From an optimization exercise on the open Yosys and OpenROAD flow, aimed at small area, a short achievable clock period and few clock cycles per item; shortcuts taken in it are not production practice. The RTL was checked by simulation tests, not by an equivalence proof against the original design. The series may have gaps, and a smaller design here may also do less where the tests do not look. No activity file was given, so power comes from the tool's default toggle rates.

**Run 1: selected gate families**

Bar = 100 um.
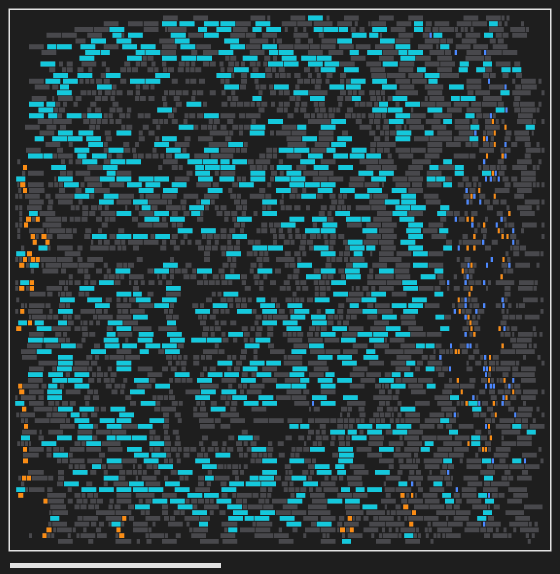
**Run 1: zoomed window**

Bar = 20 um. Window x 167 to 217, y 167 to 217 um. Cells in gray, sequential cells in the stronger gray; small squares are vias.
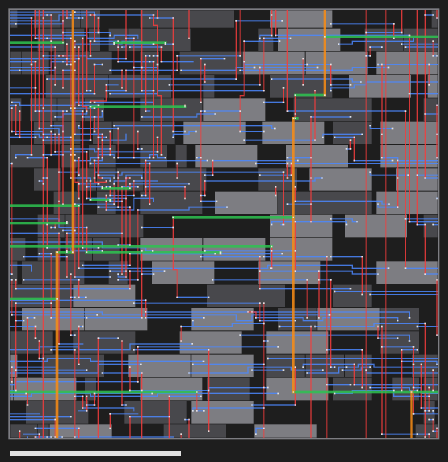
**Run 1: cell area per tile**

Bar = 100 um. The die is cut into 26 by 26 equal tiles; dark purple is low, yellow is high, 0 to 100% covered.
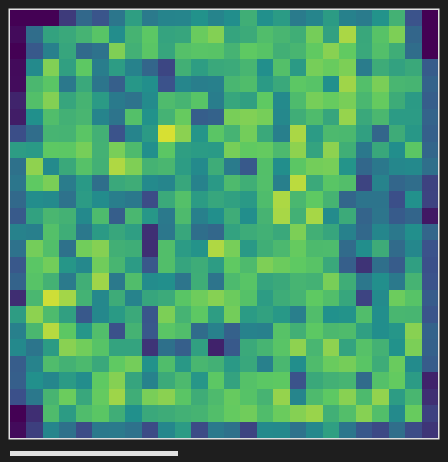
## flow/design.v in outline (module list and top-level ports)
// module vproc_mul_block: 55 lines
// module vector_mul_simple: 4555 lines
// module mul_pp: 3 lines
// module mul_ppn: 3 lines
// module mul_fa: 4 lines
// module mul_aoi: 3 lines
// module mul_oai: 3 lines
// module mul_nand: 3 lines
// module mul_nor: 3 lines
// module mul_inv: 3 lines
// module mul_ha: 4 lines
module vector_mul_simple (
    input  logic               clk_i,
    input  logic               rst_ni,
    input  logic               in_valid_i,
    input  logic signed [31:0] in_a_i,
    input  logic signed [31:0] in_b_i,
    output logic               out_valid_o,
    output logic signed [63:0] out_result_o
);
  // ...
==> flow/flow/run.sh <==
#!/bin/bash
# Layout flow: the standard ORFS flow (standard.sh, unchanged synthesis), except that the
# buffers placed on the input and output ports are sky130_fd_sc_hd__buf_2 instead of the
# resizer's default pick (clkdlybuf4s50_1, which is twice the area and slow).
set -euo pipefail
export BUFFER_PORTS_ARGS="-buffer_cell sky130_fd_sc_hd__buf_2"
bash standard.sh > standard.log 2>&1
==> flow/standard.sh <==
#!/bin/bash
# synth_recipe.tcl (not shown) runs the flow's synth.tcl, then flattens the netlist and writes it again
# the make line also repeats each setting of config.mk as NAME=value (left out here)
make -C /OpenROAD-flow-scripts/flow DESIGN_CONFIG=/design/flow/config.mk WORK_HOME=/design/flow/orfs CLKGATE_MAP_FILE= SYNTH_SCRIPT=/design/flow/synth_recipe.tcl "${@:-finish}"
==> flow/config.mk <==
export PLATFORM = sky130hd
export DESIGN_NAME = vector_mul_simple
export DESIGN_NICKNAME = vector_mul_simple
export VERILOG_FILES = /design/flow/design.v
export SDC_FILE = /design/flow/constraint.sdc
export NUM_CORES = 4
export LEC_CHECK = 0
export CAP_MARGIN = 20
export CORE_MARGIN = 2
export CORE_UTILIZATION = 55
export SETUP_SLACK_MARGIN = 5
export SLEW_MARGIN = 20
export SYNTH_HIERARCHICAL = 1
export SYNTH_MINIMUM_KEEP_SIZE = 0
==> flow/constraint.sdc <==
create_clock -name core_clock -period 8.0 [get_ports {clk_i}]
set_input_delay 1.6000 -clock core_clock [delete_from_list [all_inputs] [get_ports {clk_i}]]
set_output_delay 1.6000 -clock core_clock [all_outputs]
set_load 0.01 [all_outputs]
==> key figures, run 1 <==
Status
  • Outcome: complete, no violations

Logic synthesis
  • Top FF cell, synth: dfxtp_1
  • Register area share after synthesis: 32.5%
  • Most frequent cell after synthesis: dfxtp_1
  • Leading area contributor after synthesis: dfxtp_1

Final layout
  • Filler cells: 5254
  • Seq area share: 30.4%
  • Final Cell Area: 37400 sq um
  • Clk cell area share: 5.67%
  • Signal buf overhead: 2.90%
  • Synthesis-to-layout area growth: 7.46%
  • Clock Buffer Count: 89
  • Repair and plain buffers: 188
  • #MultiIn Comb: 2100
  • Seq Cell Count: 563

Timing
  • Final setup violation count: 0
  • Worst Skew: 29.7 ps
  • Period minus WS final: 2800 ps
  • RSZ-0062 raised after global routing: no
  • Slew at the pin with the worst max-slew slack: 1010 ps
  • Pins Over Slew Limit: 0
  • Setup ws final: 5200 ps
  • Hold Worst Slack: 322 ps

Clock network
  • CTS sink cnt: 563
  • Deepest clock path buffer count: 3
  • CTS tree: built

Power and ir drop
  • Seq pwr share: 26.8%
  • Clock group: 0.00293 W
  • Design Power: 0.0179 W
  • Logic power comb: 0.0102 W
  • Max VDD drop: 0.000338 V

Placement
  • Hpwl dp: 76200 um
  • Post-DP Area: 35200 sq um

Drt
  • Max layer used: met4
  • Initial DRC count: 3330

Critical path
  • Critical Path Source Type: flop
  • Worst path required time: 6400 ps
  • CP Buf/Inv Count: 1
  • Stages on worst setup path: 1
  • Setup crit end kind: primary output

Global route
  • GR Util All Layers: 32.6%
  • Met1 Track Usage GR: 46.6%

Floorplanning
  • Initial core utilization: 55.4%
  • Die area: 65200 sq um
  • DIE WIDTH: 255 um
Testbench counts for the RTL of run 1, summed over its fixed seeds: cycles 16,024, items 16,000.
## Picture notes: 'selected gate families'
[cyan] fa/ha/maj cells | cells: 596 | where: all over the die
[orange] nor cells | cells: 97
[blue] nand cells | cells: 75
commonest non-fill, non-tap cell in the layout: xnor2_1
fraction of area in multi-input gates: 57.7%
Layout Cells excl Fill: 3860

## Picture notes: 'zoomed window'
[red] M2
[orange] M4
[blue] M1
[green] M3
sequential cells in the window: 40
most frequent: dfxtp_1 (40), fa_1 (17), o22ai_1 (15)
cells with their middle in the window: 119

## Picture notes: 'cell area per tile'
fullest tile: 94%
nearly empty tiles: 1.2%
tiles over 75% full: 15%

==> run 2, diff against run 1 <==
==> flow/flow/run.sh (replaced) <==
#!/bin/bash
# Layout flow: the standard ORFS flow (standard.sh, unchanged synthesis), except that
#  - the buffers placed on the input and output ports are sky130_fd_sc_hd__buf_2 instead of the
#    resizer's default pick (clkdlybuf4s50_1, twice the area and slow), and
set -euo pipefail
export BUFFER_PORTS_ARGS="-buffer_cell sky130_fd_sc_hd__buf_2"
export SETUP_SLACK_MARGIN=5.5
bash standard.sh > standard.log 2>&1
--- a/flow/config.mk
+++ b/flow/config.mk
@@ -10,3 +10,2 @@
 export CORE_UTILIZATION = 55
-export SETUP_SLACK_MARGIN = 5
 export SLEW_MARGIN = 20
**Run 2: zoomed window**

Bar = 20 um. Window x 167 to 217, y 167 to 217 um. Cells in gray, sequential cells in the stronger gray; small squares are vias.
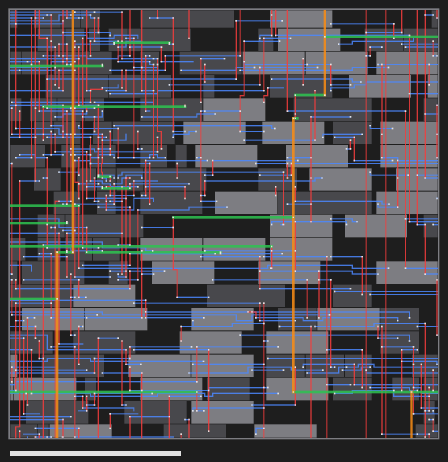
[blue] M1
[green] M3
[red] M2
[orange] M4
sequential cells in the window: 40
most frequent: dfxtp_1 (40), fa_1 (17), o22ai_1 (15)
cells with their middle in the window: 119

**Run 2: selected gate families**

Bar = 100 um.
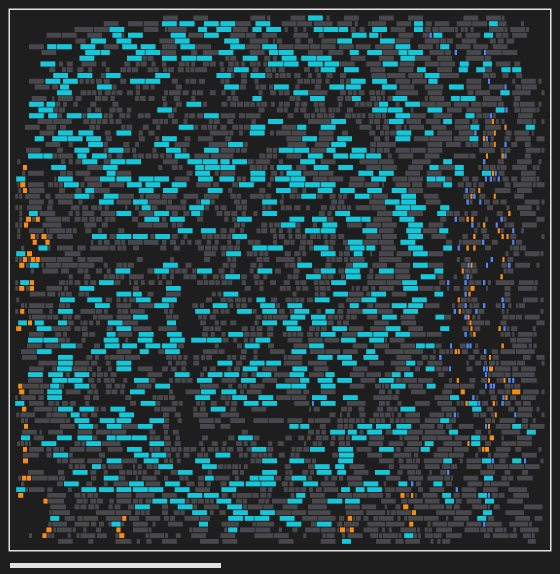
[orange] nor cells | cells: 97
[blue] nand cells | cells: 75
[cyan] fa/ha/maj cells | cells: 596 | where: all over the die

**Run 2: port wiring**

Bar = 100 um.
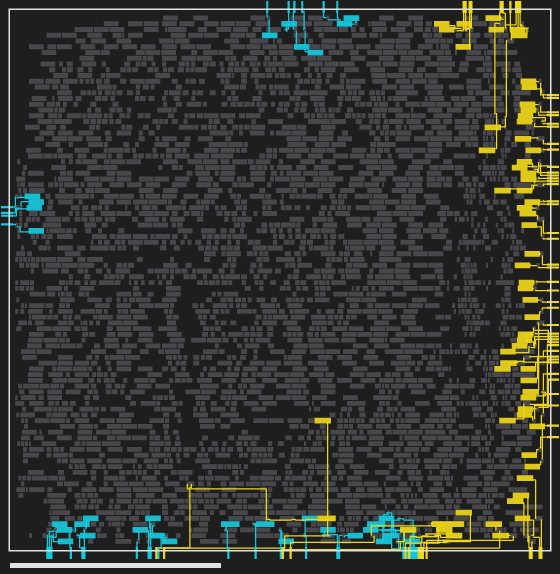
[cyan] in_b_i | direction: input | edge: 22 bottom, 6 top, 4 left | end cells: 32 | buffers: 32 | wire: 570 um
[yellow] out_result_o | direction: output | edge: 40 right, 14 bottom, 10 top | end cells: 64 | buffers: 64 | wire: 1560 um

==> key figures, run 2 <==
Timing
  • Final setup violation count: 0 (unchanged)
  • Slew at the pin with the worst max-slew slack: 1010 ps (-2.20 ps)
  • RSZ-0062 raised after global routing: yes
  • Pins Over Slew Limit: 0 (unchanged)
  • Worst Skew: 28.7 ps (-1.01 ps)
  • Hold Worst Slack: 323 ps (+0.123 ps)
  • Setup ws final: 5260 ps (+55.7 ps)

Logic synthesis
  • Top FF cell, synth: dfxtp_1
  • Post-synth ARST share: 0.710%
  • Register area share after synthesis: 32.5% (unchanged)
  • Most frequent cell after synthesis: dfxtp_1

Final layout
  • Fraction of area in multi-input gates: 57.3% (-0.45 points)
  • Final Cell Area: 37900 sq um (+1.3%)
  • #MultiIn Comb: 2100 (unchanged)
  • Repair and plain buffers: 201 (+6.9%)
  • Filler cells: 5197 (-1.1%)
  • Commonest non-fill, non-tap cell in the layout: xnor2_1
  • Layout Cells excl Fill: 3873 (+0.34%)
  • Synthesis-to-layout area growth: 8.91%
  • Seq Cell Count: 563 (unchanged)
  • Clock Buffer Count: 89 (unchanged)
  • Clk cell area share: 5.59% (-0.075 points)

Power and ir drop
  • Logic power comb: 0.0103 W (about the same)
  • Max VDD drop: 0.000332 V (-1.8%)
  • Clock group: 0.00293 W (about the same)

Critical path
  • Worst path required time: 6400 ps (about the same)
  • Stages on worst setup path: 1 (unchanged)
  • Critical Path Source Type: flop
  • Setup crit end kind: primary output
  • CP Buf/Inv Count: 1 (unchanged)

Clock network
  • CTS sink cnt: 563 (unchanged)
  • Deepest clock path buffer count: 3 (unchanged)
  • CTS tree: built

Floorplanning
  • Die area: 65200 sq um (unchanged)
  • DIE WIDTH: 255 um (unchanged)

Global route
  • GR Util All Layers: 32.8% (+0.14 points)
  • Largest net degree at the start of global routing: 35
  • Met1 Track Usage GR: 46.4% (-0.13 points)

Placement
  • Post-DP Area: 35200 sq um (unchanged)
  • Hpwl dp: 76200 um (unchanged)

Status
  • Outcome: complete, no violations

Drt
  • Number of antenna-violating nets in the routed design: 0
  • Max layer used: met5
  • Initial DRC count: 3404 (+2.2%)
==> run 3, diff against run 2 <==
--- a/flow/flow/run.sh
+++ b/flow/flow/run.sh
@@ -6,3 +6,3 @@
 export BUFFER_PORTS_ARGS="-buffer_cell sky130_fd_sc_hd__buf_2"
-export SETUP_SLACK_MARGIN=5.5
+export SETUP_SLACK_MARGIN=5.3
 bash standard.sh > standard.log 2>&1
**Run 3: selected gate families**

Bar = 100 um.
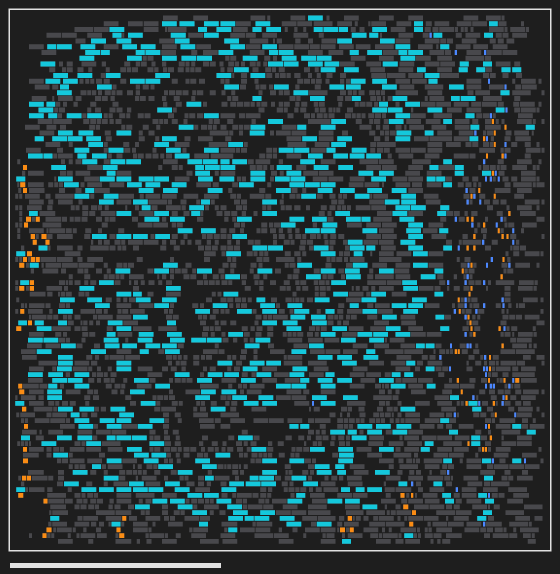
[blue] nand cells | cells: 75
[cyan] fa/ha/maj cells | cells: 596 | where: all over the die
[orange] nor cells | cells: 97

**Run 3: the whole layout, all layers**

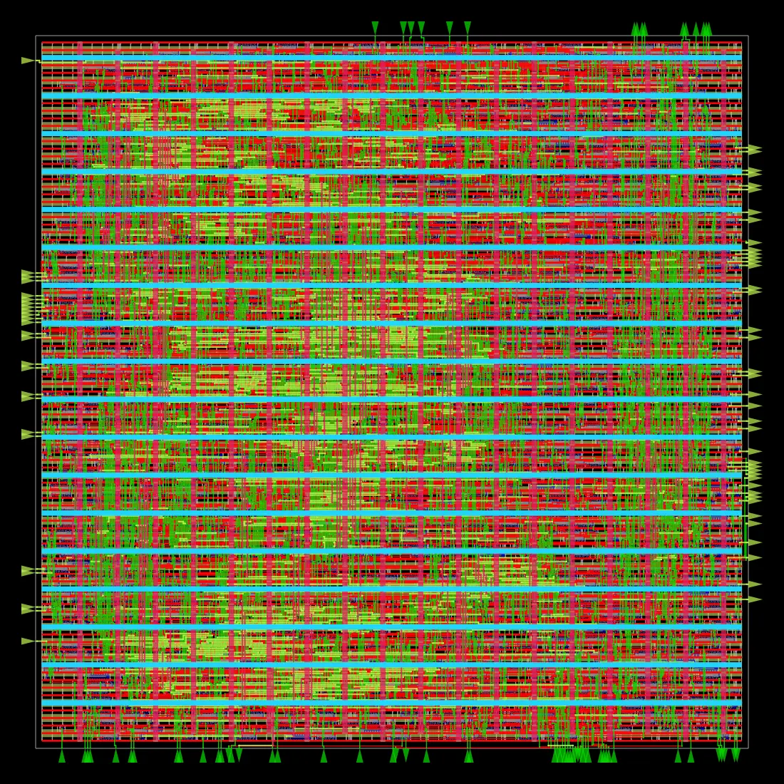
WL final: 107000 um
fin util: 59.9%
row cnt: 92

**Run 3: cell area per tile**

Bar = 100 um. The die is cut into 26 by 26 equal tiles; dark purple is low, yellow is high, 0 to 100% covered.
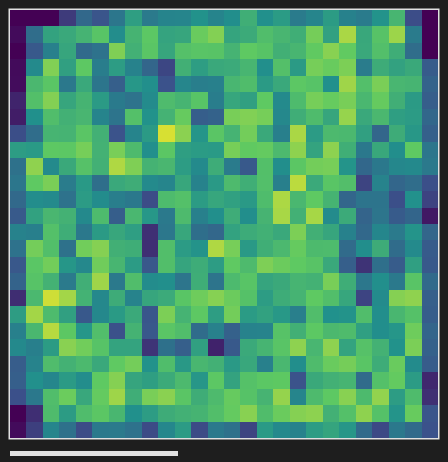
nearly empty tiles: 1.2%
fullest tile: 94%
mean over tiles: 56%
tiles over 75% full: 15%

==> key figures, run 3 <==
Placement
  • Hpwl dp: 76200 um (unchanged)
  • Post-DP Area: 35200 sq um (unchanged)

Final layout
  • Layout Cells excl Fill: 3861 (-0.31%)
  • Final Cell Area: 37600 sq um (-0.81%)
  • Repair and plain buffers: 188 (-6.5%)
  • Seq Cell Count: 563 (unchanged)
  • #MultiIn Comb: 2100 (unchanged)
  • Fraction of area in multi-input gates: 57.5% (+0.19 points)
  • Clk cell area share: 5.64% (+0.046 points)
  • Synthesis-to-layout area growth: 8.03%

Drt
  • Number of antenna-violating nets in the routed design: 0 (unchanged)
  • Max layer used: met4
  • Initial DRC count: 3227 (-5.2%)

Timing
  • Pins Over Slew Limit: 0 (unchanged)
  • Setup ws final: 5260 ps (+0.0900 ps)
  • Slew at the pin with the worst max-slew slack: 1020 ps (+9.04 ps)
  • Final setup violation count: 0 (unchanged)
  • RSZ-0062 raised after global routing: yes

Logic synthesis
  • Most frequent cell after synthesis: dfxtp_1
  • Register area share after synthesis: 32.5% (unchanged)

Clock network
  • CTS tree: built
  • Deepest clock path buffer count: 3 (unchanged)

Critical path
  • CP Buf/Inv Count: 1 (unchanged)

Status
  • Outcome: complete, no violations

Floorplanning
  • Die area: 65200 sq um (unchanged)

Global route
  • GR Util All Layers: 32.6% (-0.11 points)

Power and ir drop
  • Logic power comb: 0.0102 W (about the same)
==> run 4, diff against run 3 <==
--- a/flow/config.mk
+++ b/flow/config.mk
@@ -10,2 +10,5 @@
 export CORE_UTILIZATION = 55
+export CTS_BUF_LIST = sky130_fd_sc_hd__clkbuf_16 sky130_fd_sc_hd__clkbuf_8
+export CTS_CLUSTER_DIAMETER = 80
+export CTS_CLUSTER_SIZE = 30
 export SLEW_MARGIN = 20
**Run 4: cell area per tile**

Bar = 100 um. The die is cut into 26 by 26 equal tiles; dark purple is low, yellow is high, 0 to 100% covered.
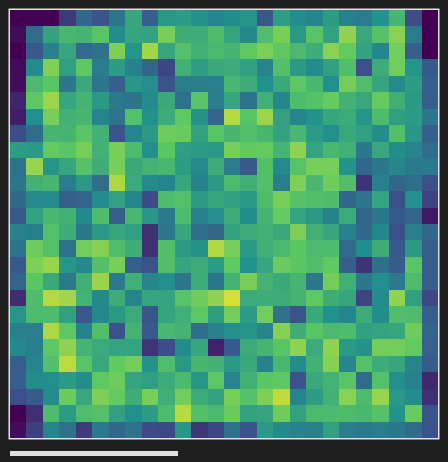
tiles over 75% full: 13%
nearly empty tiles: 1.2%
fullest tile: 94%
mean over tiles: 55%
fin util: 58.4%
initial core utilization: 55.4%
core area: 62700 sq um

**Run 4: zoomed window**

Bar = 20 um. Window x 167 to 217, y 167 to 217 um. Cells in gray, sequential cells in the stronger gray; small squares are vias.
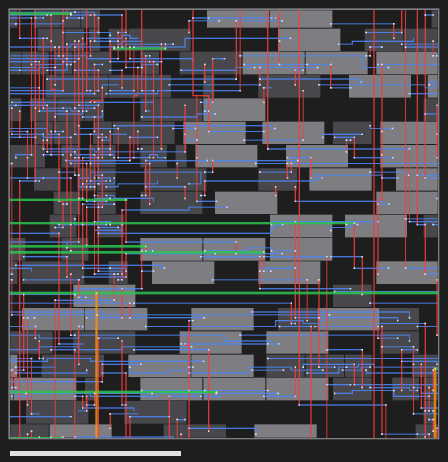
[red] M2
[green] M3
[blue] M1
[orange] M4
sequential cells in the window: 41
most frequent: dfxtp_1 (41), fa_1 (18), o22ai_1 (15)
cells with their middle in the window: 110

**Run 4: selected gate families**

Bar = 100 um.
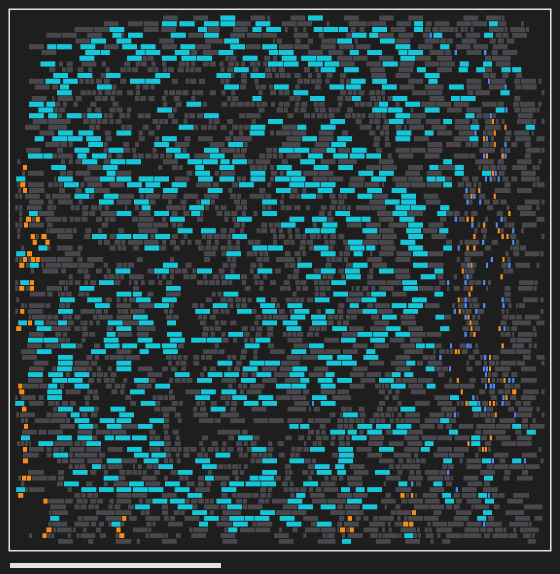
[blue] nand cells | cells: 75
[orange] nor cells | cells: 97 | where: all over the die
[cyan] fa/ha/maj cells | cells: 596 | where: all over the die
fraction of area in multi-input gates: 59.0%
Layout Cells excl Fill: 3804

==> key figures, run 4 <==
Placement
  • Post-DP Area: 35200 sq um (unchanged)
  • Placement Setup Slack: 5040 ps
  • Hpwl dp: 76200 um (unchanged)
  • PortBufs: 131

Logic synthesis
  • Most frequent cell after synthesis: dfxtp_1
  • Share of the synthesized area in the top cell type: 32.2%
  • Post-Synthesis Cells: 2825
  • Register area share after synthesis: 32.5% (unchanged)
  • Synth cell count leaders: dfxtp_1, xnor2_1, o22ai_1, fa_1, ha_1
  • Largest family of logic cells by synthesized area: adder cells

Global route
  • Met1 Track Usage GR: 46.3%
  • GR Util All Layers: 32.4% (-0.25 points)
  • Global routing's busiest layer: met2

Drt
  • WL final: 107000 um (-0.69%)
  • Metal2 WL: 44100 um
  • Max layer used: met4
  • Met3 WL post-DR: 12600 um
  • WL/cell: 28.0 um
  • Initial DRC count: 2947 (-8.7%)
  • Number of antenna-violating nets in the routed design: 0 (unchanged)
  • DRC: 0

Power and ir drop
  • Sw frac: 46.2%
  • Logic power comb: 0.0102 W (about the same)
  • Switching power total: 0.00786 W

Floorplanning
  • Row cnt: 92 (unchanged)
  • Die outline height: 255 um
  • I/O Pins: 132
  • Die area: 65200 sq um (unchanged)

Timing
  • Slew at the pin with the worst max-slew slack: 1000 ps (-15.4 ps)
  • Pins Over Slew Limit: 0 (unchanged)
  • RSZ-0062 raised after global routing: yes
  • Hold Fails Final Rpt: 0
  • Final setup violation count: 0 (unchanged)
  • Setup ws final: 5220 ps (-40.8 ps)

Clock network
  • Deepest clock path buffer count: 3 (unchanged)
  • CTS tree: built

Final layout
  • Antenna diodes: 2
  • Clk cell area share: 3.20% (-2.4 points)
  • Synthesis-to-layout area growth: 5.35%
  • Seq Cell Count: 563 (unchanged)
  • Final Cell Area: 36600 sq um (-2.5%)
  • Layout cell share with drive strength beyond 1: 14.2%
  • Filler cells: 5314
  • Repair and plain buffers: 188 (unchanged)

Critical path
  • CP Buf/Inv Count: 1 (unchanged)

Status
  • Outcome: complete, no violations
==> run 5, diff against run 4 <==
==> flow/flow/run.sh (replaced) <==
#!/bin/bash
# Layout flow: the standard ORFS flow (standard.sh, unchanged synthesis), except that
#  - the buffers placed on the input and output ports are sky130_fd_sc_hd__buf_2 instead of the
#    resizer's default pick (clkdlybuf4s50_1, twice the area and slow),
#  - flow/downsize.tcl, run when the synthesized netlist is loaded into OpenROAD, starts the
#    a21oi cells that abc sized _2 at _1 (the resizer upsizes those that timing needs).
set -euo pipefail
export BUFFER_PORTS_ARGS="-buffer_cell sky130_fd_sc_hd__buf_2"
export SETUP_SLACK_MARGIN=5.3
export POST_SYNTH_TCL="$PWD/flow/downsize.tcl"
bash standard.sh > standard.log 2>&1
==> flow/flow/downsize.tcl (new file) <==
# Sourced by ORFS's synth_odb step (POST_SYNTH_TCL) with the synthesized netlist loaded:
# abc maps the prefix adder's AOI cells to a21oi_2; start them at a21oi_1 and let the
# resizer upsize the ones that timing needs.
set db [ord::get_db]
set small [$db findMaster sky130_fd_sc_hd__a21oi_1]
set n 0
foreach inst [[ord::get_db_block] getInsts] {
  if {[[$inst getMaster] getName] eq "sky130_fd_sc_hd__a21oi_2"} {
    $inst swapMaster $small
    incr n
  }
}
puts "downsize.tcl: a21oi_2 -> a21oi_1 on $n instances"
--- a/flow/config.mk
+++ b/flow/config.mk
@@ -9,3 +9,3 @@
 export CORE_MARGIN = 2
-export CORE_UTILIZATION = 55
+export CORE_UTILIZATION = 65
 export CTS_BUF_LIST = sky130_fd_sc_hd__clkbuf_16 sky130_fd_sc_hd__clkbuf_8
**Run 5: cell area per tile**

Bar = 50 um. The die is cut into 23 by 23 equal tiles; dark purple is low, yellow is high, 0 to 100% covered.
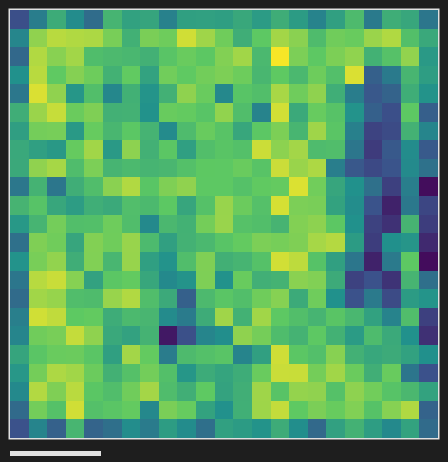
fullest tile: 99%
emptiest ninth of the die: right middle
tiles over 75% full: 34%
mean over tiles: 64%
fin util: 68.8%
initial core utilization: 65.5%
core area: 52400 sq um

**Run 5: zoomed window**

Bar = 20 um. Window x 150 to 200, y 150 to 200 um. Cells in gray, sequential cells in the stronger gray; small squares are vias.
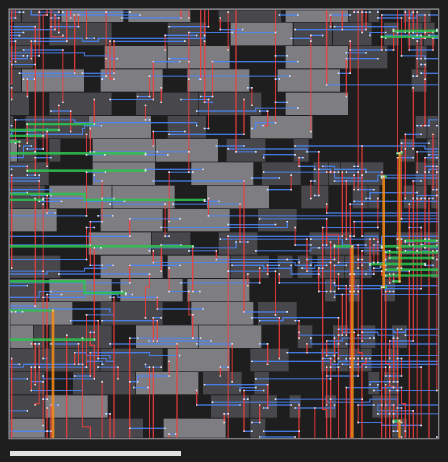
[orange] M4
[green] M3
[blue] M1
[red] M2
cells with their middle in the window: 140
most frequent: dfxtp_1 (39), a21oi_1 (17)
sequential cells in the window: 39

**Run 5: selected gate families**

Bar = 50 um.
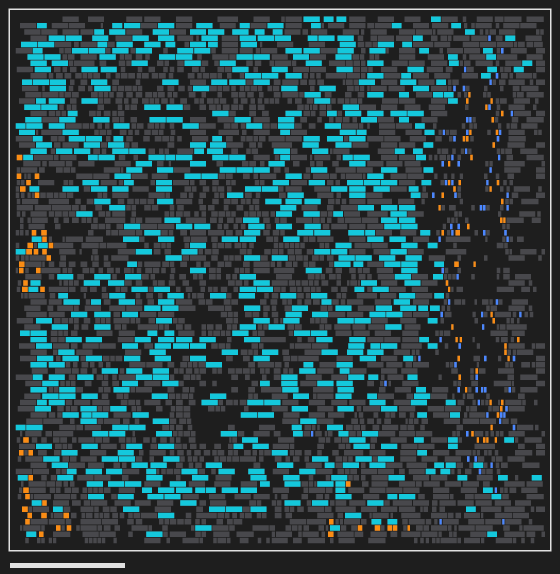
[orange] nor cells | cells: 97 | where: all over the die
[blue] nand cells | cells: 75
[cyan] fa/ha/maj cells | cells: 596 | where: all over the die
Layout Cells excl Fill: 3648
fraction of area in multi-input gates: 58.7%

==> key figures, run 5 <==
Final layout
  • Synthesis-to-layout area growth: 5.05%
  • Antenna diodes: 1 (-1)
  • Final Cell Area: 36100 sq um (-1.5%)
  • Seq Cell Count: 563 (unchanged)
  • Repair and plain buffers: 192 (+2.1%)
  • Clk cell area share: 3.17% (-0.028 points)
  • Layout cell share with drive strength beyond 1: 10.5% (-3.8 points)
  • Filler cells: 3915 (-26%)

Drt
  • WL final: 104000 um (-2.7%)
  • Metal2 WL: 43700 um (-0.89%)
  • DRC: 0 (unchanged)
  • Number of antenna-violating nets in the routed design: 0 (unchanged)
  • Vias per inst: 6.68
  • Max layer used: met5
  • WL/cell: 28.4 um (+1.5%)
  • Met3 WL post-DR: 15000 um (+18%)

Logic synthesis
  • Post-Synthesis Cells: 2825 (unchanged)

Timing
  • Final setup violation count: 0 (unchanged)
  • RSZ-0062 raised after global routing: yes
  • Hold Fails Final Rpt: 0 (unchanged)
  • Setup ws final: 5260 ps (+47.2 ps)
  • Slew at the pin with the worst max-slew slack: 982 ps (-18.1 ps)

Clock network
  • CTS tree: built
  • Deepest clock path buffer count: 3 (unchanged)

Floorplanning
  • Die outline height: 234 um (-8.4%)
  • Row cnt: 84 (-8.7%)
  • Die area: 54700 sq um (-16%)
  • DIE WIDTH: 234 um
  • I/O Pins: 132 (unchanged)

Placement
  • PortBufs: 131 (unchanged)
  • Placement Setup Slack: 4970 ps (-71.1 ps)
  • Hpwl dp: 74500 um (-2.2%)

Critical path
  • Crit-path max cell delay: 380 ps
  • CP Buf/Inv Count: 1 (unchanged)

Global route
  • First-pass GRT wire length: 154000 um
  • GR Util All Layers: 38.3% (+5.9 points)
  • Met1 Track Usage GR: 52.2% (+5.9 points)
  • Global routing's busiest layer: met2

Power and ir drop
  • Sw frac: 46.2% (about the same)
  • Logic power comb: 0.0100 W (about the same)
  • Combinational power share: 59.7%

Status
  • Outcome: complete, no violations

Job
  • Max-Cap Viols: 0
==> run 6, diff against run 5 <==
--- a/flow/config.mk
+++ b/flow/config.mk
@@ -9,3 +9,3 @@
 export CORE_MARGIN = 2
-export CORE_UTILIZATION = 65
+export CORE_UTILIZATION = 55
 export CTS_BUF_LIST = sky130_fd_sc_hd__clkbuf_16 sky130_fd_sc_hd__clkbuf_8
**Run 6: port wiring**

Bar = 100 um.
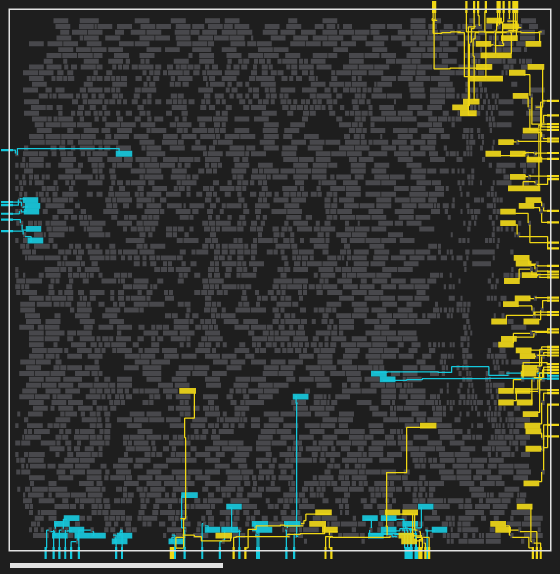
[yellow] out_result_o | direction: output | edge: 38 right, 13 bottom, 13 top | end cells: 64 | buffers: 64 | wire: 1650 um
[cyan] in_b_i | direction: input | edge: 24 bottom, 6 left, 2 right | end cells: 32 | buffers: 32 | wire: 753 um
I/O Pins: 132
PortBufs: 131

**Run 6: the whole layout, all layers**

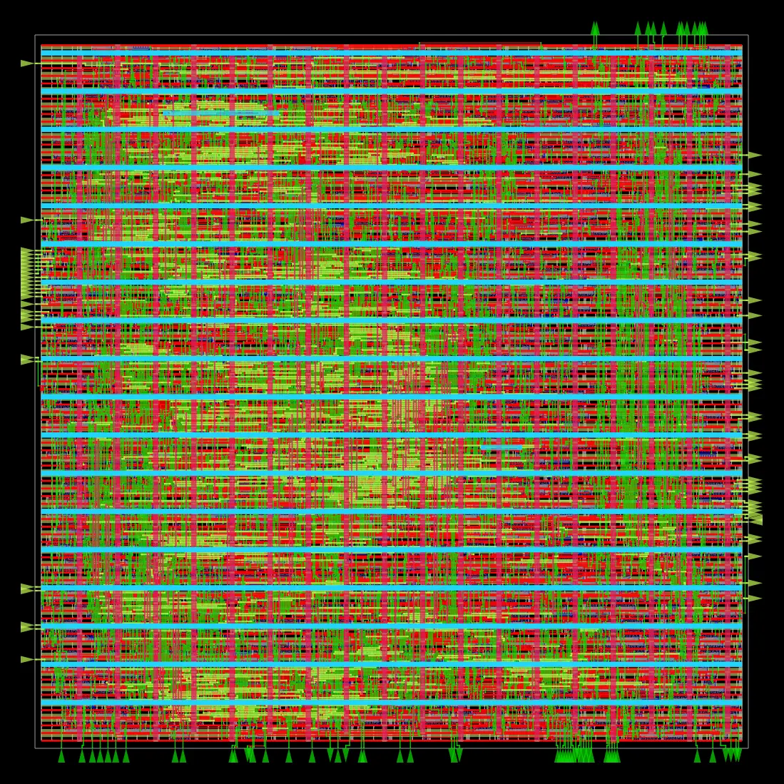
row cnt: 91
Layout Cells excl Fill: 3793
Final Cell Area: 36100 sq um

**Run 6: cell area per tile**

Bar = 100 um. The die is cut into 25 by 25 equal tiles; dark purple is low, yellow is high, 0 to 100% covered.
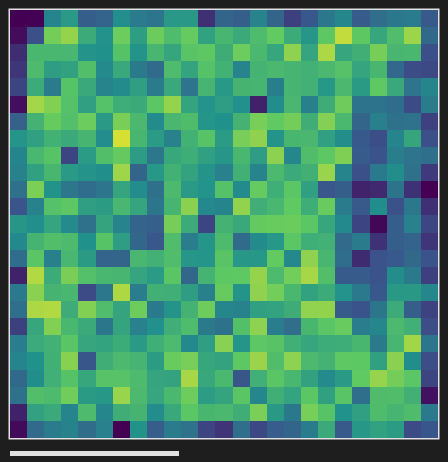
mean over tiles: 54%
emptiest ninth of the die: right middle
tiles over 75% full: 13%
fullest tile: 94%
core area: 61700 sq um
initial core utilization: 55.7%
fin util: 58.6%

==> key figures, run 6 <==
Status
  • Outcome: complete, no violations

Drt
  • Vias: 23877
  • Metal2 WL: 44700 um (+2.3%)
  • Max layer used: met5
  • WL final: 108000 um (+3.8%)
  • WL/cell: 28.4 um (-0.17%)
  • Vias per inst: 6.30 (-5.8%)
  • Met3 WL post-DR: 13400 um (-10%)
  • DRC: 0 (unchanged)
  • Number of antenna-violating nets in the routed design: 0 (unchanged)

Final layout
  • Clk cell area share: 3.36% (+0.19 points)
  • Seq area share: 31.5%
  • Seq Cell Count: 563 (unchanged)
  • Filler cells: 5236 (+34%)
  • FF/Latch Area: 11400 sq um
  • Repair and plain buffers: 181 (-5.7%)
  • Inverters: 49
  • Antenna diodes: 2 (+1)
  • Fraction of area in multi-input gates: 58.7% (about the same)
  • Layout cell share with drive strength beyond 1: 10.8% (+0.32 points)
  • Synthesis-to-layout area growth: 5.23%

Clock network
  • Deepest clock path buffer count: 3 (unchanged)
  • CTS Buf Count: 34
  • CTS tree: built

Global route
  • Global routing's busiest layer: met2
  • Met1 Track Usage GR: 47.4% (-4.8 points)
  • First-pass GRT wire length: 160000 um (+3.5%)
  • GR Util All Layers: 33.9% (-4.4 points)

Floorplanning
  • Die area: 64500 sq um (+18%)
  • Tap Cells: 837
  • Die outline height: 254 um (+8.6%)
  • DIE WIDTH: 254 um (+8.6%)

Timing
  • RSZ-0062 raised after global routing: yes
  • Slew at the pin with the worst max-slew slack: 1000 ps (+22.8 ps)
  • Hold Fails Final Rpt: 0 (unchanged)
  • Final setup violation count: 0 (unchanged)
  • Fmax: 373 MHz
  • Setup ws final: 5320 ps (+59.9 ps)
  • Setup TNS: 0 ps

Placement
  • Placed cells: 3730
  • Post-DP Area: 34800 sq um
  • Hpwl dp: 77300 um (+3.7%)
  • Placement Setup Slack: 4990 ps (+23.4 ps)

Logic synthesis
  • Mapped Avg Cell Area: 12.2 sq um
  • Post-Synthesis Cells: 2825 (unchanged)

Critical path
  • CP Buf/Inv Count: 1 (unchanged)
  • Crit-path cells: buf_2
  • Crit-path max cell delay: 370 ps (about the same)

Power and ir drop
  • Top power group: combinational logic
  • Logic power comb: 0.0101 W (about the same)
  • Combinational power share: 59.3% (-0.4 points)
  • Sw frac: 46.3% (+0.047 points)

Job
  • Max-Cap Viols: 0 (unchanged)
==> run 7, diff against run 6 <==
==> flow/flow/run.sh (replaced) <==
#!/bin/bash
# Layout flow: the standard ORFS flow (standard.sh, unchanged synthesis), except that
#  - the buffers placed on the input and output ports are sky130_fd_sc_hd__buf_1 instead of the
#    resizer's default pick (clkdlybuf4s50_1, nearly three times the area and slow),
#  - flow/downsize.tcl, run when the synthesized netlist is loaded into OpenROAD, starts the
#    a21oi cells that abc sized _2 at _1 (the resizer upsizes those that timing needs).
set -euo pipefail
export BUFFER_PORTS_ARGS="-buffer_cell sky130_fd_sc_hd__buf_1"
export SETUP_SLACK_MARGIN=5.3
export POST_SYNTH_TCL="$PWD/flow/downsize.tcl"
bash standard.sh > standard.log 2>&1
**Run 7: cell area per tile**

Bar = 100 um. The die is cut into 25 by 25 equal tiles; dark purple is low, yellow is high, 0 to 100% covered.
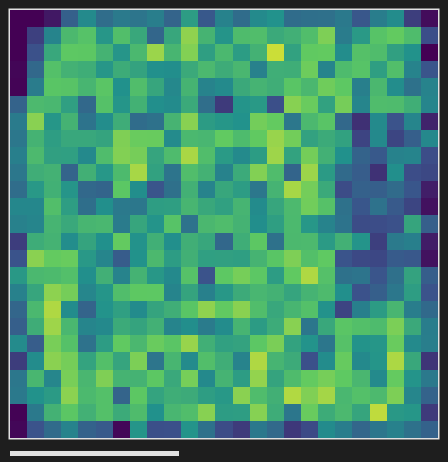
nearly empty tiles: 1.6%
tiles over 75% full: 13%
mean over tiles: 54%
fullest tile: 92%
emptiest ninth of the die: right middle
fin util: 58.2%

**Run 7: zoomed window**

Bar = 20 um. Window x 165 to 215, y 165 to 215 um. Cells in gray, sequential cells in the stronger gray; small squares are vias.
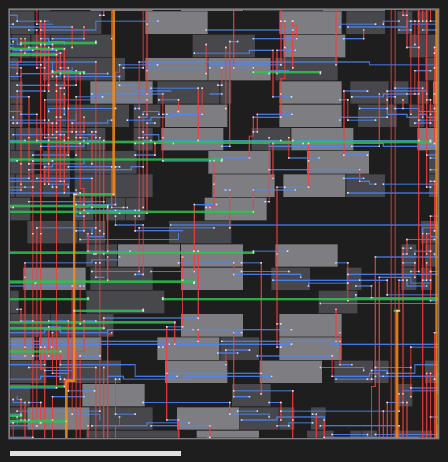
[green] M3
[red] M2
[blue] M1
[orange] M4
sequential cells in the window: 31
cells with their middle in the window: 106
most frequent: dfxtp_1 (31), o22ai_1 (15), fa_1 (15)

**Run 7: port wiring**

Bar = 100 um.
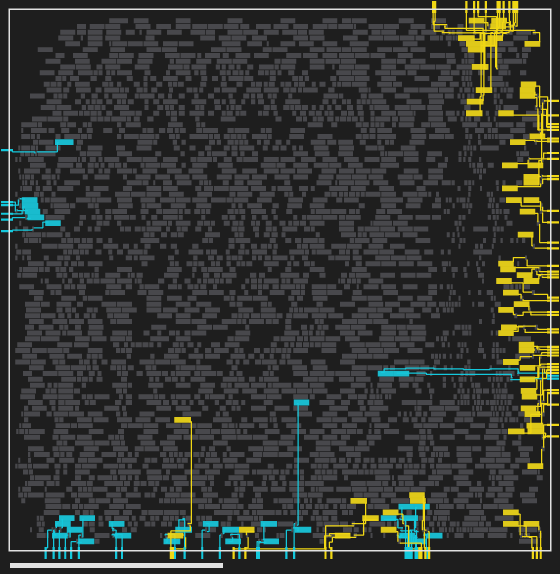
[yellow] out_result_o | direction: output | edge: 38 right, 13 bottom, 13 top | end cells: 64 | buffers: 64 | wire: 1430 um
[cyan] in_b_i | direction: input | edge: 24 bottom, 6 left, 2 right | end cells: 32 | buffers: 32 | wire: 663 um

==> key figures, run 7 <==
Timing
  • Final setup violation count: 0 (unchanged)
  • RSZ-0062 raised after global routing: yes
  • Fmax: 372 MHz (-0.30%)
  • Setup TNS: 0 ps (unchanged)

Global route
  • Met1 Track Usage GR: 46.8% (-0.66 points)
  • GR Util All Layers: 34.0% (+0.14 points)
  • First-pass GRT wire length: 160000 um (+0.20%)
  • Global routing's busiest layer: met2

Status
  • Outcome: complete, no violations

Drt
  • WL/cell: 28.6 um (+0.57%)
  • Vias: 24084 (+0.87%)
  • WL final: 108000 um (+0.36%)
  • Met3 WL post-DR: 13800 um (+3.2%)

Final layout
  • Layout Cells excl Fill: 3785 (-0.21%)
  • Synthesis-to-layout area growth: 4.52%
  • Repair and plain buffers: 180 (-0.55%)
  • Filler cells: 5347 (+2.1%)
  • FF/Latch Area: 11400 sq um (about the same)
  • Seq area share: 31.7% (+0.22 points)
  • Inverters: 49 (unchanged)
  • Clk cell area share: 3.23% (-0.13 points)
  • Final Cell Area: 35900 sq um (-0.68%)

Placement
  • Post-DP Area: 34600 sq um (-0.53%)
  • Placement Setup Slack: 5070 ps (+79.2 ps)

Floorplanning
  • Die area: 64500 sq um (unchanged)
  • DIE WIDTH: 254 um (unchanged)
  • Tap Cells: 837 (unchanged)
  • Core area: 61700 sq um (unchanged)
  • Die outline height: 254 um (unchanged)

Job
  • Max-Cap Viols: 0 (unchanged)

Logic synthesis
  • Mapped Avg Cell Area: 12.2 sq um (unchanged)
  • Post-Synthesis Cells: 2825 (unchanged)

Critical path
  • Crit-path max cell delay: 370 ps (about the same)
  • Crit-path cells: clkbuf_2
  • CP Buf/Inv Count: 1 (unchanged)

Power and ir drop
  • Logic power comb: 0.00996 W (about the same)

Clock network
  • Deepest clock path buffer count: 3 (unchanged)
--- run 8: outline of the changes from run 7 ---
flow/design.v: 4639 -> 4554 lines; modules unchanged: 10
  vector_mul_simple: edited, 4555 -> 4470 lines
==> flow/flow/run.sh (replaced) <==
#!/bin/bash
# Layout flow: the standard ORFS flow (standard.sh, unchanged synthesis), except that
#  - the buffers placed on the input and output ports are sky130_fd_sc_hd__buf_2 instead of the
#    resizer's default pick (clkdlybuf4s50_1, twice the area and slow),
#  - flow/downsize.tcl, run when the synthesized netlist is loaded into OpenROAD, starts the
#    a21oi cells that abc sized _2 at _1 (the resizer upsizes those that timing needs).
set -euo pipefail
export BUFFER_PORTS_ARGS="-buffer_cell sky130_fd_sc_hd__buf_2"
export SETUP_SLACK_MARGIN=5.3
export POST_SYNTH_TCL="$PWD/flow/downsize.tcl"
bash standard.sh > standard.log 2>&1
**Run 8: cell area per tile**

Bar = 100 um. The die is cut into 25 by 25 equal tiles; dark purple is low, yellow is high, 0 to 100% covered.
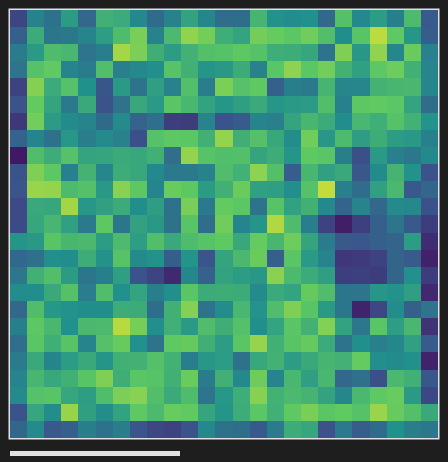
tiles over 75% full: 11%
emptiest ninth of the die: right middle
mean over tiles: 55%
fullest tile: 91%

**Run 8: the whole layout, all layers**

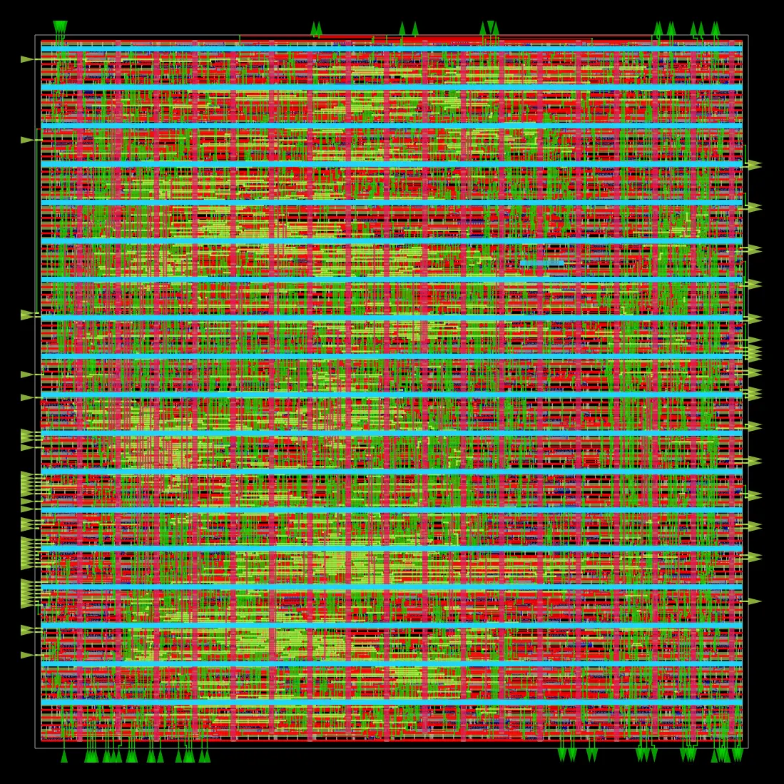
DIE WIDTH: 252 um
die outline height: 252 um

**Run 8: zoomed window**

Bar = 20 um. Window x 164 to 214, y 164 to 214 um. Cells in gray, sequential cells in the stronger gray; small squares are vias.
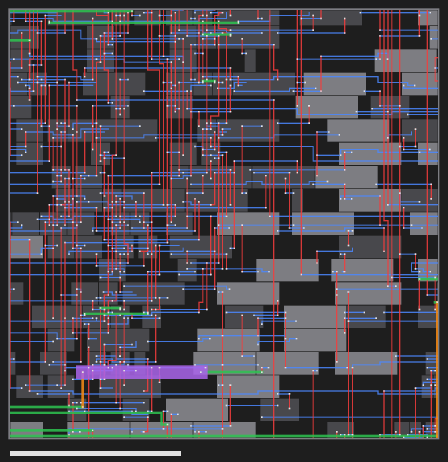
[green] M3
[purple] M5
[red] M2
[blue] M1
[orange] M4
most frequent: o22ai_1 (27), xnor2_1 (26), dfxtp_1 (26)
cells with their middle in the window: 118
sequential cells in the window: 27

==> key figures, run 8 <==
Critical path
  • Crit-path max cell delay: 370 ps (about the same)
  • Crit-path cells: buf_2
  • CP Buf/Inv Count: 1 (unchanged)

Timing
  • Final setup violation count: 0 (unchanged)
  • RSZ-0062 raised after global routing: yes
  • Fmax: 363 MHz (-2.6%)
  • Setup TNS: 0 ps (unchanged)

Global route
  • Global routing's busiest layer: met2
  • GR Util All Layers: 33.2% (-0.83 points)
  • Met1 Track Usage GR: 46.2% (-0.59 points)
  • First-pass GRT wire length: 156000 um (-2.7%)

Floorplanning
  • Row cnt: 91
  • Die area: 63700 sq um (-1.2%)
  • Tap Cells: 790 (-5.6%)

Final layout
  • Repair and plain buffers: 177 (-1.7%)
  • Fin util: 58.2% (about the same)
  • Layout Cells excl Fill: 3705 (-2.1%)
  • Filler cells: 5162 (-3.5%)
  • Seq area share: 31.6% (about the same)
  • Synthesis-to-layout area growth: 5.22%
  • FF/Latch Area: 11300 sq um (-0.64%)
  • Clk cell area share: 3.21% (-0.024 points)
  • Final Cell Area: 35700 sq um (-0.54%)

Placement
  • Placement Setup Slack: 5050 ps (-19.7 ps)
  • Post-DP Area: 34300 sq um (-0.92%)

Logic synthesis
  • Mapped Avg Cell Area: 12.1 sq um (-0.14%)
  • Post-Synthesis Cells: 2795 (-1.1%)

Status
  • Outcome: complete, no violations

Power and ir drop
  • Leakage Power: 13.5 nW
  • Logic power comb: 0.0102 W (about the same)

Clock network
  • Deepest clock path buffer count: 3 (unchanged)

Drt
  • Met3 WL post-DR: 12800 um (-7.4%)
  • WL/cell: 28.5 um (-0.24%)
  • WL final: 106000 um (-2.3%)

Job
  • Max-Cap Viols: 0 (unchanged)
Testbench counts for the RTL of run 8, summed over its fixed seeds: cycles 16,024, items 16,000.
==> run 9, diff against run 8 <==
--- a/flow/flow/run.sh
+++ b/flow/flow/run.sh
@@ -8,3 +8,3 @@
 export BUFFER_PORTS_ARGS="-buffer_cell sky130_fd_sc_hd__buf_2"
-export SETUP_SLACK_MARGIN=5.3
+export SETUP_SLACK_MARGIN=5.2
 export POST_SYNTH_TCL="$PWD/flow/downsize.tcl"
**Run 9: selected gate families**

Bar = 100 um.
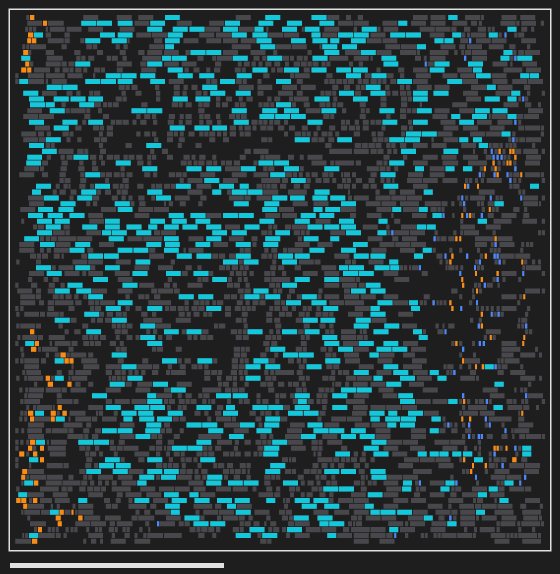
[cyan] fa/ha/maj cells | cells: 571 | where: all over the die
[blue] nand cells | cells: 75 | where: a column on the right
[orange] nor cells | cells: 97 | where: all over the die

**Run 9: cell area per tile**

Bar = 100 um. The die is cut into 25 by 25 equal tiles; dark purple is low, yellow is high, 0 to 100% covered.
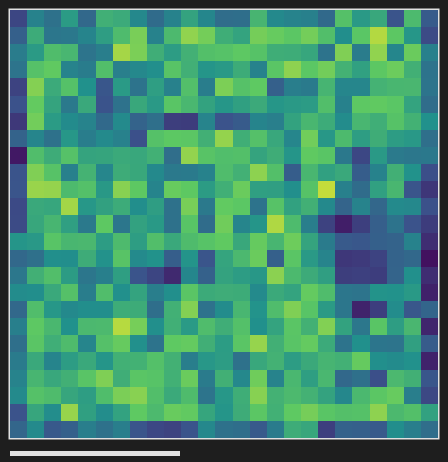
fullest tile: 91%
mean over tiles: 54%
emptiest ninth of the die: right middle
tiles over 75% full: 11%

**Run 9: the whole layout, all layers**

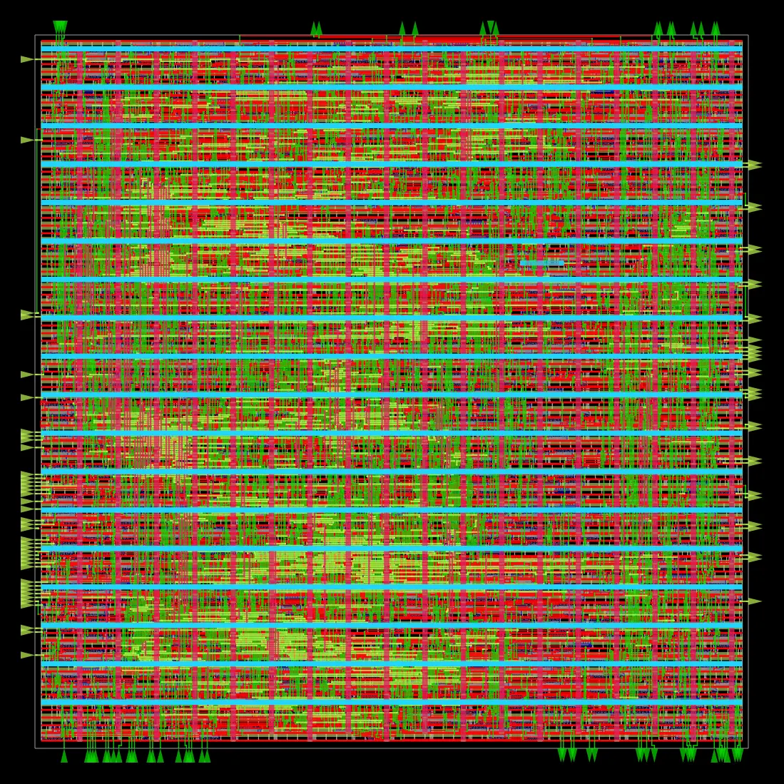
Final Cell Area: 35500 sq um
fin util: 57.8%
Layout Cells excl Fill: 3705
WL final: 105000 um

==> key figures, run 9 <==
Status
  • Outcome: complete, no violations

Drt
  • WL/cell: 28.5 um (about the same)
  • Met3 WL post-DR: 12500 um (-2.5%)

Clock network
  • CTS Buf Count: 31
  • Clk pin slew, worst setup/hold paths: 110 ps
  • Hold buffers post-CTS: 0
  • Deepest clock path buffer count: 3 (unchanged)
  • Clock latency on the worst-skew pair: 660 ps
  • CTS Root Cell: clkbuf_16

Timing
  • Final setup violation count: 0 (unchanged)
  • RSZ-0062 raised after global routing: yes
  • Fmax: 361 MHz (-0.37%)
  • Setup TNS: 0 ps (unchanged)
  • Final period util: 34.6%
  • Hold Worst Slack: 340 ps
  • Period minus WS final: 2770 ps

Final layout
  • Area of the multi-input gates: 20900 sq um
  • Signal buf overhead: 2.89%
  • Synthesis-to-layout area growth: 4.53%
  • Seq area share: 31.8% (+0.12 points)
  • Clk cell area share: 3.23% (+0.021 points)
  • Filler cells: 5162 (unchanged)
  • Repair and plain buffers: 177 (unchanged)
  • Clock Buffer Count: 32
  • FF/Latch Area: 11300 sq um (-0.28%)
  • Fraction of area in multi-input gates: 58.8%

Critical path
  • Stages on worst setup path: 1
  • Worst reg-to-reg path cell count: 9
  • Setup crit end kind: primary output
  • Critical path arrival: 1170 ps
  • Crit-path max cell delay: 380 ps (about the same)
  • CP Buf/Inv Count: 1 (unchanged)
  • Crit-path cells: buf_2
  • Critical Path Source Type: flop
  • Crit Path Class: reg -> out

Power and ir drop
  • Switching power total: 0.00788 W
  • Logic power comb: 0.0101 W (about the same)
  • Combinational power share: 60.1%
  • Leakage Power: 13.4 nW (-0.47%)
  • Max VDD drop: 0.000856 V

Global route
  • Global routing's busiest layer: met2
  • GR Util All Layers: 33.2% (about the same)
  • First-pass GRT wire length: 156000 um (about the same)
  • Met1 Track Usage GR: 46.0% (-0.18 points)

Placement
  • Hpwl dp: 75300 um
  • Placed cells: 3649
  • Placement Setup Slack: 5050 ps (unchanged)
  • Post-DP Area: 34300 sq um (unchanged)

Logic synthesis
  • Yosys warning count: 7
  • Mapped Avg Cell Area: 12.1 sq um (unchanged)
  • Post-Synthesis Cells: 2795 (unchanged)

Floorplanning
  • Die outline height: 252 um (unchanged)
  • Die area: 63700 sq um (unchanged)
  • Tap Cells: 790 (unchanged)
  • DIE WIDTH: 252 um (unchanged)
  • Row cnt: 91 (unchanged)

Job
  • Max-Cap Viols: 0 (unchanged)
==> run 10, diff against run 9 <==
--- a/flow/flow/run.sh
+++ b/flow/flow/run.sh
@@ -8,3 +8,3 @@
 export BUFFER_PORTS_ARGS="-buffer_cell sky130_fd_sc_hd__buf_2"
-export SETUP_SLACK_MARGIN=5.2
+export SETUP_SLACK_MARGIN=5.4
 export POST_SYNTH_TCL="$PWD/flow/downsize.tcl"
--- a/flow/config.mk
+++ b/flow/config.mk
@@ -9,3 +9,3 @@
 export CORE_MARGIN = 2
-export CORE_UTILIZATION = 55
+export CORE_UTILIZATION = 50
 export CTS_BUF_LIST = sky130_fd_sc_hd__clkbuf_16 sky130_fd_sc_hd__clkbuf_8
**Run 10: zoomed window**

Bar = 20 um. Window x 173 to 223, y 173 to 223 um. Cells in gray, sequential cells in the stronger gray; small squares are vias.
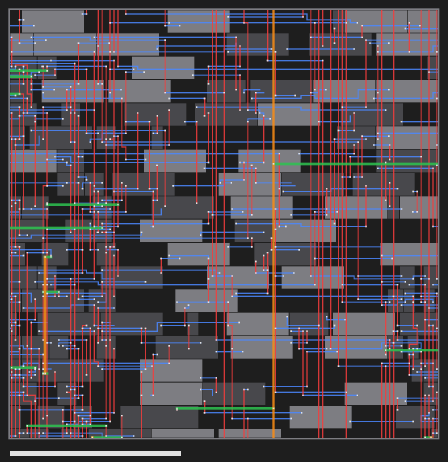
[orange] M4
[green] M3
[red] M2
[blue] M1
most frequent: dfxtp_1 (35), fa_1 (21), o22ai_1 (18)
cells with their middle in the window: 106
sequential cells in the window: 35

**Run 10: selected gate families**

Bar = 100 um.
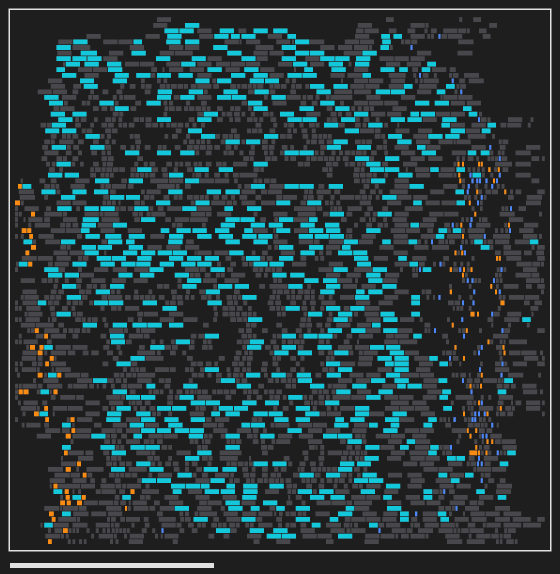
[cyan] fa/ha/maj cells | cells: 571 | where: all over the die
[blue] nand cells | cells: 75
[orange] nor cells | cells: 97

**Run 10: cell area per tile**

Bar = 100 um. The die is cut into 26 by 26 equal tiles; dark purple is low, yellow is high, 0 to 100% covered.
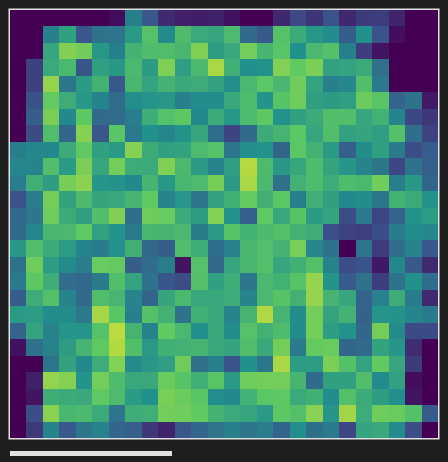
mean over tiles: 50%
tiles over 75% full: 11%
fullest tile: 90%
nearly empty tiles: 6.2%
fin util: 53.7%
initial core utilization: 50.5%
core area: 67200 sq um

==> key figures, run 10 <==
Status
  • Outcome: complete, no violations

Timing
  • RSZ-0062 raised after global routing: yes
  • Setup TNS: 0 ps (unchanged)

Final layout
  • Filler cells: 5888 (+14%)
  • FF/Latch Area: 11300 sq um (+0.35%)
  • Repair and plain buffers: 182 (+2.8%)
  • Synthesis-to-layout area growth: 6.36%
  • Final Cell Area: 36100 sq um (+1.8%)
  • Signal buf overhead: 3.59% (+0.71 points)
  • Area of the multi-input gates: 20900 sq um (+0.40%)

Clock network
  • Hold buffers post-CTS: 0 (unchanged)
  • Clock latency on the worst-skew pair: 590 ps (-70 ps)
  • CTS Root Cell: clkbuf_16

Placement
  • Hpwl dp: 75600 um (+0.42%)
  • Placement Setup Slack: 5050 ps (-7.40 ps)
  • Placed cells: 3736 (+2.4%)
  • Post-DP Area: 34400 sq um (+0.38%)

Logic synthesis
  • Yosys warning count: 7 (unchanged)
  • Mapped Avg Cell Area: 12.1 sq um (unchanged)

Critical path
  • Setup crit end kind: primary output
  • Worst reg-to-reg path cell count: 4 (-5)
  • Stages on worst setup path: 1 (unchanged)
  • Critical Path Source Type: flop
  • Crit-path max cell delay: 400 ps (+20 ps)

Power and ir drop
  • Logic power comb: 0.0102 W (about the same)
  • Leakage Power: 13.6 nW (+1.4%)
  • Max VDD drop: 0.000499 V (-42%)
  • Switching power total: 0.00787 W (-0.13%)

Floorplanning
  • DIE WIDTH: 265 um (+4.8%)
  • Die outline height: 265 um (+4.8%)
  • Die area: 70000 sq um (+9.8%)

Drt
  • Met3 WL post-DR: 12000 um (-3.7%)
  • WL final: 107000 um (+1.4%)

Global route
  • GR Util All Layers: 30.7% (-2.5 points)
  • First-pass GRT wire length: 159000 um (+1.9%)
==> run 11, diff against run 10 <==
--- a/flow/flow/run.sh
+++ b/flow/flow/run.sh
@@ -8,3 +8,3 @@
 export BUFFER_PORTS_ARGS="-buffer_cell sky130_fd_sc_hd__buf_2"
-export SETUP_SLACK_MARGIN=5.4
+export SETUP_SLACK_MARGIN=5.5
 export POST_SYNTH_TCL="$PWD/flow/downsize.tcl"
**Run 11: port wiring**

Bar = 100 um.
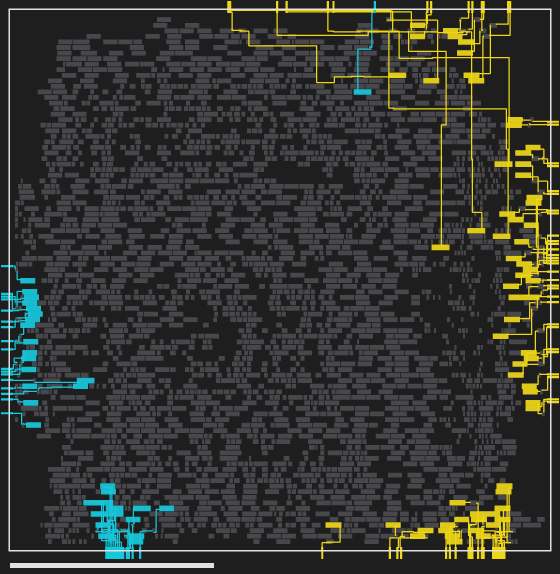
[cyan] in_b_i | direction: input | edge: 17 left, 14 bottom, 1 top | end cells: 32 | buffers: 32 | wire: 660 um
[yellow] out_result_o | direction: output | edge: 30 right, 20 bottom, 14 top | end cells: 64 | buffers: 64 | wire: 2120 um

**Run 11: the whole layout, all layers**

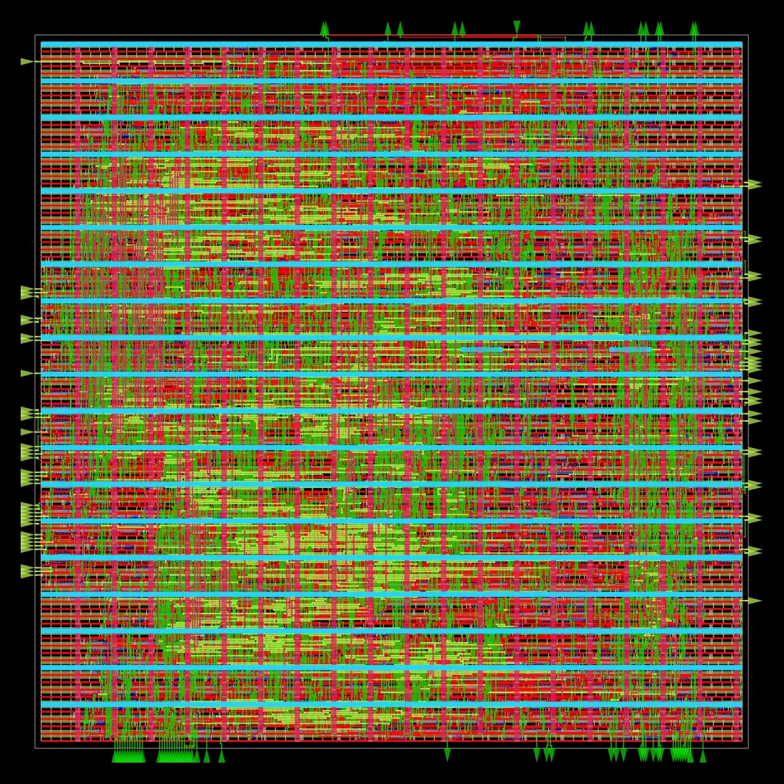
Final Cell Area: 36300 sq um
fin util: 54.1%
DIE WIDTH: 265 um
die outline height: 265 um

**Run 11: zoomed window**

Bar = 20 um. Window x 173 to 223, y 173 to 223 um. Cells in gray, sequential cells in the stronger gray; small squares are vias.
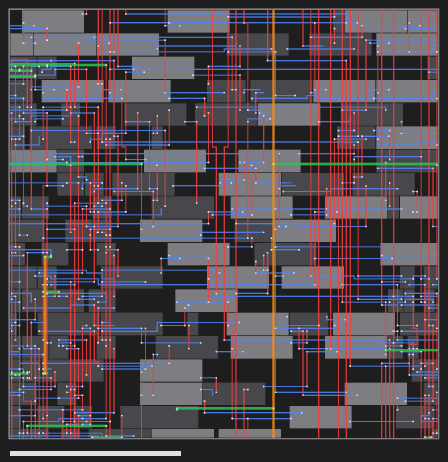
[orange] M4
[red] M2
[blue] M1
[green] M3
most frequent: dfxtp_1 (35), fa_1 (21), o22ai_1 (18)
sequential cells in the window: 35
cells with their middle in the window: 106

==> key figures, run 11 <==
Worst hold path
  • Hold path depth: 0

Power and ir drop
  • Switching power total: 0.00793 W (+0.82%)
  • Logic power comb: 0.0104 W (about the same)
  • Leakage Power: 13.7 nW (+0.49%)
  • Max VDD drop: 0.000515 V (+3.0%)
  • Design Power: 0.0173 W
  • Int Pwr: 0.00934 W
  • Sw frac: 45.9%

Final layout
  • Area of the multi-input gates: 21100 sq um (+0.59%)
  • Signal buf overhead: 3.82% (+0.23 points)
  • Filler cells: 5859 (-0.49%)
  • Repair and plain buffers: 188 (+3.3%)
  • Layout Cells excl Fill: 3806
  • FF/Latch Area: 11300 sq um (+0.20%)

Status
  • Outcome: complete, no violations

Logic synthesis
  • Mapped Avg Cell Area: 12.1 sq um (unchanged)
  • Post-Synthesis Cells: 2795
  • Yosys warning count: 7 (unchanged)

Critical path
  • Worst reg-to-reg path cell count: 3 (-1)
  • Crit-path max cell delay: 400 ps (about the same)
  • Setup crit end kind: primary output
  • Critical Path Source Type: flop
  • Stages on worst setup path: 1 (unchanged)

Placement
  • Placement Setup Slack: 5050 ps (unchanged)
  • Hpwl dp: 75600 um (unchanged)
  • Placed cells: 3736 (unchanged)
  • Post-DP Area: 34400 sq um (unchanged)

Drt
  • WL final: 108000 um (+0.57%)
  • Met3 WL post-DR: 12300 um (+2.1%)
  • Metal-1 WL: 43600 um

Clock network
  • CTS Root Cell: clkbuf_16
  • Clock latency on the worst-skew pair: 600 ps (about the same)
  • Hold buffers post-CTS: 0 (unchanged)
  • Post-CTS Setup Inserts: 2

Timing
  • Setup TNS: 0 ps (unchanged)
  • RSZ-0062 raised after global routing: yes
  • Slew at the pin with the worst max-slew slack: 1030 ps

Floorplanning
  • Die area: 70000 sq um (unchanged)
  • Core area: 67200 sq um (unchanged)
  • Initial core utilization: 50.5% (unchanged)

Global route
  • GR Util All Layers: 30.7% (about the same)
  • First-pass GRT wire length: 159000 um (about the same)
  • Grt met2 use: 46.0%
==> run 12, diff against run 11 <==
--- a/flow/flow/run.sh
+++ b/flow/flow/run.sh
@@ -8,3 +8,3 @@
 export BUFFER_PORTS_ARGS="-buffer_cell sky130_fd_sc_hd__buf_2"
-export SETUP_SLACK_MARGIN=5.5
+export SETUP_SLACK_MARGIN=5.3
 export POST_SYNTH_TCL="$PWD/flow/downsize.tcl"
**Run 12: selected gate families**

Bar = 100 um.
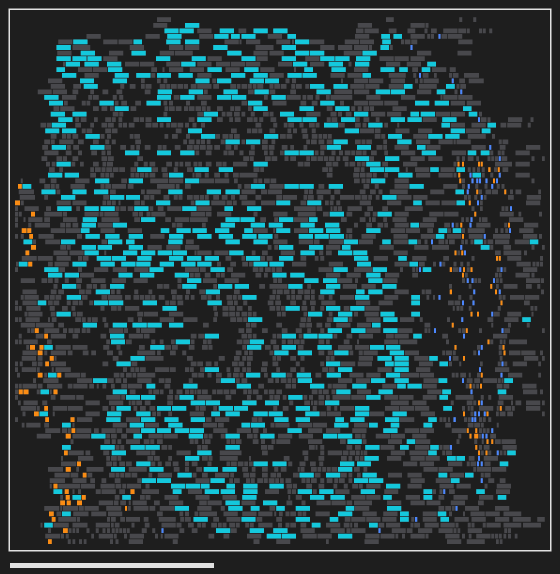
[orange] nor cells | cells: 97
[cyan] fa/ha/maj cells | cells: 571 | where: all over the die
[blue] nand cells | cells: 75

**Run 12: zoomed window**

Bar = 20 um. Window x 173 to 223, y 173 to 223 um. Cells in gray, sequential cells in the stronger gray; small squares are vias.
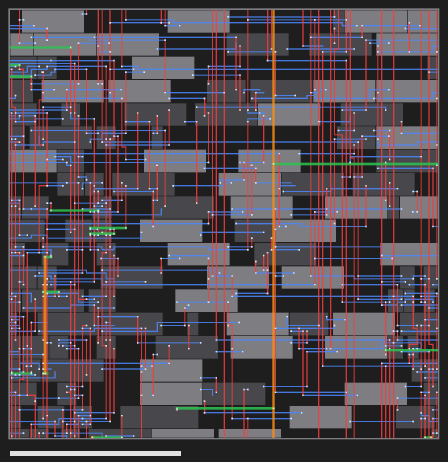
[blue] M1
[orange] M4
[red] M2
[green] M3
most frequent: dfxtp_1 (35), fa_1 (21), o22ai_1 (18)
sequential cells in the window: 35
cells with their middle in the window: 106

**Run 12: the whole layout, all layers**

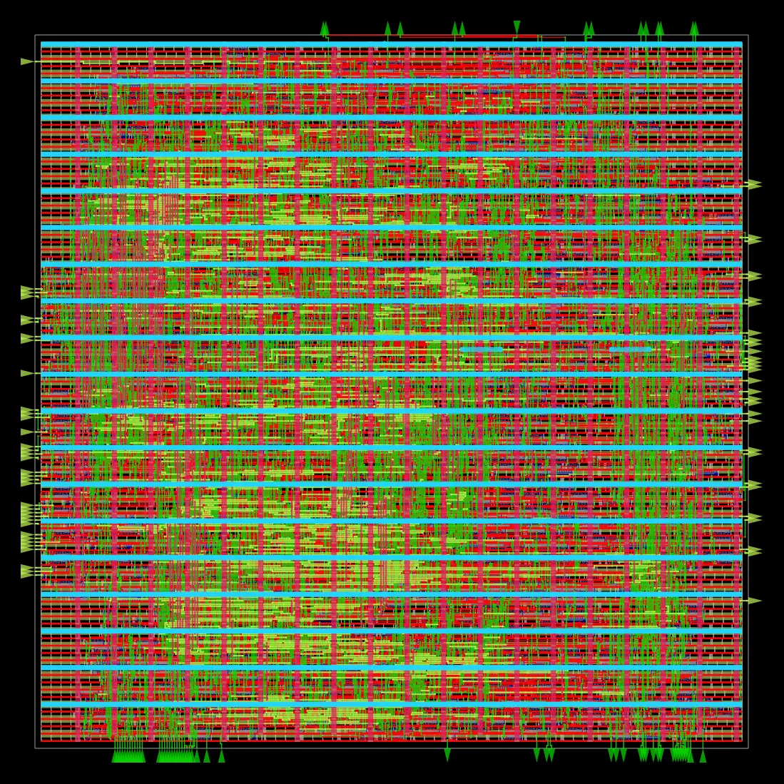
Final Cell Area: 35800 sq um
Layout Cells excl Fill: 3800
WL final: 107000 um
die area: 70000 sq um

==> key figures, run 12 <==
Status
  • Outcome: complete, no violations

Clock network
  • Post-CTS Setup Inserts: 0 (-2)
  • Hold buffers post-CTS: 0 (unchanged)
  • CTS Root Cell: clkbuf_16
  • Deepest clock path buffer count: 3
  • Clock latency on the worst-skew pair: 590 ps (about the same)
  • Post-CTS Resized: 38

Final layout
  • Layout cell share with drive strength beyond 1: 10.5%
  • Signal buf overhead: 3.02% (-0.80 points)
  • Filler cells: 5895 (+0.61%)
  • Fin util: 53.3% (-0.81 points)
  • Clk cell area share: 3.53%
  • Area of the multi-input gates: 20900 sq um (-0.86%)
  • FF/Latch Area: 11300 sq um (-0.51%)
  • Fraction of area in multi-input gates: 58.4%
  • Repair and plain buffers: 181 (-3.7%)

Logic synthesis
  • Yosys warning count: 7 (unchanged)
  • Mapped Avg Cell Area: 12.1 sq um (unchanged)
  • Post-Synthesis Cells: 2795 (unchanged)

Critical path
  • Worst reg-to-reg path cell count: 9 (+6)
  • CP Max Fanout: 1
  • Setup crit end kind: primary output
  • Crit-path max cell delay: 380 ps (-20 ps)
  • Stages on worst setup path: 1 (unchanged)

Floorplanning
  • Die outline height: 265 um (unchanged)
  • I/O Pins: 132
  • Core area: 67200 sq um (unchanged)
  • Row cnt: 95
  • DIE WIDTH: 265 um (unchanged)
  • Initial core utilization: 50.5% (unchanged)

Timing
  • Hold Worst Slack: 338 ps
  • RSZ-0062 raised after global routing: yes
  • Slew at the pin with the worst max-slew slack: 1090 ps (+57.5 ps)
  • Pins Over Slew Limit: 0
  • Setup TNS: 0 ps (unchanged)

Drt
  • WL/cell: 28.2 um
  • Met3 WL post-DR: 12300 um (-0.24%)
  • Metal-1 WL: 43200 um (-0.89%)
  • Vias per inst: 6.20

Global route
  • Largest net degree at the start of global routing: 35
  • First-pass GRT wire length: 158000 um (-0.19%)
  • GR Util All Layers: 30.6% (-0.058 points)
  • Grt met2 use: 45.9% (-0.15 points)
  • Remaining global-route overflow: 0

Power and ir drop
  • Sequential Power: 0.00481 W
  • Sw frac: 46.3% (+0.41 points)
  • Switching power total: 0.00782 W (-1.4%)
  • Design Power: 0.0169 W (-2.2%)
  • Leakage Power: 13.5 nW (-1.1%)
  • Max VDD drop: 0.000485 V (-5.7%)
  • Logic power comb: 0.0100 W (-4%)
  • Int Pwr: 0.00906 W (-3.0%)
  • Clock share of power: 12.1%

Placement
  • Placement Setup Slack: 5050 ps (unchanged)
  • Hpwl dp: 75600 um (unchanged)
  • Post-DP Area: 34400 sq um (unchanged)
  • Placed cells: 3736 (unchanged)

Worst hold path
  • Hold path depth: 0 (unchanged)
==> run 13, diff against run 12 <==
--- a/flow/flow/run.sh
+++ b/flow/flow/run.sh
@@ -10,2 +10,3 @@
 export POST_SYNTH_TCL="$PWD/flow/downsize.tcl"
+export CTS_ARGS="-sink_clustering_enable -repair_clock_nets -sink_clustering_size 30 -sink_clustering_max_diameter 80 -buf_list {sky130_fd_sc_hd__clkbuf_16 sky130_fd_sc_hd__clkbuf_8} -root_buf sky130_fd_sc_hd__clkbuf_16 -sink_clustering_levels 1"
 bash standard.sh > standard.log 2>&1
--- a/flow/config.mk
+++ b/flow/config.mk
@@ -9,3 +9,3 @@
 export CORE_MARGIN = 2
-export CORE_UTILIZATION = 50
+export CORE_UTILIZATION = 55
 export CTS_BUF_LIST = sky130_fd_sc_hd__clkbuf_16 sky130_fd_sc_hd__clkbuf_8
**Run 13: selected gate families**

Bar = 100 um.
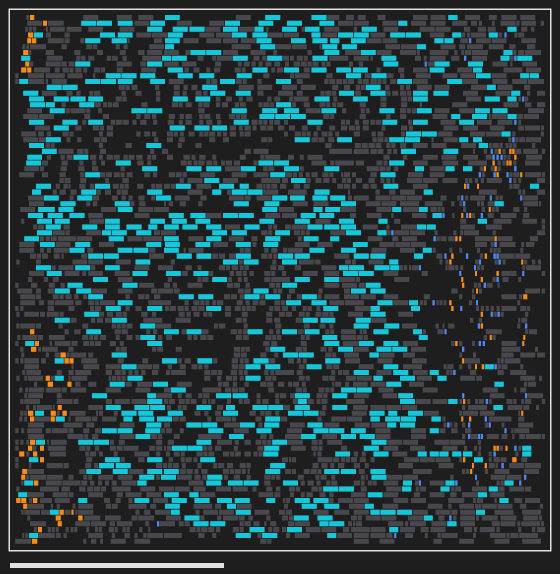
[blue] nand cells | cells: 75 | where: a column on the right
[orange] nor cells | cells: 97 | where: all over the die
[cyan] fa/ha/maj cells | cells: 571 | where: all over the die

**Run 13: port wiring**

Bar = 100 um.
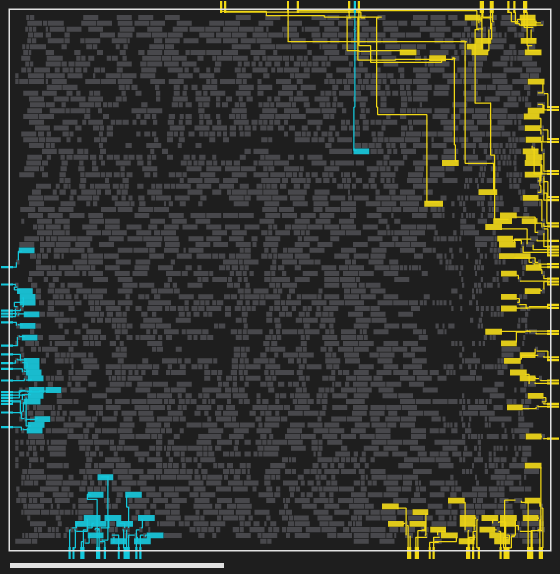
[yellow] out_result_o | direction: output | edge: 31 right, 19 bottom, 14 top | end cells: 64 | buffers: 64 | wire: 1890 um
[cyan] in_b_i | direction: input | edge: 18 left, 13 bottom, 1 top | end cells: 32 | buffers: 32 | wire: 523 um

==> key figures, run 13 <==
Floorplanning
  • Row cnt: 91 (-4.2%)
  • I/O Pins: 132 (unchanged)
  • DIE WIDTH: 252 um (-4.6%)
  • Die area: 63700 sq um (-9.0%)

Final layout
  • Filler cells: 5162 (-12%)
  • Signal buf overhead: 3.33% (+0.30 points)
  • FF/Latch Area: 11300 sq um (+0.23%)
  • Fraction of area in multi-input gates: 58.5% (+0.17 points)
  • Repair and plain buffers: 177 (-2.2%)
  • Fin util: 58.2% (+4.9 points)
  • Final Cell Area: 35700 sq um (-0.23%)
  • Layout Cells excl Fill: 3705 (-2.5%)

Critical path
  • Worst reg-to-reg path cell count: 5 (-4)
  • CP Max Fanout: 1 (unchanged)
  • Crit-path max cell delay: 370 ps (about the same)

Power and ir drop
  • Clock share of power: 11.3% (-0.8 points)
  • Switching power total: 0.00791 W (+1.1%)
  • Sw frac: 46.6% (+0.25 points)
  • Sequential Power: 0.00483 W (about the same)
  • Design Power: 0.0170 W (+0.57%)

Clock network
  • Post-CTS Resized: 40 (+5.3%)
  • Clock latency on the worst-skew pair: 660 ps (+70 ps)
  • Post-CTS Setup Inserts: 0 (unchanged)
  • Deepest clock path buffer count: 3 (unchanged)
  • Hold buffers post-CTS: 0 (unchanged)
  • CTS Root Cell: clkbuf_16

Drt
  • Met3 WL post-DR: 12800 um (+4.5%)
  • Metal-1 WL: 43400 um (+0.45%)
  • WL/cell: 28.5 um (+1.1%)
  • Vias per inst: 6.31 (+1.7%)

Global route
  • GR Util All Layers: 33.2% (+2.6 points)
  • Grt met2 use: 49.2% (+3.3 points)
  • Largest net degree at the start of global routing: 35 (unchanged)

Timing
  • Hold Worst Slack: 340 ps (+2.04 ps)
  • Pins Over Slew Limit: 0 (unchanged)
  • RSZ-0062 raised after global routing: yes
  • Slew at the pin with the worst max-slew slack: 1080 ps (-8.19 ps)

Logic synthesis
  • Yosys warning count: 7 (unchanged)
  • Post-Synthesis Cells: 2795 (unchanged)

Status
  • Outcome: complete, no violations

Placement
  • Placed cells: 3649 (-2.3%)
  • Hpwl dp: 75300 um (-0.42%)

Worst hold path
  • Hold path depth: 0 (unchanged)

==> notes/layouts.md <==
Pictures saved along the way, in no particular order.

The whole layout, all layers.
panel A
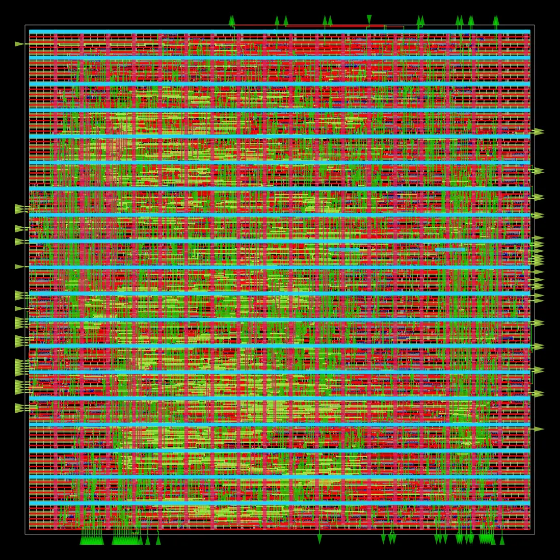
panel B
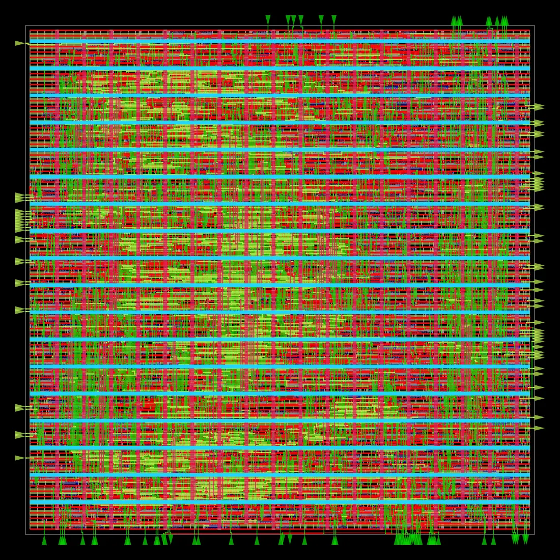
- panel B = run 1
- panel A = run 10

[static timing again, ports no longer ideal]
The results above use ideal ports. As a check the final layouts listed here were re-extracted and re-timed, cells and wires unchanged. Step 1: set_driving_cell puts a clkbuf_16 on clk_i and a buf_2 on each other input, an assumption about the parent block. Step 2 adds t to the input delays and takes it off the output delays; t is the mean of the earliest and latest rising clock arrival at the registers after step 1. Input paths then give back, and output paths get back, about the clock's delay inside the block. Three values: ideal, step 1, step 2; two values: the first two.
run	t, ns	setup WS [ns]	pins driven straight from the clock port
run 1	0.697	5.200 / 5.135 / 5.242	1
run 2	0.697	5.256 / 5.192 / 5.485	1
run 3	0.697	5.256 / 5.192 / 5.353	1
run 4	0.715	5.215 / 5.152 / 5.377	1
run 5	0.700	5.262 / 5.199 / 5.298	1
run 6	0.647	5.322 / 5.260 / 5.334	1
run 7	0.648	5.314 / 5.249 / 5.324	1
run 8	0.705	5.242 / 5.176 / 5.365	1
run 9	0.706	5.232 / 5.165 / 5.275	1
run 10	0.643	5.304 / 5.241 / 5.394	1
run 11	0.645	5.304 / 5.241 / 5.469	1
run 12	0.645	5.302 / 5.239 / 5.311	1
run 13	0.705	5.242 / 5.176 / 5.365	1
After both steps every run listed still meets setup and hold.
